Source: an optimization exercise on an open RTL-to-GDS flow (aim: small area). Production flows keep margins and buffers that such runs may drop.
Where RTL was checked, it was by simulation tests only, not by an equivalence proof against the original.
Some runs may be left out. An edit can pass the tests and still lose a function that they never use.
The RTL of runs 7 and 8 was laid out without a check of its function.
No activity file was given, so power comes from the tool's default toggle rates.

==> flow/design.v, too long to show whole: its modules and the start of the top module <==
// module ALU_16_bit: 1875 lines
module ALU_16_bit(
input wire [15:0] A,
input wire [15:0] B,
input wire [3:0] ALU_FUN,
input wire clk,
output reg [15:0] ALU_OUT,
output wire Carry_Flag,
output wire Arith_Flag,
output wire Logic_Flag,
output wire CMP_Flag,
output wire Shift_Flag
);
  // ...
==> flow/run.sh <==
#!/bin/bash
# synth_recipe.tcl (not shown) runs the flow's synth.tcl, then flattens the netlist and writes it again
# the make line also repeats each setting of config.mk as NAME=value (left out here)
make -C /OpenROAD-flow-scripts/flow DESIGN_CONFIG=/design/flow/config.mk WORK_HOME=/design/flow/orfs CLKGATE_MAP_FILE= SYNTH_SCRIPT=/design/flow/synth_recipe.tcl finish
==> flow/config.mk <==
export PLATFORM = sky130hd
export DESIGN_NAME = ALU_16_bit
export DESIGN_NICKNAME = ALU_16_bit
export VERILOG_FILES = /design/flow/design.v
export SDC_FILE = /design/flow/constraint.sdc
export NUM_CORES = 4
export LEC_CHECK = 0
export ABC_AREA = 1
export CAP_MARGIN = 20
export CORE_MARGIN = 2
export CORE_UTILIZATION = 40
export GPL_TIMING_DRIVEN = 0
export SLEW_MARGIN = 20
==> flow/constraint.sdc <==
create_clock -name core_clock -period 31.0 [get_ports {clk}]
set_input_delay 6.2000 -clock core_clock [delete_from_list [all_inputs] [get_ports {clk}]]
set_output_delay 6.2000 -clock core_clock [all_outputs]
set_load 0.01 [all_outputs]
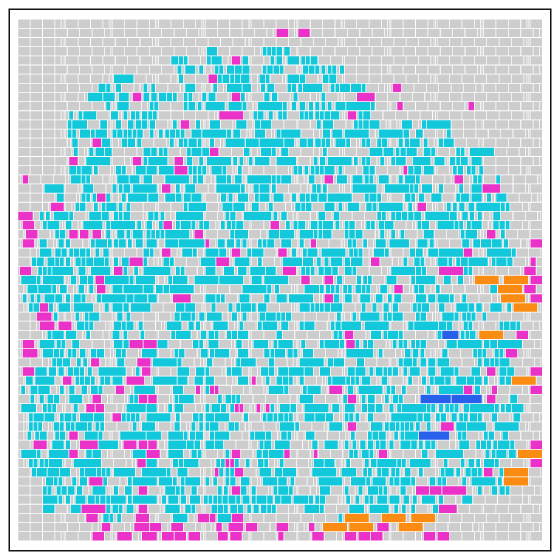
(run_1/placement_by_type.png)
Fill, decap, tap and diode cells in gray.
blue -> clock drivers and dummy loads  # cells 4, share of their area 0.77%
cyan -> combinational and other logic  # cells 1489, share of their area 84%
orange -> flops  # cells 16, share of their area 2.8%
magenta -> other buffers and delay cells  # cells 167, share of their area 13%
fin area: 11870 um2
number of rows in the core area: 57
area of the placeable core: 24180 um2
core utilization of the finished layout: 49.10%
sequential cell area share: 2.698%

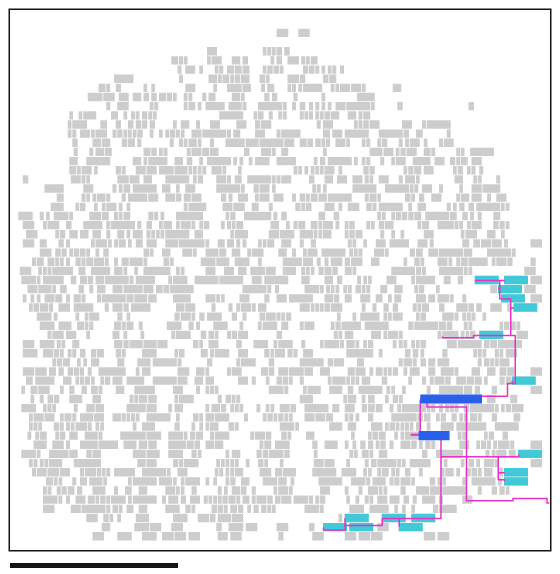
(run_1/clk_routes.png)
Bar = 50 um.
cyan -> flip-flops  # count 16
blue -> clock drivers  # count 3
magenta -> clock wires  # length 277 um
routed clock nets = 4
relative contribution of the clock network to total power: 9.2%
total clock network power: 28.2 uW

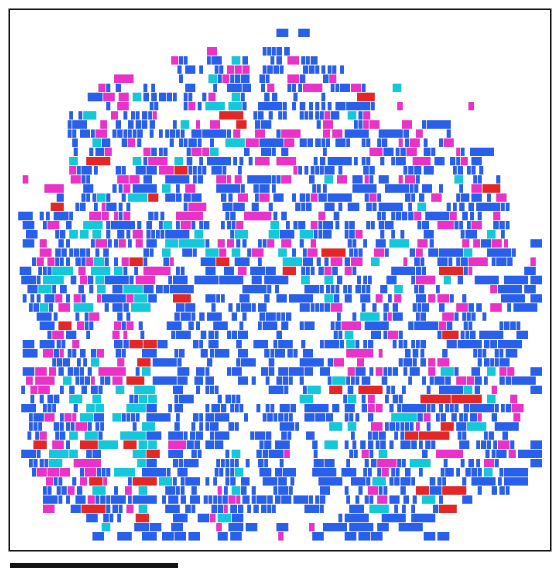
(run_1/sizes.png)
Bar = 50 um.
red -> _6 and larger  # cells 38, most used buf_6
magenta -> _2 cells  # cells 242, most used nand2_2
blue -> _0 and _1 cells  # cells 1277, most used nand2_1
cyan -> _3 and _4 cells  # cells 119, most used buf_4
setup slack of the critical path after layout: 1684 ps
Area Growth Syn to Fin: 21.16%

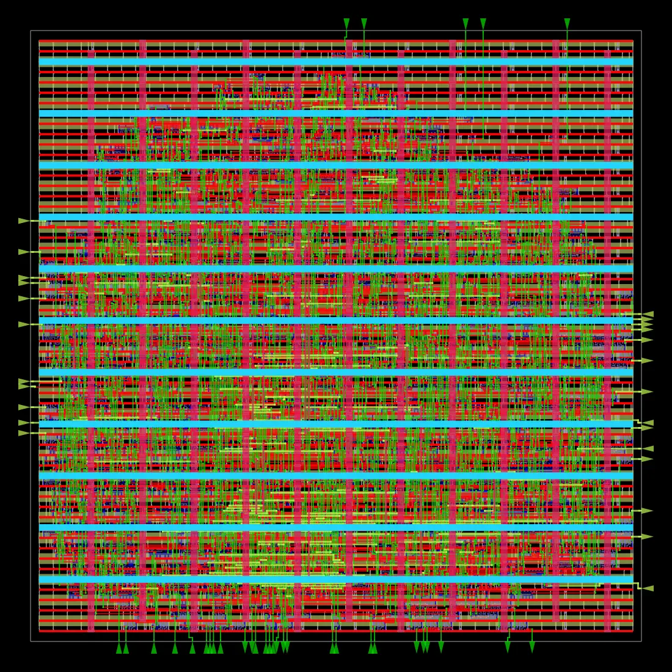
(run_1/layout.png)
number of primary I/O pins: 58
Die H: 160.5 um
fin cells: 2000
wire length reported by the detailed router: 32.93 mm
die footprint: 25760 um2

==> PnR_summary.wiki, run 1 <==
{| class="wikitable"
! Metric !! Value
|-
| Gate Count Post-Synth || 1559
|-
| Main combinational cell family by area after synthesis || simple AND/OR/NAND/NOR gates
|-
| CP Capture Type || flop
|-
| Compound-gate portion of the synthesized area || about 16%
|-
| Detail-routed net length per standard cell || between 15 and 20 um
|-
| Number of hold-slack violations in the final timing report || 0
|-
| Fmax achieved || 34.11 MHz
|-
| CP Depth || approximately 190
|-
| Setup repair bufs after CTS || 15
|-
| Max-slew headroom at the worst pin || 16.40%
|-
| Power consumed by combinational cells || around 250 uW
|-
| Ratio of routed vias to standard cells || 5.304
|-
| Routed via count || between 10000 and 15000
|-
| Max Buffers Root-to-Sink || 2
|-
| Count of plain and timing-repair buffers || 167
|-
| Post-synthesis share of cell area spent on and, or, nand and nor gates || 40.20%
|-
| Met3 Routed Length || ~1.7 mm
|-
| Global Route met1 Usage || around a third
|-
| Number of cells in the design after placement || 1940
|-
| DR WL met2 || 15.74 mm
|-
| CP required || between 30000 and 40000 ps
|-
| Worst-margin pin slew || 1222 ps
|-
| Sequential cell area || 320.3 um2
|-
| Busiest metal layer after global routing || met2
|-
| Final setup viols || 0
|-
| Antenna Nets Post-Route || 0
|-
| Largest cells by area after synthesis || sky130_fd_sc_hd__nand2_1 (17%), sky130_fd_sc_hd__fa_1 (12%), sky130_fd_sc_hd__nand3_1 (7.7%)
|-
| Portion of the post-synthesis area used by sequential elements || 3.269%
|-
| Area fraction of the dominant cell type after synthesis || 16.51%
|-
| Int Power || 145.8 uW
|-
| All-layer global routing usage || 25.09%
|-
| Placed Area || 10770 um2
|-
| Sequential fraction of design power || between 8 and 9%
|-
| Post-synthesis cell type count || 68
|-
| Non-clock inverter count || 206
|-
| Mean cell area of the mapped netlist || 6.284 um2
|-
| Switching power share of the total || 52.28%
|-
| Aggregate global routing overflow || 0
|-
| Fraction of met3 tracks used by global routing || under 10%
|-
| Initial antenna violation count || 0
|-
| Number of flip-flops under the largest register name || 16
|-
| Num sequential || 16
|-
| Total area of multi-input combinational cells || 8778 um2
|-
| Most frequently used cell type in the post-synthesis netlist || sky130_fd_sc_hd__nand2_1
|-
| Cell chosen for the clock root || sky130_fd_sc_hd__clkbuf_16
|-
| Antenna diodes || 0
|-
| Fraction of synthesis flops using an asynchronous set or reset pin || 0%
|-
| Metal-1 WL || 14.94 mm
|-
| Multi-Input Combinational || 1283
|-
| Hold buffers post-CTS || 0
|-
| Post-synthesis sequential element count || 16
|-
| H-tree levels || 1
|-
| Cell with the largest stage delay on the worst path || sky130_fd_sc_hd__fa_2
|-
| Tap cells || 324
|-
| Power group with the highest consumption || combinational logic
|-
| Detailed placer's ending HPWL || 25.96 mm
|-
| Synth area leader || sky130_fd_sc_hd__nand2_1
|-
| Number of port buffers || 57
|-
| Outcome || timing/DRC/antenna clean
|-
| Post-Route Setup TNS || 0 ps
|-
| Worst-case setup slack after placement || -4649 ps
|-
| Routability congestion estimate || 0.9321
|-
| Relative contribution of combinational cells to total power || 82.6%
|-
| Synthesis warning total || 1
|-
| Die width || 160.5 um
|-
| Hold Worst Slack || 6402 ps
|-
| Largest net degree at the start of global routing || 20
|-
| Net load switching power || 159.8 uW
|-
| Clock edge transition at the registers on the reported setup and hold paths || 50 ps
|-
| Family with the most delay on the worst path || simple AND/OR/NAND/NOR gates
|-
| Clk_buf instances || 4
|-
| Arithmetic-cell share of the synthesized area counting full adders, half adders and majority gates || ~18%
|-
| Arrival time at the worst endpoint || between 20000 and 30000 ps
|-
| IR Drop Worst-Case VDD || 0.00002361 V
|-
| Most frequent cell on the critical path || sky130_fd_sc_hd__nand2_1
|-
| Synthesized area || 9797 um2
|-
| Clock period minus final worst setup slack || 29320 ps
|-
| Top cells by instance count after synthesis || sky130_fd_sc_hd__nand2_1 (431), sky130_fd_sc_hd__inv_1 (169), sky130_fd_sc_hd__nand3_1 (150)
|-
| Number of global-route vias before repair || 9658
|-
| Startpoint kind of the worst setup timing path || input pin
|-
| Number of nets in the synthesized netlist || 1702
|-
| Dominant class by area || multi-input gates
|-
| Final-layout clock-cell area share || 0.7484%
|-
| Number of nets in the final layout || 1820
|-
| Final slew viol count || 0
|-
| Commonest non-fill, non-tap cells in the layout || sky130_fd_sc_hd__nand2_1 (410), sky130_fd_sc_hd__inv_1 (164), sky130_fd_sc_hd__nand3_1 (134)
|-
| Total leakage power || 0.005818 uW
|-
| Met2 Resource Use GR || 43.30%
|-
| Largest fanout of any net on the critical path || 10
|-
| Hold Path Class || input pin to flop
|}
==> run 2, diff against run 1 <==
--- a/flow/config.mk
+++ b/flow/config.mk
@@ -11,3 +11,2 @@
 export CORE_UTILIZATION = 40
-export GPL_TIMING_DRIVEN = 0
 export SLEW_MARGIN = 20
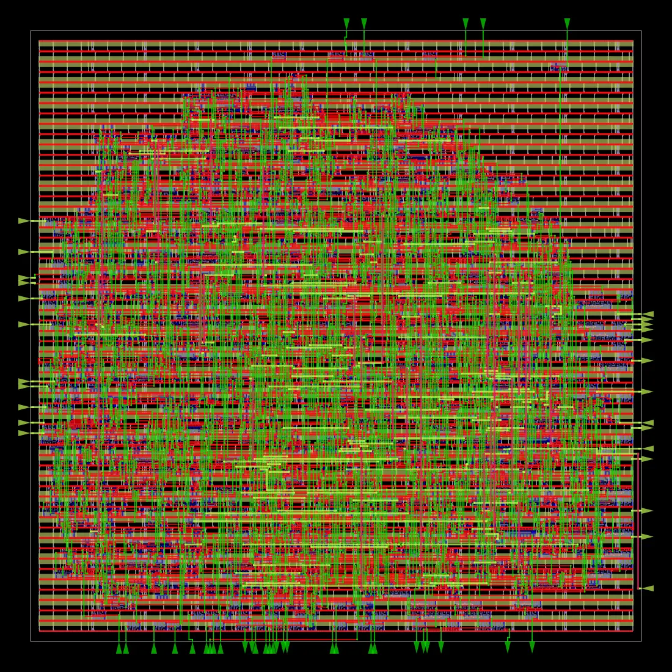
(run_2/routing.png)
Metal-1 WL: 14.66 mm
Met3 Routed Length: 1.737 mm
DR WL met2: 16.30 mm

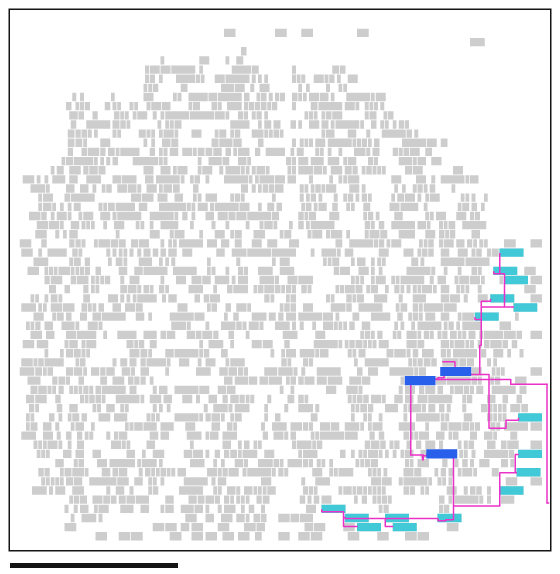
(run_2/clk_routes.png)
Bar = 50 um.
blue -> clock drivers  # count 3
magenta -> clock wires  # length 330 um
cyan -> flip-flops  # count 16
routed clock nets = 4
relative contribution of the clock network to total power: 9.5%
total clock network power: 28.9 uW

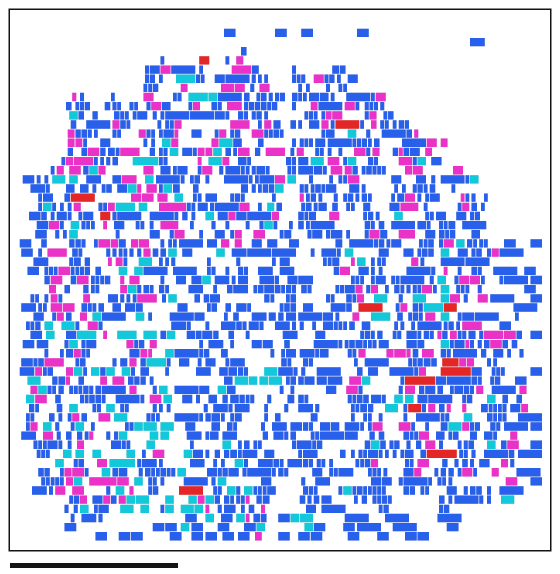
(run_2/sizes.png)
Bar = 50 um.
magenta -> _2 cells  # cells 214, most used nand2_2
red -> _6 and larger  # cells 12
cyan -> _3 and _4 cells  # cells 139, most used buf_4
blue -> _0 and _1 cells  # cells 1307, most used nand2_1
Area Growth Syn to Fin: 17.66%
fin area: 11530 um2
setup slack of the critical path after layout: 2070 ps
count of plain and timing-repair buffers: 162

==> run 2 against run 1 <==
Still clean. Clock-buffer cell count unchanged. Wire length up 1.9%. First-iteration DRC count down 1.1%. Via count down 0.10%. Worst setup slack better by 390 ps. Cell count down 0.20%. Power down 0.31%. Sequential cell count unchanged. Sequential share of layout area up 0.080 points. Non-clock buffer count down 5. Design area down 2.9%. Sequential power about the same. Critical path type unchanged. Largest power group unchanged. Highest routed layer unchanged.
==> PnR_summary.wiki, run 2 <==
{| class="wikitable"
! Metric !! Value
|-
| Die H || 160.5 um (unchanged)
|-
| Primary FF master, synth || sky130_fd_sc_hd__dfxtp_1
|-
| Number of nets in the final layout || 1816 (-0.22%)
|-
| Multiplexer share of the synthesized area || 0.3448%
|-
| Number of port buffers || 57 (unchanged)
|-
| Hold Path Class || input pin to flop
|-
| Most frequent cell on the critical path || sky130_fd_sc_hd__nand2_1
|-
| Max Buffers Root-to-Sink || 2 (unchanged)
|-
| Cell chosen for the clock root || sky130_fd_sc_hd__clkbuf_16
|-
| Clock period minus final worst setup slack || 28930 ps (-386.1 ps)
|-
| Max-slew headroom at the worst pin || 28.94% (+13 points)
|-
| Number of cells in the design after placement || 1969 (+1.5%)
|-
| Wire length reported by the detailed router || 33.55 mm (+1.9%)
|-
| Relative contribution of combinational cells to total power || 82.3% (-0.3 points)
|-
| Antenna Nets Post-Route || 0 (unchanged)
|-
| Area of the placeable core || 24180 um2 (unchanged)
|-
| Sequential fraction of design power || 8.2% (about the same)
|-
| CP Depth || 184 (-4.7%)
|-
| Dominant class by area || multi-input gates
|-
| Cell with the largest stage delay on the worst path || sky130_fd_sc_hd__clkdlybuf4s50_1
|-
| Arithmetic-cell share of the synthesized area counting full adders, half adders and majority gates || 18.29% (unchanged)
|-
| Main combinational cell family by area after synthesis || simple AND/OR/NAND/NOR gates
|-
| Family with the most delay on the worst path || simple AND/OR/NAND/NOR gates
|-
| Non-clock inverter count || 206 (unchanged)
|-
| Switching power share of the total || 52.66% (+0.38 points)
|-
| Initial antenna violation count || 0 (unchanged)
|-
| Number of nets in the synthesized netlist || 1702 (unchanged)
|-
| Global Route met1 Usage || 33.67% (-0.93 points)
|-
| Hold Worst Slack || 6698 ps (+296.2 ps)
|-
| H-tree levels || 1 (unchanged)
|-
| Final slew viol count || 0 (unchanged)
|-
| Final-layout clock-cell area share || 0.7707% (+0.022 points)
|-
| Multi-Input Combinational || 1284 (+0.078%)
|-
| Flip-flop and latch power || about 25 uW
|-
| Signal buffers share of area || 11.84%
|-
| CP required || 31110 ps (-30 ps)
|-
| Arrival time at the worst endpoint || 29040 ps (-420 ps)
|-
| CP Capture Type || flop
|-
| Post-synthesis sequential element count || 16 (unchanged)
|-
| Routed via count || 10600 (-0.10%)
|-
| Most frequently used cell type in the post-synthesis netlist || sky130_fd_sc_hd__nand2_1
|-
| Post-Route Setup TNS || 0 ps (unchanged)
|-
| Sequential cell area || 320.3 um2 (unchanged)
|-
| Number of hold-slack violations in the final timing report || 0 (unchanged)
|-
| Ratio of routed vias to standard cells || 5.309 (about the same)
|-
| Number of max-cap violations || 0
|-
| Count of flip-flops with a built-in enable after synthesis || 0
|-
| Largest cells by area after synthesis || sky130_fd_sc_hd__nand2_1 (17%), sky130_fd_sc_hd__fa_1 (12%), sky130_fd_sc_hd__nand3_1 (7.7%)
|-
| Power group with the highest consumption || combinational logic
|-
| Aggregate global routing overflow || 0 (unchanged)
|-
| Post-synthesis cell type count || 68 (unchanged)
|-
| Drc violations || 0
|-
| Area fraction of the dominant cell type after synthesis || 16.51% (unchanged)
|-
| Power consumed by combinational cells || 251 uW (about the same)
|-
| Starting Density || between 40% and 50%
|-
| Post-synthesis share of cell area spent on and, or, nand and nor gates || 40.20% (unchanged)
|-
| Tap cells || 324 (unchanged)
|-
| Setup repair bufs after CTS || 1 (-14)
|-
| Int Power || 144.2 uW (-1.1%)
|-
| Largest net degree at the start of global routing || 33 (+65%)
|-
| Synthesized area || 9797 um2 (unchanged)
|-
| Total area of multi-input combinational cells || 8548 um2 (-2.6%)
|-
| Gate Count Post-Synth || 1559 (unchanged)
|-
| Final setup viols || 0 (unchanged)
|-
| Number of flip-flops under the largest register name || 16 (unchanged)
|-
| Total leakage power || 0.005695 uW (-2.1%)
|-
| Detailed placer's ending HPWL || 26.07 mm (+0.44%)
|-
| Largest fanout of any net on the critical path || 14 (+4)
|-
| IR Drop Worst-Case VDD || 0.00001781 V (-25%)
|-
| Antenna diodes || 0 (unchanged)
|-
| Startpoint kind of the worst setup timing path || input pin
|-
| Fraction of synthesis flops using an asynchronous set or reset pin || 0% (unchanged)
|-
| Fraction of met3 tracks used by global routing || 1.834% (-0.44 points)
|-
| Die footprint || 25760 um2 (unchanged)
|-
| Number of rows in the core area || 57 (unchanged)
|-
| Net load switching power || 160.4 uW (+0.41%)
|-
| Busiest metal layer after global routing || met2
|-
| Wire length of the first global-routing pass || 52.84 mm
|-
| Outcome || timing/DRC/antenna clean
|-
| Clk_buf instances || 4 (unchanged)
|-
| Share of post-route cells with drive strength above 1 || 21.83%
|-
| Core utilization of the finished layout || 47.68% (-1.4 points)
|-
| Top cells by instance count after synthesis || sky130_fd_sc_hd__nand2_1 (431), sky130_fd_sc_hd__inv_1 (169), sky130_fd_sc_hd__nand3_1 (150)
|-
| Worst-case setup slack after placement || -981.9 ps (+3667 ps)
|-
| Sequential cell area share || 2.779% (+0.080 points)
|-
| Portion of the post-synthesis area used by sequential elements || 3.269% (unchanged)
|-
| Routability congestion estimate || 0.9229 (-0.99%)
|-
| Synth area leader || sky130_fd_sc_hd__nand2_1
|-
| Mean cell area of the mapped netlist || 6.284 um2 (unchanged)
|-
| Die width || 160.5 um (unchanged)
|-
| Compound-gate portion of the synthesized area || 16.19% (unchanged)
|-
| Fin cells || 1996 (-0.20%)
|-
| Worst-margin pin slew || 1062 ps (-160.3 ps)
|-
| All-layer global routing usage || 25.53% (+0.44 points)
|-
| Placed Area || 10960 um2 (+1.7%)
|-
| Number of primary I/O pins || 58 (unchanged)
|-
| Synthesis warning total || 1 (unchanged)
|-
| Met2 Resource Use GR || 44.95% (+1.6 points)
|-
| Clock edge transition at the registers on the reported setup and hold paths || 50 ps (about the same)
|-
| Fillers || 2507
|-
| Commonest non-fill, non-tap cells in the layout || sky130_fd_sc_hd__nand2_1 (417), sky130_fd_sc_hd__inv_1 (165), sky130_fd_sc_hd__nand3_1 (136)
|-
| Hold buffers post-CTS || 0 (unchanged)
|-
| Uppermost layer routed || met4
|-
| Detail-routed net length per standard cell || 16.81 um (+2.1%)
|-
| Num CTS Buffers || 3
|-
| Fmax achieved || 34.57 MHz (+1.3%)
|-
| Num sequential || 16 (unchanged)
|-
| Number of global-route vias before repair || 10030 (+3.8%)
|}
==> run 3, diff against run 2 <==
--- a/flow/config.mk
+++ b/flow/config.mk
@@ -8,5 +8,7 @@
 export ABC_AREA = 1
-export CAP_MARGIN = 20
+export CAP_MARGIN = 0
 export CORE_MARGIN = 2
 export CORE_UTILIZATION = 40
-export SLEW_MARGIN = 20
+export CTS_BUF_LIST = sky130_fd_sc_hd__clkbuf_4
+export GPL_TIMING_DRIVEN = 0
+export SLEW_MARGIN = 0
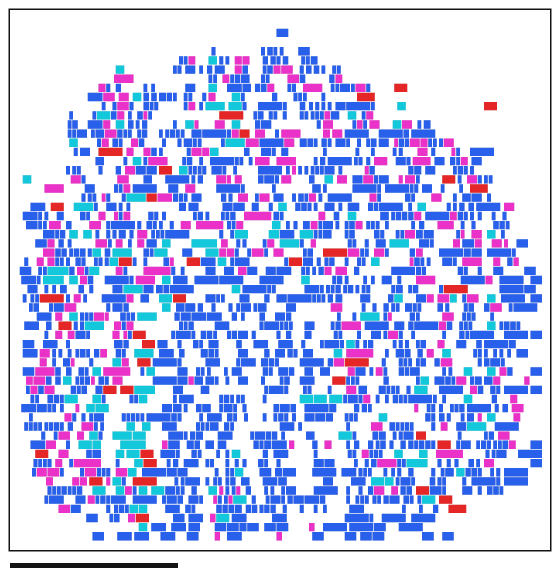
(run_3/sizes.png)
Bar = 50 um.
blue -> _0 and _1 cells  # cells 1291, most used nand2_1
cyan -> _3 and _4 cells  # cells 120, most used buf_4
magenta -> _2 cells  # cells 233, most used nand2_2
red -> _6 and larger  # cells 37, most used buf_6
count of plain and timing-repair buffers: 172
fin area: 11750 um2
setup slack of the critical path after layout: 1677 ps
Area Growth Syn to Fin: 19.97%

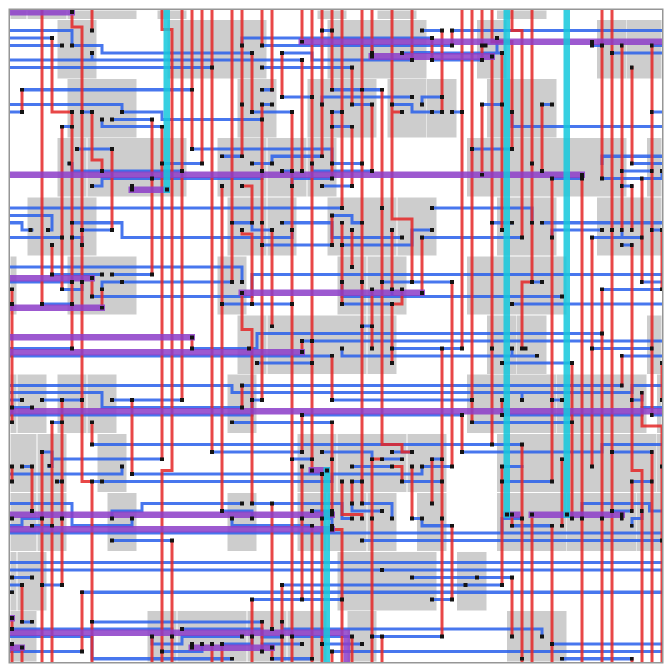
(run_3/detail.png)
Region (65, 33) to (95, 63) um. Cells in gray, sequential cells in the stronger gray; small squares are vias.
blue -> metal 1
purple -> metal 3
cyan -> metal 4
red -> metal 2
most frequent = nand2_1 (15), o21ai_0 (10)
sequential cells in the window = 0
cells with their middle in the window = 67

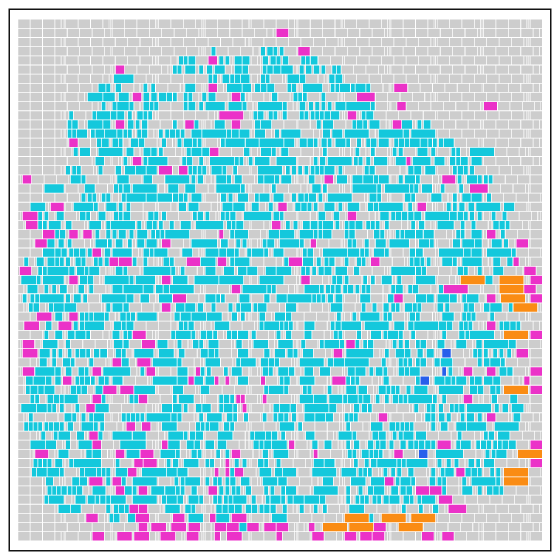
(run_3/placement_by_type.png)
Fill, decap, tap and diode cells in gray.
blue -> clock drivers and dummy loads  # cells 4, share of their area 0.23%
cyan -> combinational and other logic  # cells 1489, share of their area 84%
magenta -> other buffers and delay cells  # cells 172, share of their area 13%
orange -> flops  # cells 16, share of their area 2.8%
sequential cell area share: 2.725%
core utilization of the finished layout: 48.62%

==> run 3 against run 2 <==
Sequential cell count did not move. Worst setup slack worse by 390 ps. Largest power group unchanged. Power is 4.8% lower. Synthesized cell count did not move. Wire length is 1.4% lower. Largest cell class unchanged. Cell count grew 0.45%.
==> PnR_summary.wiki, run 3 <==
{| class="wikitable"
! Metric !! Value
|-
| Antenna diodes || 0 (unchanged)
|-
| CP required || 31220 ps (+110 ps)
|-
| Metal-1 WL || 14.70 mm (+0.29%)
|-
| Final setup viols || 0 (unchanged)
|-
| DR WL met2 || 15.44 mm (-5.3%)
|-
| Max-slew headroom at the worst pin || 14.73% (-14 points)
|-
| Total clock network power || 12.7 uW (-56%)
|-
| Switching power share of the total || 54.77% (+2.1 points)
|-
| Detailed placer's ending HPWL || 25.96 mm (-0.43%)
|-
| Ratio of routed vias to standard cells || 5.326 (+0.32%)
|-
| Number of rows in the core area || 57 (unchanged)
|-
| Number of nets in the final layout || 1825 (+0.50%)
|-
| Final slew viol count || 0 (unchanged)
|-
| Family with the most delay on the worst path || simple AND/OR/NAND/NOR gates
|-
| Routability congestion estimate || 0.9321 (+1.0%)
|-
| Arithmetic-cell share of the synthesized area counting full adders, half adders and majority gates || 18.29% (unchanged)
|-
| Total area of multi-input combinational cells || 8700 um2 (+1.8%)
|-
| Number of port buffers || 57 (unchanged)
|-
| Number of global-route vias before repair || 9496 (-5.3%)
|-
| Commonest non-fill, non-tap cells in the layout || sky130_fd_sc_hd__nand2_1 (412), sky130_fd_sc_hd__inv_1 (164), sky130_fd_sc_hd__nand3_1 (136)
|-
| Flip-flop and latch power || 24.9 uW (about the same)
|-
| Uppermost layer routed || met4
|-
| Fraction of met3 tracks used by global routing || 2.454% (+0.62 points)
|-
| Multi-Input Combinational || 1283 (-0.078%)
|-
| Aggregate global routing overflow || 0 (unchanged)
|-
| Worst-margin pin slew || 1247 ps (+184.8 ps)
|-
| Gate Count Post-Synth || 1559 (unchanged)
|-
| Post-synthesis cell type count || 68 (unchanged)
|-
| Synth area leader || sky130_fd_sc_hd__nand2_1
|-
| Cell chosen for the clock root || sky130_fd_sc_hd__clkbuf_4
|-
| Net load switching power || 158.9 uW (-0.98%)
|-
| Num CTS Buffers || 3 (unchanged)
|-
| Number of max-cap violations || 0 (unchanged)
|-
| Largest net degree at the start of global routing || 20 (-39%)
|-
| Global Route met1 Usage || 33.87% (+0.20 points)
|-
| IR Drop Worst-Case VDD || 0.00001402 V (-21%)
|-
| CP Capture Type || flop
|-
| Number of cells in the design after placement || 1941 (-1.4%)
|-
| Final-layout clock-cell area share || 0.2235% (-0.55 points)
|-
| Top cells by instance count after synthesis || sky130_fd_sc_hd__nand2_1 (431), sky130_fd_sc_hd__inv_1 (169), sky130_fd_sc_hd__nand3_1 (150)
|-
| Tap cells || 324 (unchanged)
|-
| Fillers || 2516 (+0.36%)
|-
| Die width || 160.5 um (unchanged)
|-
| Power group with the highest consumption || combinational logic
|-
| Routed via count || 10680 (+0.77%)
|-
| Hold Path Class || input pin to flop
|-
| Detail-routed net length per standard cell || 16.49 um (-1.9%)
|-
| Largest fanout of any net on the critical path || 10 (-4)
|-
| Met3 Routed Length || 2.159 mm (+24%)
|-
| Number of hold-slack violations in the final timing report || 0 (unchanged)
|-
| Clock period minus final worst setup slack || 29320 ps (+393.3 ps)
|-
| Number of primary I/O pins || 58 (unchanged)
|-
| Number of nets in the synthesized netlist || 1702 (unchanged)
|-
| Busiest metal layer after global routing || met2
|-
| Non-clock inverter count || 206 (unchanged)
|-
| Startpoint kind of the worst setup timing path || input pin
|-
| Met2 Resource Use GR || 41.89% (-3.1 points)
|-
| Power consumed by combinational cells || 252 uW (about the same)
|-
| Count of flip-flops with a built-in enable after synthesis || 0 (unchanged)
|-
| Clock edge transition at the registers on the reported setup and hold paths || 110 ps (+60 ps)
|-
| Relative contribution of the clock network to total power || 4.4% (-5.1 points)
|-
| Synthesized area || 9797 um2 (unchanged)
|-
| Outcome || timing/DRC/antenna clean
|-
| Starting Density || 40.52% (unchanged)
|-
| Worst-case setup slack after placement || -4604 ps (-3622 ps)
|-
| Main combinational cell family by area after synthesis || simple AND/OR/NAND/NOR gates
|-
| Hold Worst Slack || 6345 ps (-353.0 ps)
|-
| Total leakage power || 0.005818 uW (+2.1%)
|-
| Fmax achieved || 34.10 MHz (-1.3%)
|-
| CP Depth || 192 (+4.3%)
|}
==> run 4, diff against run 3 <==
--- a/flow/config.mk
+++ b/flow/config.mk
@@ -12,3 +12,2 @@
 export CTS_BUF_LIST = sky130_fd_sc_hd__clkbuf_4
-export GPL_TIMING_DRIVEN = 0
 export SLEW_MARGIN = 0
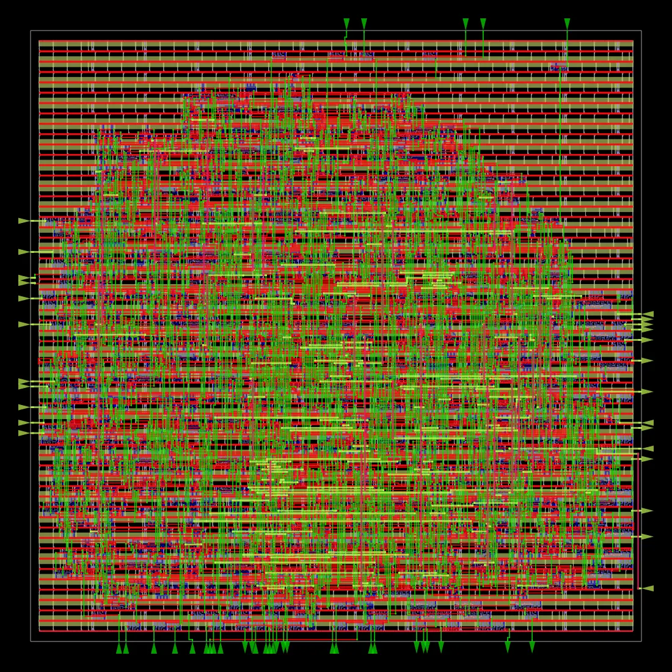
(run_4/routing.png)
DR WL met2: 16.15 mm
routed via count: 10640
Met3 Routed Length: 1.571 mm
wire length reported by the detailed router: 33.55 mm

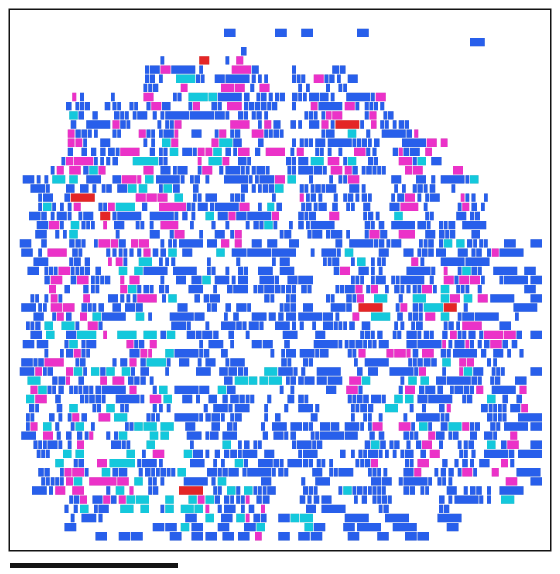
(run_4/sizes.png)
Bar = 50 um.
blue -> _0 and _1 cells  # cells 1313, most used nand2_1
magenta -> _2 cells  # cells 209, most used nand2_2
cyan -> _3 and _4 cells  # cells 142, most used buf_4
red -> _6 and larger  # cells 7, most used nand2_8
setup slack of the critical path after layout: 2140 ps
count of plain and timing-repair buffers: 161
Area Growth Syn to Fin: 16.73%
fin area: 11440 um2

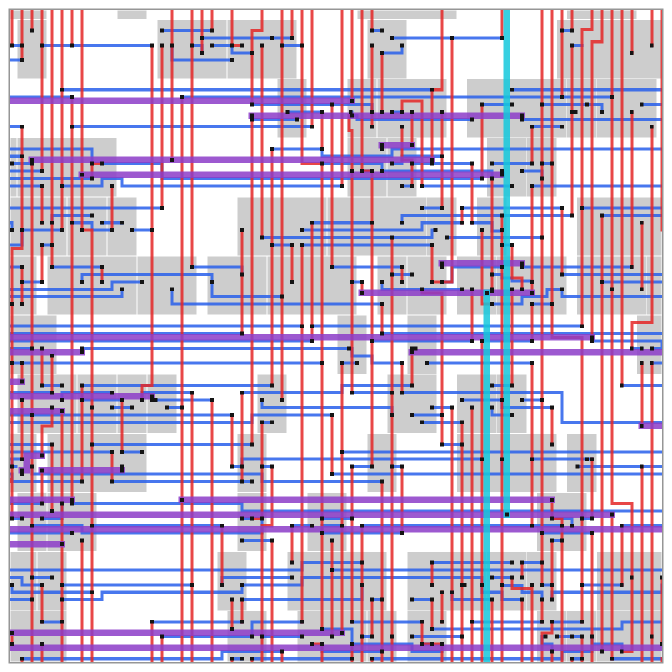
(run_4/detail.png)
Region (65, 33) to (95, 63) um. Cells in gray, sequential cells in the stronger gray; small squares are vias.
blue -> metal 1
cyan -> metal 4
purple -> metal 3
red -> metal 2
sequential cells in the window = 0
most frequent = nand2_1 (17), o21ai_0 (10), inv_1 (8)
cells with their middle in the window = 70

==> run 4 against run 3 <==
Die area unchanged. Clock-buffer cell count unchanged. Critical path depth decreased by 7. Core utilization decreased by 1.3 points. Largest power group unchanged. Highest routed layer unchanged.
==> PnR_summary.wiki, run 4 <==
{| class="wikitable"
! Metric !! Value
|-
| Outcome || timing/DRC/antenna clean
|-
| Largest net degree at the start of global routing || 33 (+65%)
|-
| Synthesized area || 9797 um2 (unchanged)
|-
| Routability congestion estimate || 0.9229 (-0.99%)
|-
| Post-synthesis cell type count || 68 (unchanged)
|-
| Number of global-route vias before repair || 10040 (+5.8%)
|-
| Busiest metal layer after global routing || met2
|-
| Power consumed by combinational cells || 250 uW (about the same)
|-
| Non-clock inverter count || 206 (unchanged)
|-
| Flip-flop and latch power || 24.9 uW (about the same)
|-
| Number of nets in the synthesized netlist || 1702 (unchanged)
|-
| Startpoint kind of the worst setup timing path || input pin
|-
| Antenna diodes || 0 (unchanged)
|-
| Multi-Input Combinational || 1284 (+0.078%)
|-
| Global Route met1 Usage || 33.56% (-0.31 points)
|-
| Die width || 160.5 um (unchanged)
|-
| Total leakage power || 0.005655 uW (-2.8%)
|-
| Clock period minus final worst setup slack || 28860 ps (-463.4 ps)
|-
| Net load switching power || 158.9 uW (about the same)
|-
| Starting Density || 40.52% (unchanged)
|-
| Number of hold-slack violations in the final timing report || 0 (unchanged)
|-
| Aggregate global routing overflow || 0 (unchanged)
|-
| CP Depth || 185 (-3.6%)
|-
| CP Capture Type || flop
|-
| Metal-1 WL || 14.94 mm (+1.6%)
|-
| Num CTS Buffers || 3 (unchanged)
|-
| Final setup viols || 0 (unchanged)
|-
| Top cells by instance count after synthesis || sky130_fd_sc_hd__nand2_1 (431), sky130_fd_sc_hd__inv_1 (169), sky130_fd_sc_hd__nand3_1 (150)
|-
| Detail-routed net length per standard cell || 16.81 um (+2.0%)
|-
| Ratio of routed vias to standard cells || 5.334 (+0.16%)
|-
| Gate Count Post-Synth || 1559 (unchanged)
|-
| Number of nets in the final layout || 1815 (-0.55%)
|-
| Largest fanout of any net on the critical path || 13 (+3)
|-
| Tap cells || 324 (unchanged)
|-
| Arithmetic-cell share of the synthesized area counting full adders, half adders and majority gates || 18.29% (unchanged)
|-
| Final slew viol count || 0 (unchanged)
|-
| Worst-margin pin slew || 1135 ps (-111.7 ps)
|-
| Fraction of met3 tracks used by global routing || 1.860% (-0.59 points)
|-
| CP required || 31210 ps (about the same)
|-
| Total area of multi-input combinational cells || 8531 um2 (-1.9%)
|-
| Fillers || 2521 (+0.20%)
|-
| Number of max-cap violations || 0 (unchanged)
|-
| Synth area leader || sky130_fd_sc_hd__nand2_1
|-
| Number of cells in the design after placement || 1969 (+1.4%)
|-
| Uppermost layer routed || met4
|-
| Number of rows in the core area || 57 (unchanged)
|-
| Total clock network power || 12.7 uW (about the same)
|-
| Hold Path Class || input pin to flop
|-
| Switching power share of the total || 55.19% (+0.42 points)
|-
| Clock edge transition at the registers on the reported setup and hold paths || 110 ps (about the same)
|-
| Family with the most delay on the worst path || simple AND/OR/NAND/NOR gates
|-
| IR Drop Worst-Case VDD || 0.00001741 V (+24%)
|-
| Worst-case setup slack after placement || -981.9 ps (+3622 ps)
|}
--- run 5: outline of the changes from run 4 ---
flow/design.v: 1875 -> 1375 lines; modules unchanged: 0
  ALU_16_bit: edited, 1875 -> 1375 lines
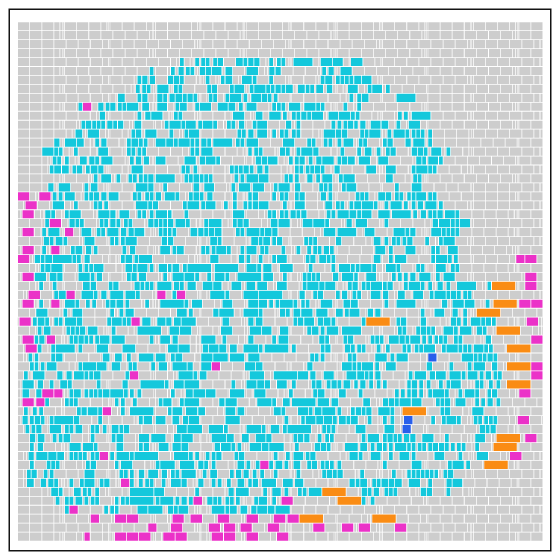
(run_5/placement_by_type.png)
Fill, decap, tap and diode cells in gray.
magenta -> other buffers and delay cells  # cells 79, share of their area 7.2%
cyan -> combinational and other logic  # cells 1591, share of their area 89%
blue -> clock drivers  # cells 3, share of their area 0.22%
orange -> flops  # cells 16, share of their area 3.2%
core utilization of the finished layout: 41.95%
sequential cell area share: 3.032%

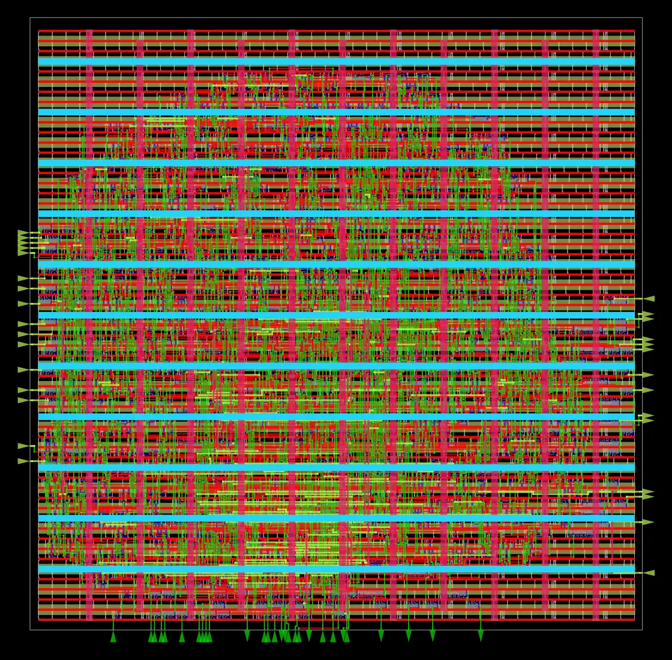
(run_5/layout.png)
wire length reported by the detailed router: 29.63 mm
die width: 164.0 um
number of rows in the core area: 58
fin area: 10560 um2
fin cells: 2019

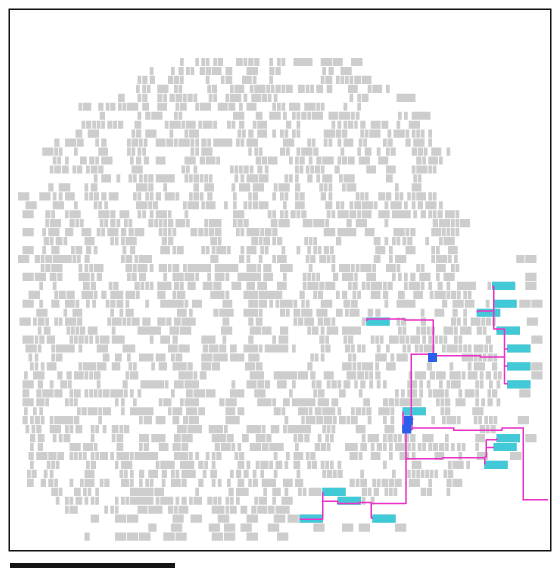
(run_5/clk_routes.png)
Bar = 50 um.
magenta -> clock wires  # length 310 um
cyan -> flip-flops  # count 16
blue -> clock drivers  # count 3
routed clock nets = 4
total clock network power: 11.9 uW
relative contribution of the clock network to total power: 4.9%

==> run 5 against run 4 <==
Clock power is 6% lower. Core utilization is 5.4 points lower. Highest routed layer unchanged. Power is 16% lower. Sequential cell count stayed put. Wire length shrank 12%. Cell count rose by 1.2%. Non-clock buffer count decreased by 82. Synthesized cell count increased by 8.1%. Critical path type unchanged. Worst hold slack better by 81 ps. Still clean on timing, DRC and antenna.
==> PnR_summary.wiki, run 5 <==
{| class="wikitable"
! Metric !! Value
|-
| Outcome || timing/DRC/antenna clean
|-
| Post-synthesis cell type count || 51 (-25%)
|-
| Number of global-route vias before repair || 9659 (-3.8%)
|-
| Starting Density || 40.69% (+0.17 points)
|-
| Multi-Input Combinational || 1359 (+5.8%)
|-
| Fillers || 2713 (+7.6%)
|-
| Count of plain and timing-repair buffers || 79 (-51%)
|-
| IR Drop Worst-Case VDD || 0.00001424 V (-18%)
|-
| Power consumed by combinational cells || 206 uW (-18%)
|-
| Net load switching power || 141.2 uW (-11%)
|-
| Flip-flop and latch power || 25.0 uW (about the same)
|-
| Total area of multi-input combinational cells || 8205 um2 (-3.8%)
|-
| Number of max-cap violations || 0 (unchanged)
|-
| Number of hold-slack violations in the final timing report || 0 (unchanged)
|-
| Worst-margin pin slew || 1281 ps (+145.8 ps)
|-
| CP Capture Type || flop
|-
| Fraction of met3 tracks used by global routing || 2.828% (+0.97 points)
|-
| Ratio of routed vias to standard cells || 5.195 (-2.6%)
|-
| CP Depth || 207 (+12%)
|-
| Final setup viols || 0 (unchanged)
|-
| Global Route met1 Usage || 29.37% (-4.2 points)
|-
| Final slew viol count || 0 (unchanged)
|-
| Worst-case setup slack after placement || 4460 ps (+5442 ps)
|-
| Gate Count Post-Synth || 1685 (+8.1%)
|-
| Routability congestion estimate || 0.9024 (-2.2%)
|-
| Number of nets in the final layout || 1775 (-2.2%)
|-
| Setup slack of the critical path after layout || 4702 ps (+2562 ps)
|-
| Number of cells in the design after placement || 2016 (+2.4%)
|-
| Clock period minus final worst setup slack || 26300 ps (-2562 ps)
|-
| Detail-routed net length per standard cell || 14.68 um (-13%)
|-
| DR WL met2 || 13.81 mm (-14%)
|-
| Tap cells || 330 (+1.9%)
|-
| Aggregate global routing overflow || 0 (unchanged)
|-
| Hold Path Class || input pin to flop
|-
| Synth area leader || sky130_fd_sc_hd__nand2_1
|-
| Uppermost layer routed || met4
|-
| Num CTS Buffers || 3 (unchanged)
|-
| Total leakage power || 0.005242 uW (-7.3%)
|-
| Synthesized area || 10250 um2 (+4.6%)
|-
| Met3 Routed Length || 1.801 mm (+15%)
|-
| Switching power share of the total || 58.21% (+3.0 points)
|-
| Clock edge transition at the registers on the reported setup and hold paths || 110 ps (about the same)
|-
| Routed via count || 10490 (-1.4%)
|-
| Top cells by instance count after synthesis || sky130_fd_sc_hd__nand2_1 (509), sky130_fd_sc_hd__inv_1 (216), sky130_fd_sc_hd__nand3_1 (207)
|-
| Busiest metal layer after global routing || met2
|-
| Family with the most delay on the worst path || simple AND/OR/NAND/NOR gates
|-
| Non-clock inverter count || 232 (+13%)
|}
==> run 6, diff against run 5 <==
--- a/flow/config.mk
+++ b/flow/config.mk
@@ -8,6 +8,5 @@
 export ABC_AREA = 1
-export CAP_MARGIN = 0
+export CAP_MARGIN = 20
 export CORE_MARGIN = 2
 export CORE_UTILIZATION = 40
-export CTS_BUF_LIST = sky130_fd_sc_hd__clkbuf_4
-export SLEW_MARGIN = 0
+export SLEW_MARGIN = 20
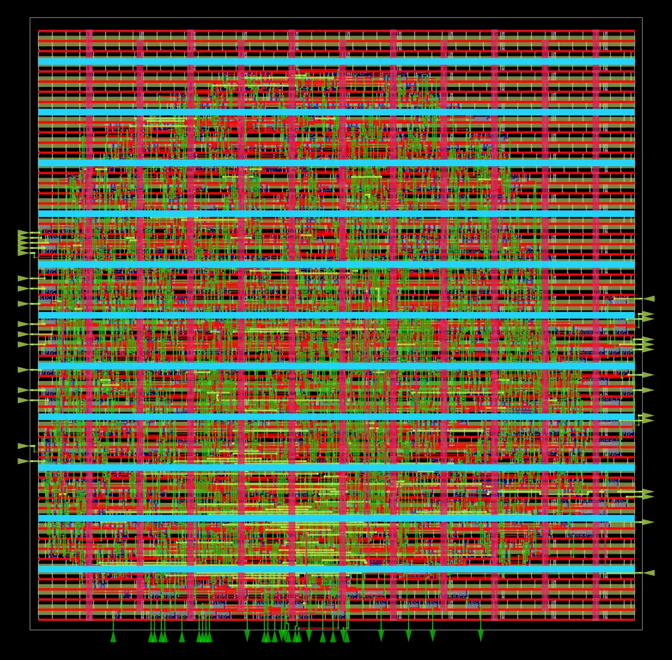
(run_6/layout.png)
core utilization of the finished layout: 42.18%
fin area: 10620 um2
Die H: 164.0 um
die footprint: 26910 um2
wire length reported by the detailed router: 29.65 mm

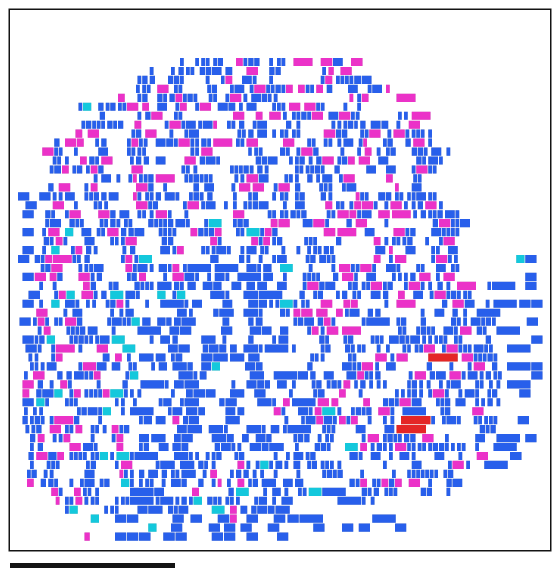
(run_6/sizes.png)
Bar = 50 um.
magenta -> _2 cells  # cells 241, most used nand3_2
cyan -> _3 and _4 cells  # cells 37, most used buf_4
blue -> _0 and _1 cells  # cells 1408, most used nand2_1
red -> _6 and larger  # cells 3, most used clkbuf_16
count of plain and timing-repair buffers: 79
setup slack of the critical path after layout: 4653 ps

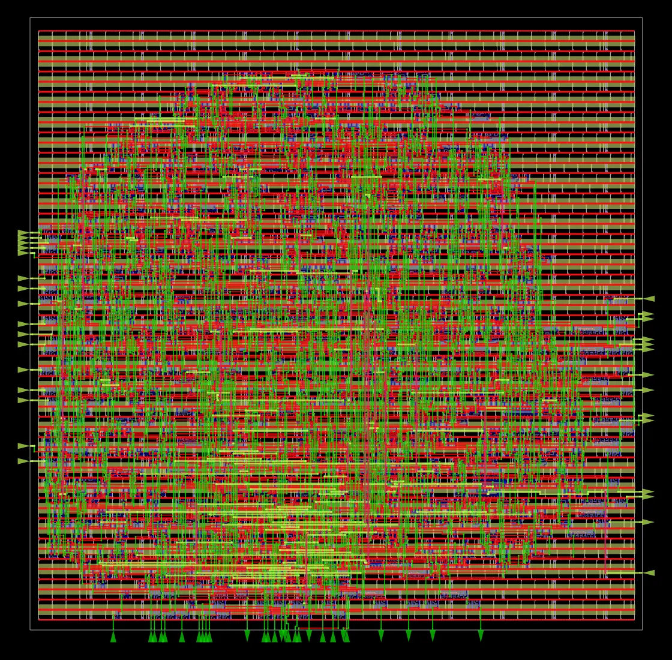
(run_6/routing.png)
DR WL met2: 13.92 mm
routed via count: 10450
Met3 Routed Length: 1.626 mm
all-layer global routing usage: 22.16%

==> run 6 against run 5 <==
Clock-buffer cell count is the same. First-iteration DRC count shrank 11%. Synthesized cell count is the same. Wire length is essentially flat. Sequential power is essentially flat. Global-route usage is essentially flat. Non-clock buffer count is the same. Combinational power is essentially flat. Design area grew 0.54%. Via count shrank 0.40%. Largest cell class unchanged. Core utilization grew 0.23 points. Worst hold slack gained 49 ps.
==> PnR_summary.wiki, run 6 <==
{| class="wikitable"
! Metric !! Value
|-
| Outcome || timing/DRC/antenna clean
|-
| Num CTS Buffers || 3 (unchanged)
|-
| Family with the most delay on the worst path || simple AND/OR/NAND/NOR gates
|-
| Post-synthesis cell type count || 51 (unchanged)
|-
| Routability congestion estimate || 0.9024 (unchanged)
|-
| Total area of multi-input combinational cells || 8210 um2 (about the same)
|-
| Gate Count Post-Synth || 1685 (unchanged)
|-
| Global Route met1 Usage || 29.37% (unchanged)
|-
| Area fraction of the dominant cell type after synthesis || 18.65%
|-
| Fraction of met3 tracks used by global routing || 2.828% (unchanged)
|-
| Sequential cell area share || 3.016% (-0.016 points)
|-
| IR Drop Worst-Case VDD || 0.00002924 V (+110%)
|-
| Synth area leader || sky130_fd_sc_hd__nand2_1
|-
| CP Capture Type || flop
|-
| Hold Path Class || input pin to flop
|-
| Number of max-cap violations || 0 (unchanged)
|-
| Total leakage power || 0.005265 uW (+0.44%)
|-
| Total clock network power || 25.6 uW (+120%)
|-
| Power per cell area || 24.15 nW/um2
|-
| Non-clock inverter count || 232 (unchanged)
|-
| Fillers || 2708 (-0.18%)
|-
| Flip-flop and latch power || 25.1 uW (about the same)
|-
| Starting Density || 40.69% (unchanged)
|-
| CP Depth || 207 (unchanged)
|-
| Multi-Input Combinational || 1359 (unchanged)
|-
| Die width || 164.0 um (unchanged)
|-
| Relative contribution of the clock network to total power || 10.0% (+5.1 points)
|-
| Aggregate global routing overflow || 0 (unchanged)
|-
| Final slew viol count || 0 (unchanged)
|-
| Number of global-route vias before repair || 9658 (-0.010%)
|-
| Worst-case setup slack after placement || 4460 ps (unchanged)
|-
| Final setup viols || 0 (unchanged)
|-
| Fin cells || 2019 (unchanged)
|-
| Uppermost layer routed || met4
|-
| Number of nets in the final layout || 1775 (unchanged)
|-
| Synthesized area || 10250 um2 (unchanged)
|-
| Worst-margin pin slew || 1095 ps (-186.2 ps)
|-
| Busiest metal layer after global routing || met2
|-
| Number of hold-slack violations in the final timing report || 0 (unchanged)
|-
| Ratio of routed vias to standard cells || 5.174 (-0.40%)
|-
| Detail-routed net length per standard cell || 14.69 um (about the same)
|-
| Top cells by instance count after synthesis || sky130_fd_sc_hd__nand2_1 (509), sky130_fd_sc_hd__inv_1 (216), sky130_fd_sc_hd__nand3_1 (207)
|-
| Net load switching power || 142.5 uW (+0.92%)
|-
| Switching power share of the total || 55.57% (-2.6 points)
|-
| Number of cells in the design after placement || 2016 (unchanged)
|}
==> run 7, diff against run 6 <==
--- a/flow/design.v
+++ b/flow/design.v
@@ -26,14 +26,12 @@
 assign Shift_Flag = is_shr | is_shl;
-wire as_sub = ~is_add;
-wire [15:0] bs = B ^ {16{as_sub}};
+wire [15:0] ai = A ^ {16{is_add}};
 wire [16:0] cc;
-assign cc[0] = as_sub;
+assign cc[0] = 1'b1;
 genvar gi;
 generate for (gi = 0; gi < 16; gi = gi + 1) begin : cchain
-  assign cc[gi+1] = (A[gi] & bs[gi]) | ((A[gi] | bs[gi]) & cc[gi]);
+  assign cc[gi+1] = (ai[gi] & ~B[gi]) | ((ai[gi] | ~B[gi]) & cc[gi]);
 end endgenerate
-wire [15:0] as_sum = A ^ bs ^ cc[15:0];
 wire ge = cc[16];
 wire eq = ~|(A ^ B);
-assign Carry_Flag = (is_add & ge) | (is_sub & ~ge);
+assign Carry_Flag = is_as & ~ge;
 wire [15:0] nb = ~B;
@@ -48,3 +46,3 @@
 wire [15:0] q;
-assign x16 = A | {16{is_mul}};
+assign x16 = ai | {16{is_mul}};
 wire [15:0] x0;
@@ -629,6 +627,6 @@
 assign co15 = r15_g0;
-assign r15_s0 = x16[15] ^ (nb[0] ^ 1'b1);
+assign r15_s0 = x16[15] ^ nb[0] ^ 1'b1;
 assign q[15] = co15 & zd[15];
 assign sel15 = q[15] | ma[15];
-assign x15[15] = x16[15] ^ (sel15 & (nb[0] ^ 1'b1));
+assign x15[15] = sel15 ? r15_s0 : x16[15];
 assign x15[14:0] = x16[14:0];
@@ -640,8 +638,8 @@
 assign co14 = r14_r1_g;
-assign r14_s0 = x15[14] ^ (nb[0] ^ 1'b1);
-assign r14_s1 = x15[15] ^ (nb[1] ^ r14_g0);
+assign r14_s0 = x15[14] ^ nb[0] ^ 1'b1;
+assign r14_s1 = x15[15] ^ nb[1] ^ r14_g0;
 assign q[14] = co14 & zd[14];
 assign sel14 = q[14] | ma[14];
-assign x14[14] = x15[14] ^ (sel14 & (nb[0] ^ 1'b1));
-assign x14[15] = x15[15] ^ (sel14 & (nb[1] ^ r14_g0));
+assign x14[14] = sel14 ? r14_s0 : x15[14];
+assign x14[15] = sel14 ? r14_s1 : x15[15];
 assign x14[13:0] = x15[13:0];
@@ -656,10 +654,10 @@
 assign co13 = r13_r2_g;
-assign r13_s0 = x14[13] ^ (nb[0] ^ 1'b1);
-assign r13_s1 = x14[14] ^ (nb[1] ^ r13_g0);
-assign r13_s2 = x14[15] ^ (nb[2] ^ r13_r1_g);
+assign r13_s0 = x14[13] ^ nb[0] ^ 1'b1;
+assign r13_s1 = x14[14] ^ nb[1] ^ r13_g0;
+assign r13_s2 = x14[15] ^ nb[2] ^ r13_r1_g;
 assign q[13] = co13 & zd[13];
 assign sel13 = q[13] | ma[13];
-assign x13[13] = x14[13] ^ (sel13 & (nb[0] ^ 1'b1));
-assign x13[14] = x14[14] ^ (sel13 & (nb[1] ^ r13_g0));
-assign x13[15] = x14[15] ^ (sel13 & (nb[2] ^ r13_r1_g));
+assign x13[13] = sel13 ? r13_s0 : x14[13];
+assign x13[14] = sel13 ? r13_s1 : x14[14];
+assign x13[15] = sel13 ? r13_s2 : x14[15];
 assign x13[12:0] = x14[12:0];
@@ -677,12 +675,12 @@
 assign co12 = r12_r3_g;
-assign r12_s0 = x13[12] ^ (nb[0] ^ 1'b1);
-assign r12_s1 = x13[13] ^ (nb[1] ^ r12_g0);
-assign r12_s2 = x13[14] ^ (nb[2] ^ r12_r1_g);
-assign r12_s3 = x13[15] ^ (nb[3] ^ r12_r2_g);
+assign r12_s0 = x13[12] ^ nb[0] ^ 1'b1;
+assign r12_s1 = x13[13] ^ nb[1] ^ r12_g0;
+assign r12_s2 = x13[14] ^ nb[2] ^ r12_r1_g;
+assign r12_s3 = x13[15] ^ nb[3] ^ r12_r2_g;
 assign q[12] = co12 & zd[12];
 assign sel12 = q[12] | ma[12];
-assign x12[12] = x13[12] ^ (sel12 & (nb[0] ^ 1'b1));
-assign x12[13] = x13[13] ^ (sel12 & (nb[1] ^ r12_g0));
-assign x12[14] = x13[14] ^ (sel12 & (nb[2] ^ r12_r1_g));
-assign x12[15] = x13[15] ^ (sel12 & (nb[3] ^ r12_r2_g));
+assign x12[12] = sel12 ? r12_s0 : x13[12];
+assign x12[13] = sel12 ? r12_s1 : x13[13];
+assign x12[14] = sel12 ? r12_s2 : x13[14];
+assign x12[15] = sel12 ? r12_s3 : x13[15];
 assign x12[11:0] = x13[11:0];
@@ -1336,3 +1334,3 @@
 assign q[0] = co0 & zd[0];
-assign sel0 = q[0] | ma[0];
+assign sel0 = q[0] | ma[0] | is_as;
 assign x0[0] = x1[0] ^ (sel0 & (nb[0] ^ 1'b1));
@@ -1365,5 +1363,4 @@
 wire [15:0] res =
-    (~x0 & {16{is_mul}}) |
+    ((x0 ^ {16{is_mul | is_add}}) & {16{is_mul | is_as}}) |
     q |
-    (as_sum & {16{is_as}}) |
     (lg & {16{Logic_Flag}}) |
--- a/flow/config.mk
+++ b/flow/config.mk
@@ -8,5 +8,6 @@
 export ABC_AREA = 1
-export CAP_MARGIN = 20
+export CAP_MARGIN = 0
 export CORE_MARGIN = 2
 export CORE_UTILIZATION = 40
-export SLEW_MARGIN = 20
+export CTS_BUF_LIST = sky130_fd_sc_hd__clkbuf_4
+export SLEW_MARGIN = 0
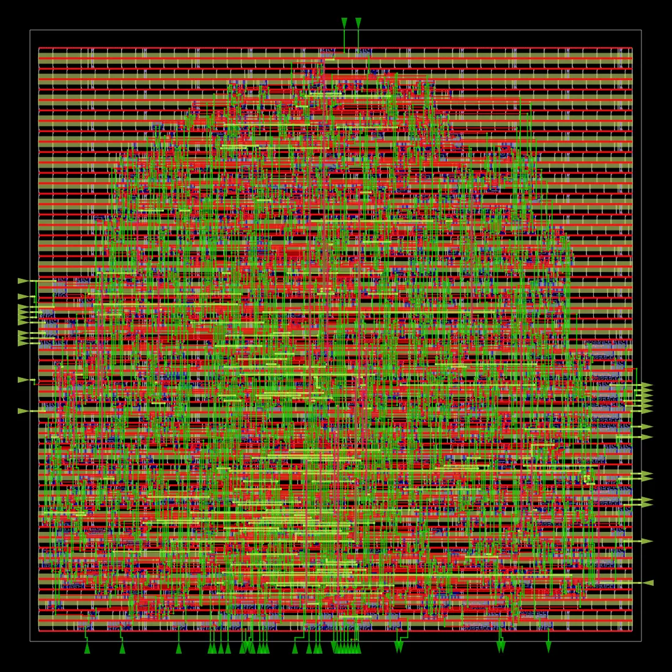
(run_7/routing.png)
wire length reported by the detailed router: 31.33 mm
routed via count: 10990
Met3 Routed Length: 1.722 mm
all-layer global routing usage: 24.18%

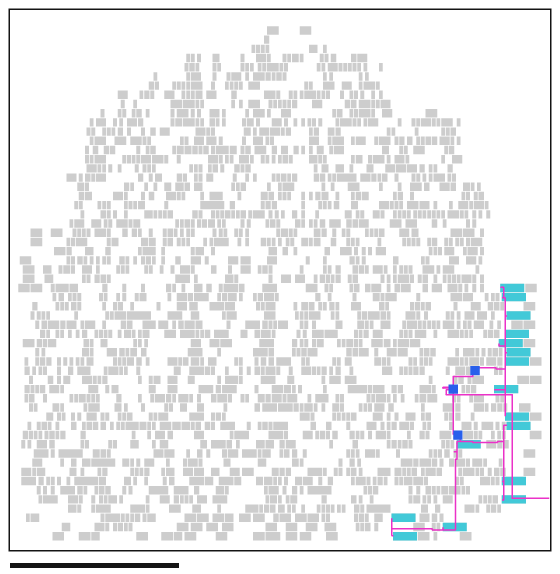
(run_7/clk_routes.png)
Bar = 50 um.
cyan -> flip-flops  # count 16
magenta -> clock wires  # length 244 um
blue -> clock drivers  # count 3
routed clock nets = 4
total clock network power: 11.3 uW
relative contribution of the clock network to total power: 4.3%

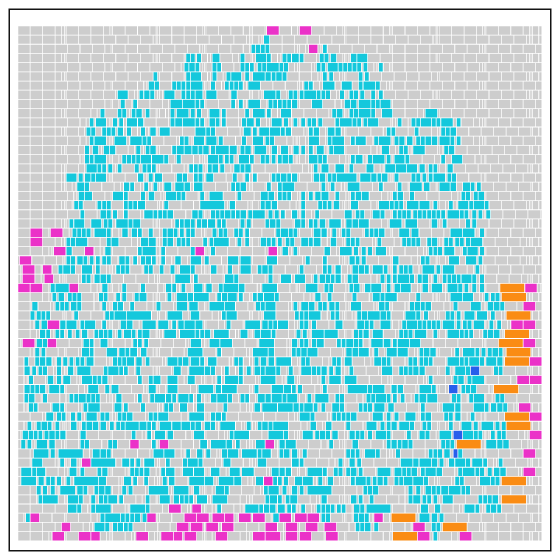
(run_7/placement_by_type.png)
Fill, decap, tap and diode cells in gray.
cyan -> combinational and other logic  # cells 1717, share of their area 89%
blue -> clock drivers and dummy loads  # cells 4, share of their area 0.26%
magenta -> other buffers and delay cells  # cells 78, share of their area 7.2%
orange -> flops  # cells 16, share of their area 3.2%
core utilization of the finished layout: 44.64%
number of rows in the core area: 56
sequential cell area share: 3.039%
area of the placeable core: 23610 um2

==> run 7 against run 6 <==
Still clean. Sequential power is essentially flat. Combinational power is about 10% higher. Die area decreased by 5.2%. Cell count is 5.7% higher. Clock power decreased by 56%. Via count increased by 5.2%. Critical path type unchanged. Largest power group unchanged.
==> PnR_summary.wiki, run 7 <==
{| class="wikitable"
! Metric !! Value
|-
| Non-clock inverter count || 278 (+20%)
|-
| CP Capture Type || flop
|-
| Starting Density || 41.08% (+0.39 points)
|-
| Outcome || timing/DRC/antenna clean
|-
| Aggregate global routing overflow || 0 (unchanged)
|-
| DR WL met2 || 14.70 mm (+5.6%)
|-
| Area fraction of the dominant cell type after synthesis || 22.48% (+3.8 points)
|-
| Switching power share of the total || 59.06% (+3.5 points)
|-
| Family with the most delay on the worst path || simple AND/OR/NAND/NOR gates
|-
| Fillers || 2618 (-3.3%)
|-
| Top cells by instance count after synthesis || sky130_fd_sc_hd__nand2_1 (581), sky130_fd_sc_hd__inv_1 (237), sky130_fd_sc_hd__nand3_1 (178)
|-
| Worst-margin pin slew || 1202 ps (+106.8 ps)
|-
| Fin area || 10540 um2 (-0.77%)
|-
| Number of global-route vias before repair || 10110 (+4.7%)
|-
| Power per cell area || 24.94 nW/um2 (+3.3%)
|-
| Ratio of routed vias to standard cells || 5.151 (-0.44%)
|-
| Net load switching power || 155.3 uW (+8.9%)
|-
| Number of hold-slack violations in the final timing report || 0 (unchanged)
|-
| Global Route met1 Usage || 31.83% (+2.5 points)
|-
| Hold Path Class || input pin to flop
|-
| Fin cells || 2134 (+5.7%)
|-
| Worst-case setup slack after placement || 2037 ps (-2423 ps)
|-
| Final slew viol count || 0 (unchanged)
|-
| Gate Count Post-Synth || 1797 (+6.6%)
|-
| Synth area leader || sky130_fd_sc_hd__nand2_1
|-
| Multi-Input Combinational || 1439 (+5.9%)
|-
| Uppermost layer routed || met4
|-
| Synthesized area || 9701 um2 (-5.3%)
|-
| Num CTS Buffers || 3 (unchanged)
|-
| Final setup viols || 0 (unchanged)
|-
| Total area of multi-input combinational cells || 8009 um2 (-2.5%)
|-
| Number of nets in the final layout || 1895 (+6.8%)
|-
| Count of plain and timing-repair buffers || 78 (-1.3%)
|-
| Die footprint || 25510 um2 (-5.2%)
|-
| Number of cells in the design after placement || 2129 (+5.6%)
|-
| IR Drop Worst-Case VDD || 0.00001394 V (-52%)
|-
| Fraction of met3 tracks used by global routing || 2.130% (-0.70 points)
|-
| Detail-routed net length per standard cell || 14.68 um (about the same)
|-
| Setup slack of the critical path after layout || 2790 ps (-1863 ps)
|-
| Flip-flop and latch power || 24.9 uW (about the same)
|-
| CP Depth || 219 (+5.8%)
|}
==> run 8, diff against run 7 <==
==> flow/flow/run.sh (new file) <==
#!/bin/bash
# The standard layout (standard.sh) unchanged except for the cell that
# buffers the ports: buf_1 instead of ORFS's default choice. make's output
# goes to flow.log here; each ORFS step's to orfs/logs/.
set -euo pipefail
export BUFFER_PORTS_ARGS="-buffer_cell sky130_fd_sc_hd__buf_1"
bash standard.sh > flow.log 2>&1
==> flow/standard.sh (new file) <==
#!/bin/bash
# synth_recipe.tcl (not shown) runs the flow's synth.tcl, then flattens the netlist and writes it again
# the make line also repeats each setting of config.mk as NAME=value (left out here)
make -C /OpenROAD-flow-scripts/flow DESIGN_CONFIG=/design/flow/config.mk WORK_HOME=/design/flow/orfs CLKGATE_MAP_FILE= SYNTH_SCRIPT=/design/flow/synth_recipe.tcl "${@:-finish}"
removed: flow/run.sh
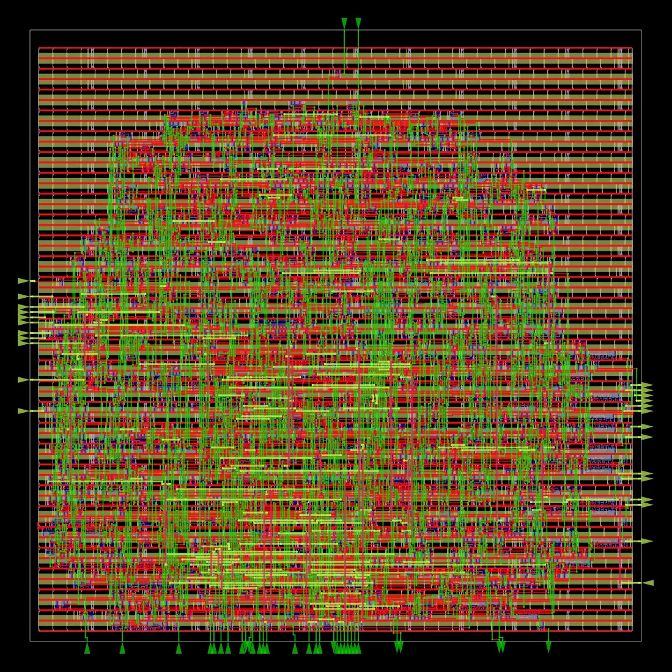
(run_8/routing.png)
Met3 Routed Length: 1.754 mm
Metal-1 WL: 13.82 mm
routed via count: 10960
DR WL met2: 13.88 mm

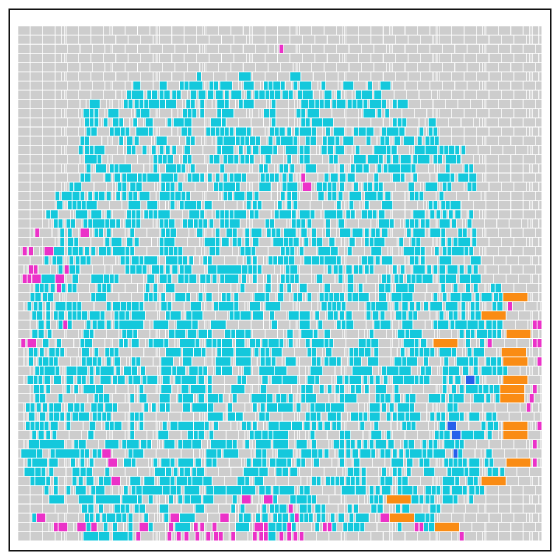
(run_8/placement_by_type.png)
Fill, decap, tap and diode cells in gray.
blue -> clock drivers and dummy loads  # cells 4, share of their area 0.27%
cyan -> combinational and other logic  # cells 1716, share of their area 93%
magenta -> other buffers and delay cells  # cells 76, share of their area 3.7%
orange -> flops  # cells 16, share of their area 3.3%
fin area: 10120 um2
sequential cell area share: 3.164%

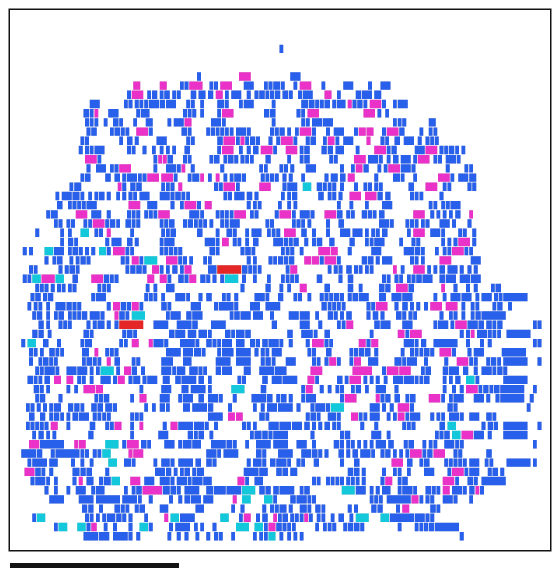
(run_8/sizes.png)
Bar = 50 um.
blue -> _0 and _1 cells  # cells 1605, most used nand2_1
magenta -> _2 cells  # cells 170, most used nand3_2
cyan -> _3 and _4 cells  # cells 35, most used buf_4
red -> _6 and larger  # cells 2, most used nand2_8
Area Growth Syn to Fin: 4.372%
setup slack of the critical path after layout: 2681 ps

==> run 8 against run 7 <==
Die area is the same. Wire length shrank 4.0%. Sequential share of layout area grew 0.12 points. Design area shrank 3.9%.
==> PnR_summary.wiki, run 8 <==
{| class="wikitable"
! Metric !! Value
|-
| Gate Count Post-Synth || 1797 (unchanged)
|-
| Num CTS Buffers || 3 (unchanged)
|-
| Die H || roughly 160 um
|-
| Uppermost layer routed || met4
|-
| Outcome || timing/DRC/antenna clean
|-
| Net load switching power || 153.2 uW (-1.3%)
|-
| Aggregate global routing overflow || 0 (unchanged)
|-
| Crit path kind || input pin to flop
|-
| Synth area leader || sky130_fd_sc_hd__nand2_1
|-
| Number of hold-slack violations in the final timing report || 0 (unchanged)
|-
| Power group with the highest consumption || combinational logic
|-
| Commonest non-fill, non-tap cells in the layout || sky130_fd_sc_hd__nand2_1 (580), sky130_fd_sc_hd__inv_1 (237), sky130_fd_sc_hd__nand3_1 (178)
|-
| Non-clock inverter count || 277 (-0.36%)
|-
| Relative contribution of the clock network to total power || 4.7% (+0.4 points)
|-
| Post-synthesis share of cell area spent on and, or, nand and nor gates || 53.80%
|-
| Flip-flop and latch power || 25.0 uW (about the same)
|-
| Core utilization of the finished layout || 42.88% (-1.8 points)
|-
| Largest fanout of any net on the critical path || 32
|-
| Hold Path Class || input pin to flop
|-
| Power per cell area || 24.95 nW/um2 (about the same)
|-
| Iteration-0 DRC Markers || 808
|-
| Total clock network power || 11.9 uW (+5%)
|-
| Worst-margin pin slew || 1179 ps (-22.87 ps)
|-
| Final setup viols || 0 (unchanged)
|-
| Final worst-path cycle share || approximately nine tenths
|-
| Arrival time at the worst endpoint || 28470 ps
|-
| Number of global-route vias before repair || 9866 (-2.4%)
|-
| CP Capture Type || flop
|-
| Synthesized area || 9701 um2 (unchanged)
|-
| Number of cells in the design after placement || 2127 (-0.094%)
|-
| Worst-case setup slack after placement || 2304 ps (+267.8 ps)
|-
| Met2 Resource Use GR || approximately two fifths
|-
| Int Power || ~99 uW
|-
| Number of nets in the final layout || 1892 (-0.16%)
|-
| Wire length reported by the detailed router || 30.07 mm (-4.0%)
|-
| Cell with the largest stage delay on the worst path || sky130_fd_sc_hd__fa_1
|-
| Fraction of met3 tracks used by global routing || 2.026% (-0.10 points)
|-
| IR Drop Worst-Case VDD || 0.00001552 V (+11%)
|-
| Clock period minus final worst setup slack || roughly 28000 ps
|-
| Arithmetic-cell share of the synthesized area counting full adders, half adders and majority gates || 5.649%
|-
| Die footprint || 25510 um2 (unchanged)
|-
| Tap cells || 319
|-
| Final slew viol count || 0 (unchanged)
|-
| All-layer global routing usage || 22.99% (-1.2 points)
|-
| Count of flip-flops with a built-in enable after synthesis || 0
|-
| Starting Density || 41.08% (unchanged)
|-
| Area fraction of the dominant cell type after synthesis || 22.48% (unchanged)
|-
| Family with the most delay on the worst path || simple AND/OR/NAND/NOR gates
|-
| Count of plain and timing-repair buffers || 76 (-2.6%)
|-
| Global Route met1 Usage || 30.46% (-1.4 points)
|-
| CP Depth || 219 (unchanged)
|-
| Power consumed by combinational cells || ~220 uW
|-
| Post-Route Setup TNS || 0 ps
|-
| Fin cells || 2131 (-0.14%)
|-
| Fillers || 2675 (+2.2%)
|-
| Total area of multi-input combinational cells || 7976 um2 (-0.41%)
|-
| Area of the placeable core || 23610 um2 (unchanged)
|-
| Unrepaired setup endpoints after global routing || no
|-
| Detail-routed net length per standard cell || 14.11 um (-3.9%)
|-
| Multi-Input Combinational || 1439 (unchanged)
|-
| Number of rows in the core area || 56 (unchanged)
|-
| Switching power share of the total || 60.65% (+1.6 points)
|-
| Share of post-route cells with drive strength above 1 || 11.42%
|}
## Run 9: large edit since run 8, in outline
flow/design.v: 1372 -> 2491 lines; modules unchanged: 0
  ALU_16_bit: edited, 1372 -> 2491 lines
==> flow/run.sh (new file) <==
#!/bin/bash
# synth_recipe.tcl (not shown) runs the flow's synth.tcl, then flattens the netlist and writes it again
# the make line also repeats each setting of config.mk as NAME=value (left out here)
make -C /OpenROAD-flow-scripts/flow DESIGN_CONFIG=/design/flow/config.mk WORK_HOME=/design/flow/orfs CLKGATE_MAP_FILE= SYNTH_SCRIPT=/design/flow/synth_recipe.tcl finish
--- a/flow/config.mk
+++ b/flow/config.mk
@@ -7,7 +7,6 @@
 export LEC_CHECK = 0
 export ABC_AREA = 1
-export CAP_MARGIN = 0
+export CAP_MARGIN = 20
 export CORE_MARGIN = 2
 export CORE_UTILIZATION = 40
-export CTS_BUF_LIST = sky130_fd_sc_hd__clkbuf_4
-export SLEW_MARGIN = 0
+export SLEW_MARGIN = 20
removed: flow/flow/run.sh
removed: flow/standard.sh
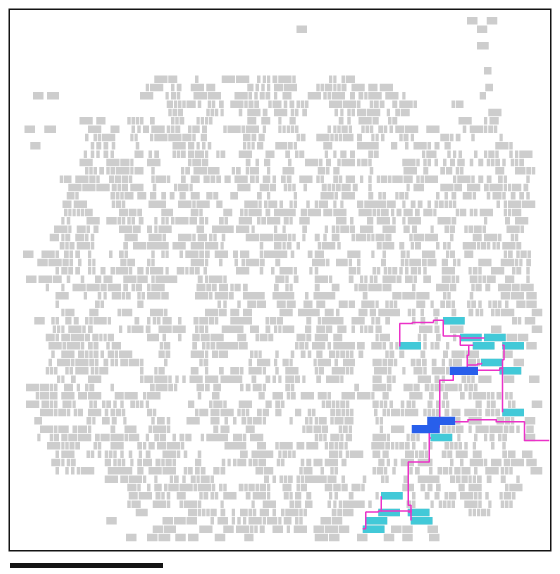
(run_9/clk_routes.png)
Bar = 50 um.
cyan -> flip-flops  # count 16
magenta -> clock wires  # length 244 um
blue -> clock drivers  # count 3
routed clock nets = 4
total clock network power: 28.1 uW
relative contribution of the clock network to total power: 7.9%

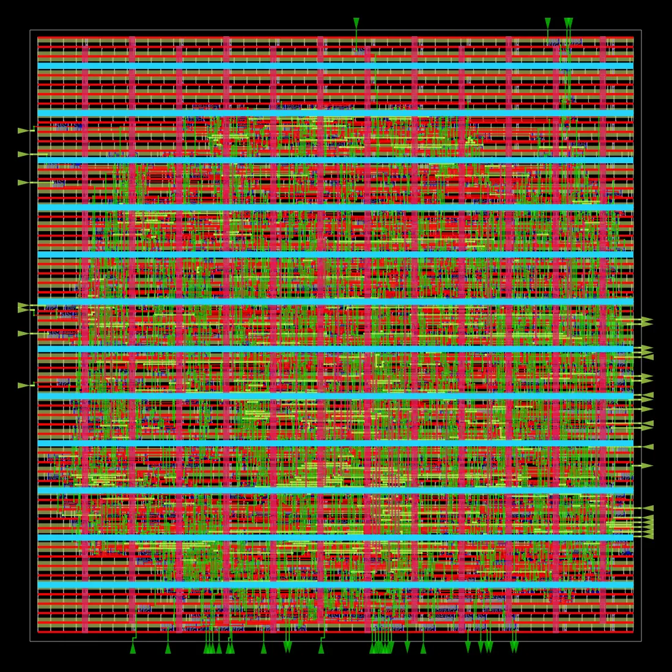
(run_9/layout.png)
wire length reported by the detailed router: 40.38 mm
Die H: 176.3 um

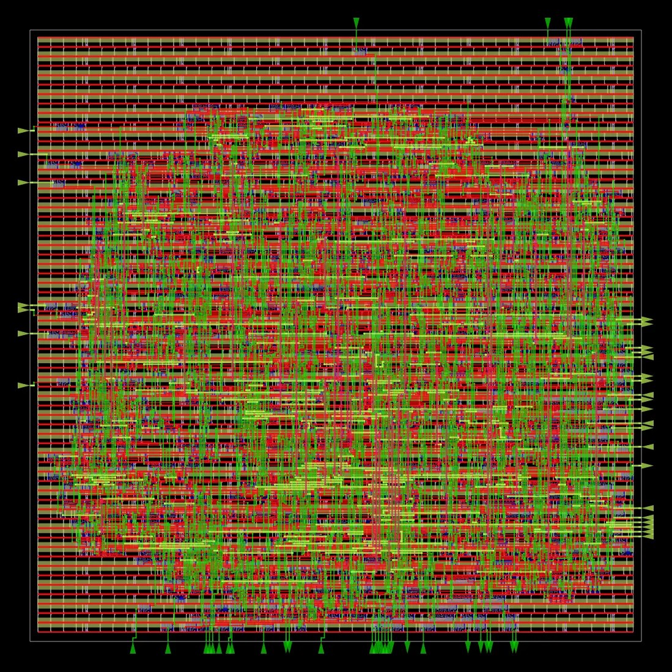
(run_9/routing.png)
uppermost layer routed: met4
routed via count: 12520
detail-routed net length per standard cell: 17.29 um
DR WL met2: 18.47 mm
Met3 Routed Length: 2.654 mm

==> run 9 against run 8 <==
Combinational power grew about 40%. Via count grew 14%. Cell count grew 9.6%. Sequential cell count is the same. Critical endpoint is now ALU_OUT[1]$_DFF_P_. Highest routed layer unchanged.
==> PnR_summary.wiki, run 9 <==
{| class="wikitable"
! Metric !! Value
|-
| Synth area leader || sky130_fd_sc_hd__ha_1
|-
| Worst-case setup slack after placement || 694.9 ps (-1609 ps)
|-
| Clock period minus final worst setup slack || 28750 ps (+430.9 ps)
|-
| Met2 Resource Use GR || 43.73% (+3.4 points)
|-
| Global Route met1 Usage || 32.93% (+2.5 points)
|-
| Post-synthesis share of cell area spent on and, or, nand and nor gates || 33.35% (-20 points)
|-
| Clk_buf instances || 4
|-
| Flip-flop and latch power || 25.3 uW (about the same)
|-
| Cell with the largest stage delay on the worst path || sky130_fd_sc_hd__clkdlybuf4s50_1
|-
| Number of rows in the core area || 63 (+13%)
|-
| Multi-Input Combinational || 1526 (+6.0%)
|-
| Setup slack of the critical path after layout || 2250 ps (-430.9 ps)
|-
| Non-clock inverter count || 311 (+12%)
|-
| Fin area || 13170 um2 (+30%)
|-
| H-tree levels || 1
|-
| Aggregate global routing overflow || 0 (unchanged)
|-
| Outcome || timing/DRC/antenna clean
|-
| Worst-margin pin slew || 922.4 ps (-256.3 ps)
|-
| Initial antenna violation count || 1
|-
| Sequential cell area share || 2.433% (-0.73 points)
|-
| Num Clock Sinks || 16
|-
| Iteration-0 DRC Markers || 839 (+3.8%)
|-
| Hold Path Class || input pin to flop
|-
| Area fraction of the dominant cell type after synthesis || 26.04% (+3.6 points)
|-
| Net load switching power || 194.3 uW (+27%)
|-
| Count of flip-flops with a built-in enable after synthesis || 0 (unchanged)
|-
| Gate Count Post-Synth || 1889 (+5.1%)
|-
| Startpoint kind of the worst setup timing path || input pin
|-
| Antenna Nets Post-Route || 0
|-
| Num CTS Buffers || 3 (unchanged)
|-
| Number of cells in the design after placement || 2330 (+9.5%)
|-
| Fillers || 3119 (+17%)
|-
| Area of the placeable core || 29400 um2 (+25%)
|-
| Starting Density || 40.37% (-0.71 points)
|-
| Tap cells || 390 (+22%)
|-
| Final slew viol count || 0 (unchanged)
|-
| Number of hold-slack violations in the final timing report || 0 (unchanged)
|-
| Clock tree from TritonCTS || done
|-
| Metal-1 WL || 17.62 mm (+28%)
|-
| Routability congestion estimate || 0.9377
|-
| Power group with the highest consumption || combinational logic
|-
| Fraction of met3 tracks used by global routing || 3.553% (+1.5 points)
|-
| Final setup viols || 0 (unchanged)
|-
| Number of primary I/O pins || 58
|-
| CP Capture Type || flop
|-
| Int Power || 162.5 uW (+64%)
|-
| Final worst-path cycle share || 92.74% (+1.4 points)
|-
| Sequential fraction of design power || under 10%
|-
| IR Drop Worst-Case VDD || 0.00001818 V (+17%)
|-
| Core utilization of the finished layout || 44.78% (+1.9 points)
|-
| Post-synthesis sequential element count || 16
|-
| All-layer global routing usage || 25.66% (+2.7 points)
|-
| Family with the most delay on the worst path || simple AND/OR/NAND/NOR gates
|-
| Share of post-route cells with drive strength above 1 || 9.404% (-2.0 points)
|-
| Cts repair resizes || 0
|-
| Portion of the post-synthesis area used by sequential elements || 2.699%
|-
| Most frequently used cell type in the post-synthesis netlist || sky130_fd_sc_hd__nand2_1
|-
| Setup repair bufs after CTS || 0
|-
| Number of nets in the final layout || 2252 (+19%)
|-
| Fin cells || 2336 (+9.6%)
|-
| Arrival time at the worst endpoint || 28930 ps (+460 ps)
|-
| Arithmetic-cell share of the synthesized area counting full adders, half adders and majority gates || 29.58% (+24 points)
|-
| Count of plain and timing-repair buffers || 89 (+17%)
|-
| Die footprint || 31070 um2 (+22%)
|-
| Total area of multi-input combinational cells || 10250 um2 (+29%)
|-
| Commonest non-fill, non-tap cells in the layout || sky130_fd_sc_hd__nand2_1 (454), sky130_fd_sc_hd__inv_1 (298), sky130_fd_sc_hd__ha_1 (247)
|-
| Power per cell area || 27.10 nW/um2 (+8.6%)
|-
| Post-Route Setup TNS || 0 ps (unchanged)
|-
| CP Depth || 178 (-19%)
|-
| Crit path kind || input pin to flop
|-
| Largest fanout of any net on the critical path || 22 (-31%)
|-
| Power consumed by combinational cells || 303 uW (+40%)
|-
| Synthesized area || 11870 um2 (+22%)
|}

[static timing again, ports no longer ideal]
How much do the figures lean on ideal ports? The routed layouts below were timed once more, with nothing changed but the port constraints.
Step 1 sets driving cells, clkbuf_16 on the clock port and buf_2 on the other inputs (assumed; they add their load-dependent delay and slew).
Step 2 adds t to the input delays and takes it off the output delays; t is the mean of the earliest and latest rising clock arrival at the registers after step 1. Input paths then give back, and output paths get back, about the clock's delay inside the block.
Three values: no drivers, after step 1, after step 2; two values: the first two.
| run | t (ns) | slack for setup (ns) | hold WS [ns] | worst register clock-pin slew, ns |
|---|---|---|---|---|
| run 1 | 0.279 | 1.684 / 1.701 / 1.422 | 6.402 / 6.390 / 6.669 | 0.05 / 0.05 |
| run 2 | 0.285 | 2.070 / 2.080 / 1.794 | 6.698 / 6.689 / 6.953 | 0.05 / 0.05 |
| run 3 | 0.336 | 1.677 / 1.682 / 1.346 | 6.345 / 6.346 / 6.682 | 0.11 / 0.11 |
| run 4 | 0.330 | 2.140 / 2.142 / 1.813 | 6.645 / 6.643 / 6.971 | 0.11 / 0.11 |
| run 5 | 0.318 | 4.702 / 4.703 / 4.386 | 6.726 / 6.720 / 6.968 | 0.11 / 0.11 |
| run 6 | 0.279 | 4.653 / 4.660 / 4.381 | 6.775 / 6.762 / 6.950 | 0.05 / 0.05 |
| run 7 | 0.310 | 2.790 / 2.790 / 2.479 | 6.691 / 6.682 / 6.960 | 0.10 / 0.10 |
| run 8 | 0.313 | 2.681 / 2.684 / 2.371 | 6.377 / 6.382 / 6.616 | 0.11 / 0.11 |
| run 9 | 0.276 | 2.250 / 2.249 / 1.973 | 6.604 / 6.592 / 6.868 | 0.05 / 0.05 |
After both steps every run listed still meets setup and hold. For run 3, which loses most, drivers alone change the setup slack by +0.005 ns; drivers and shift together by -0.331 ns.
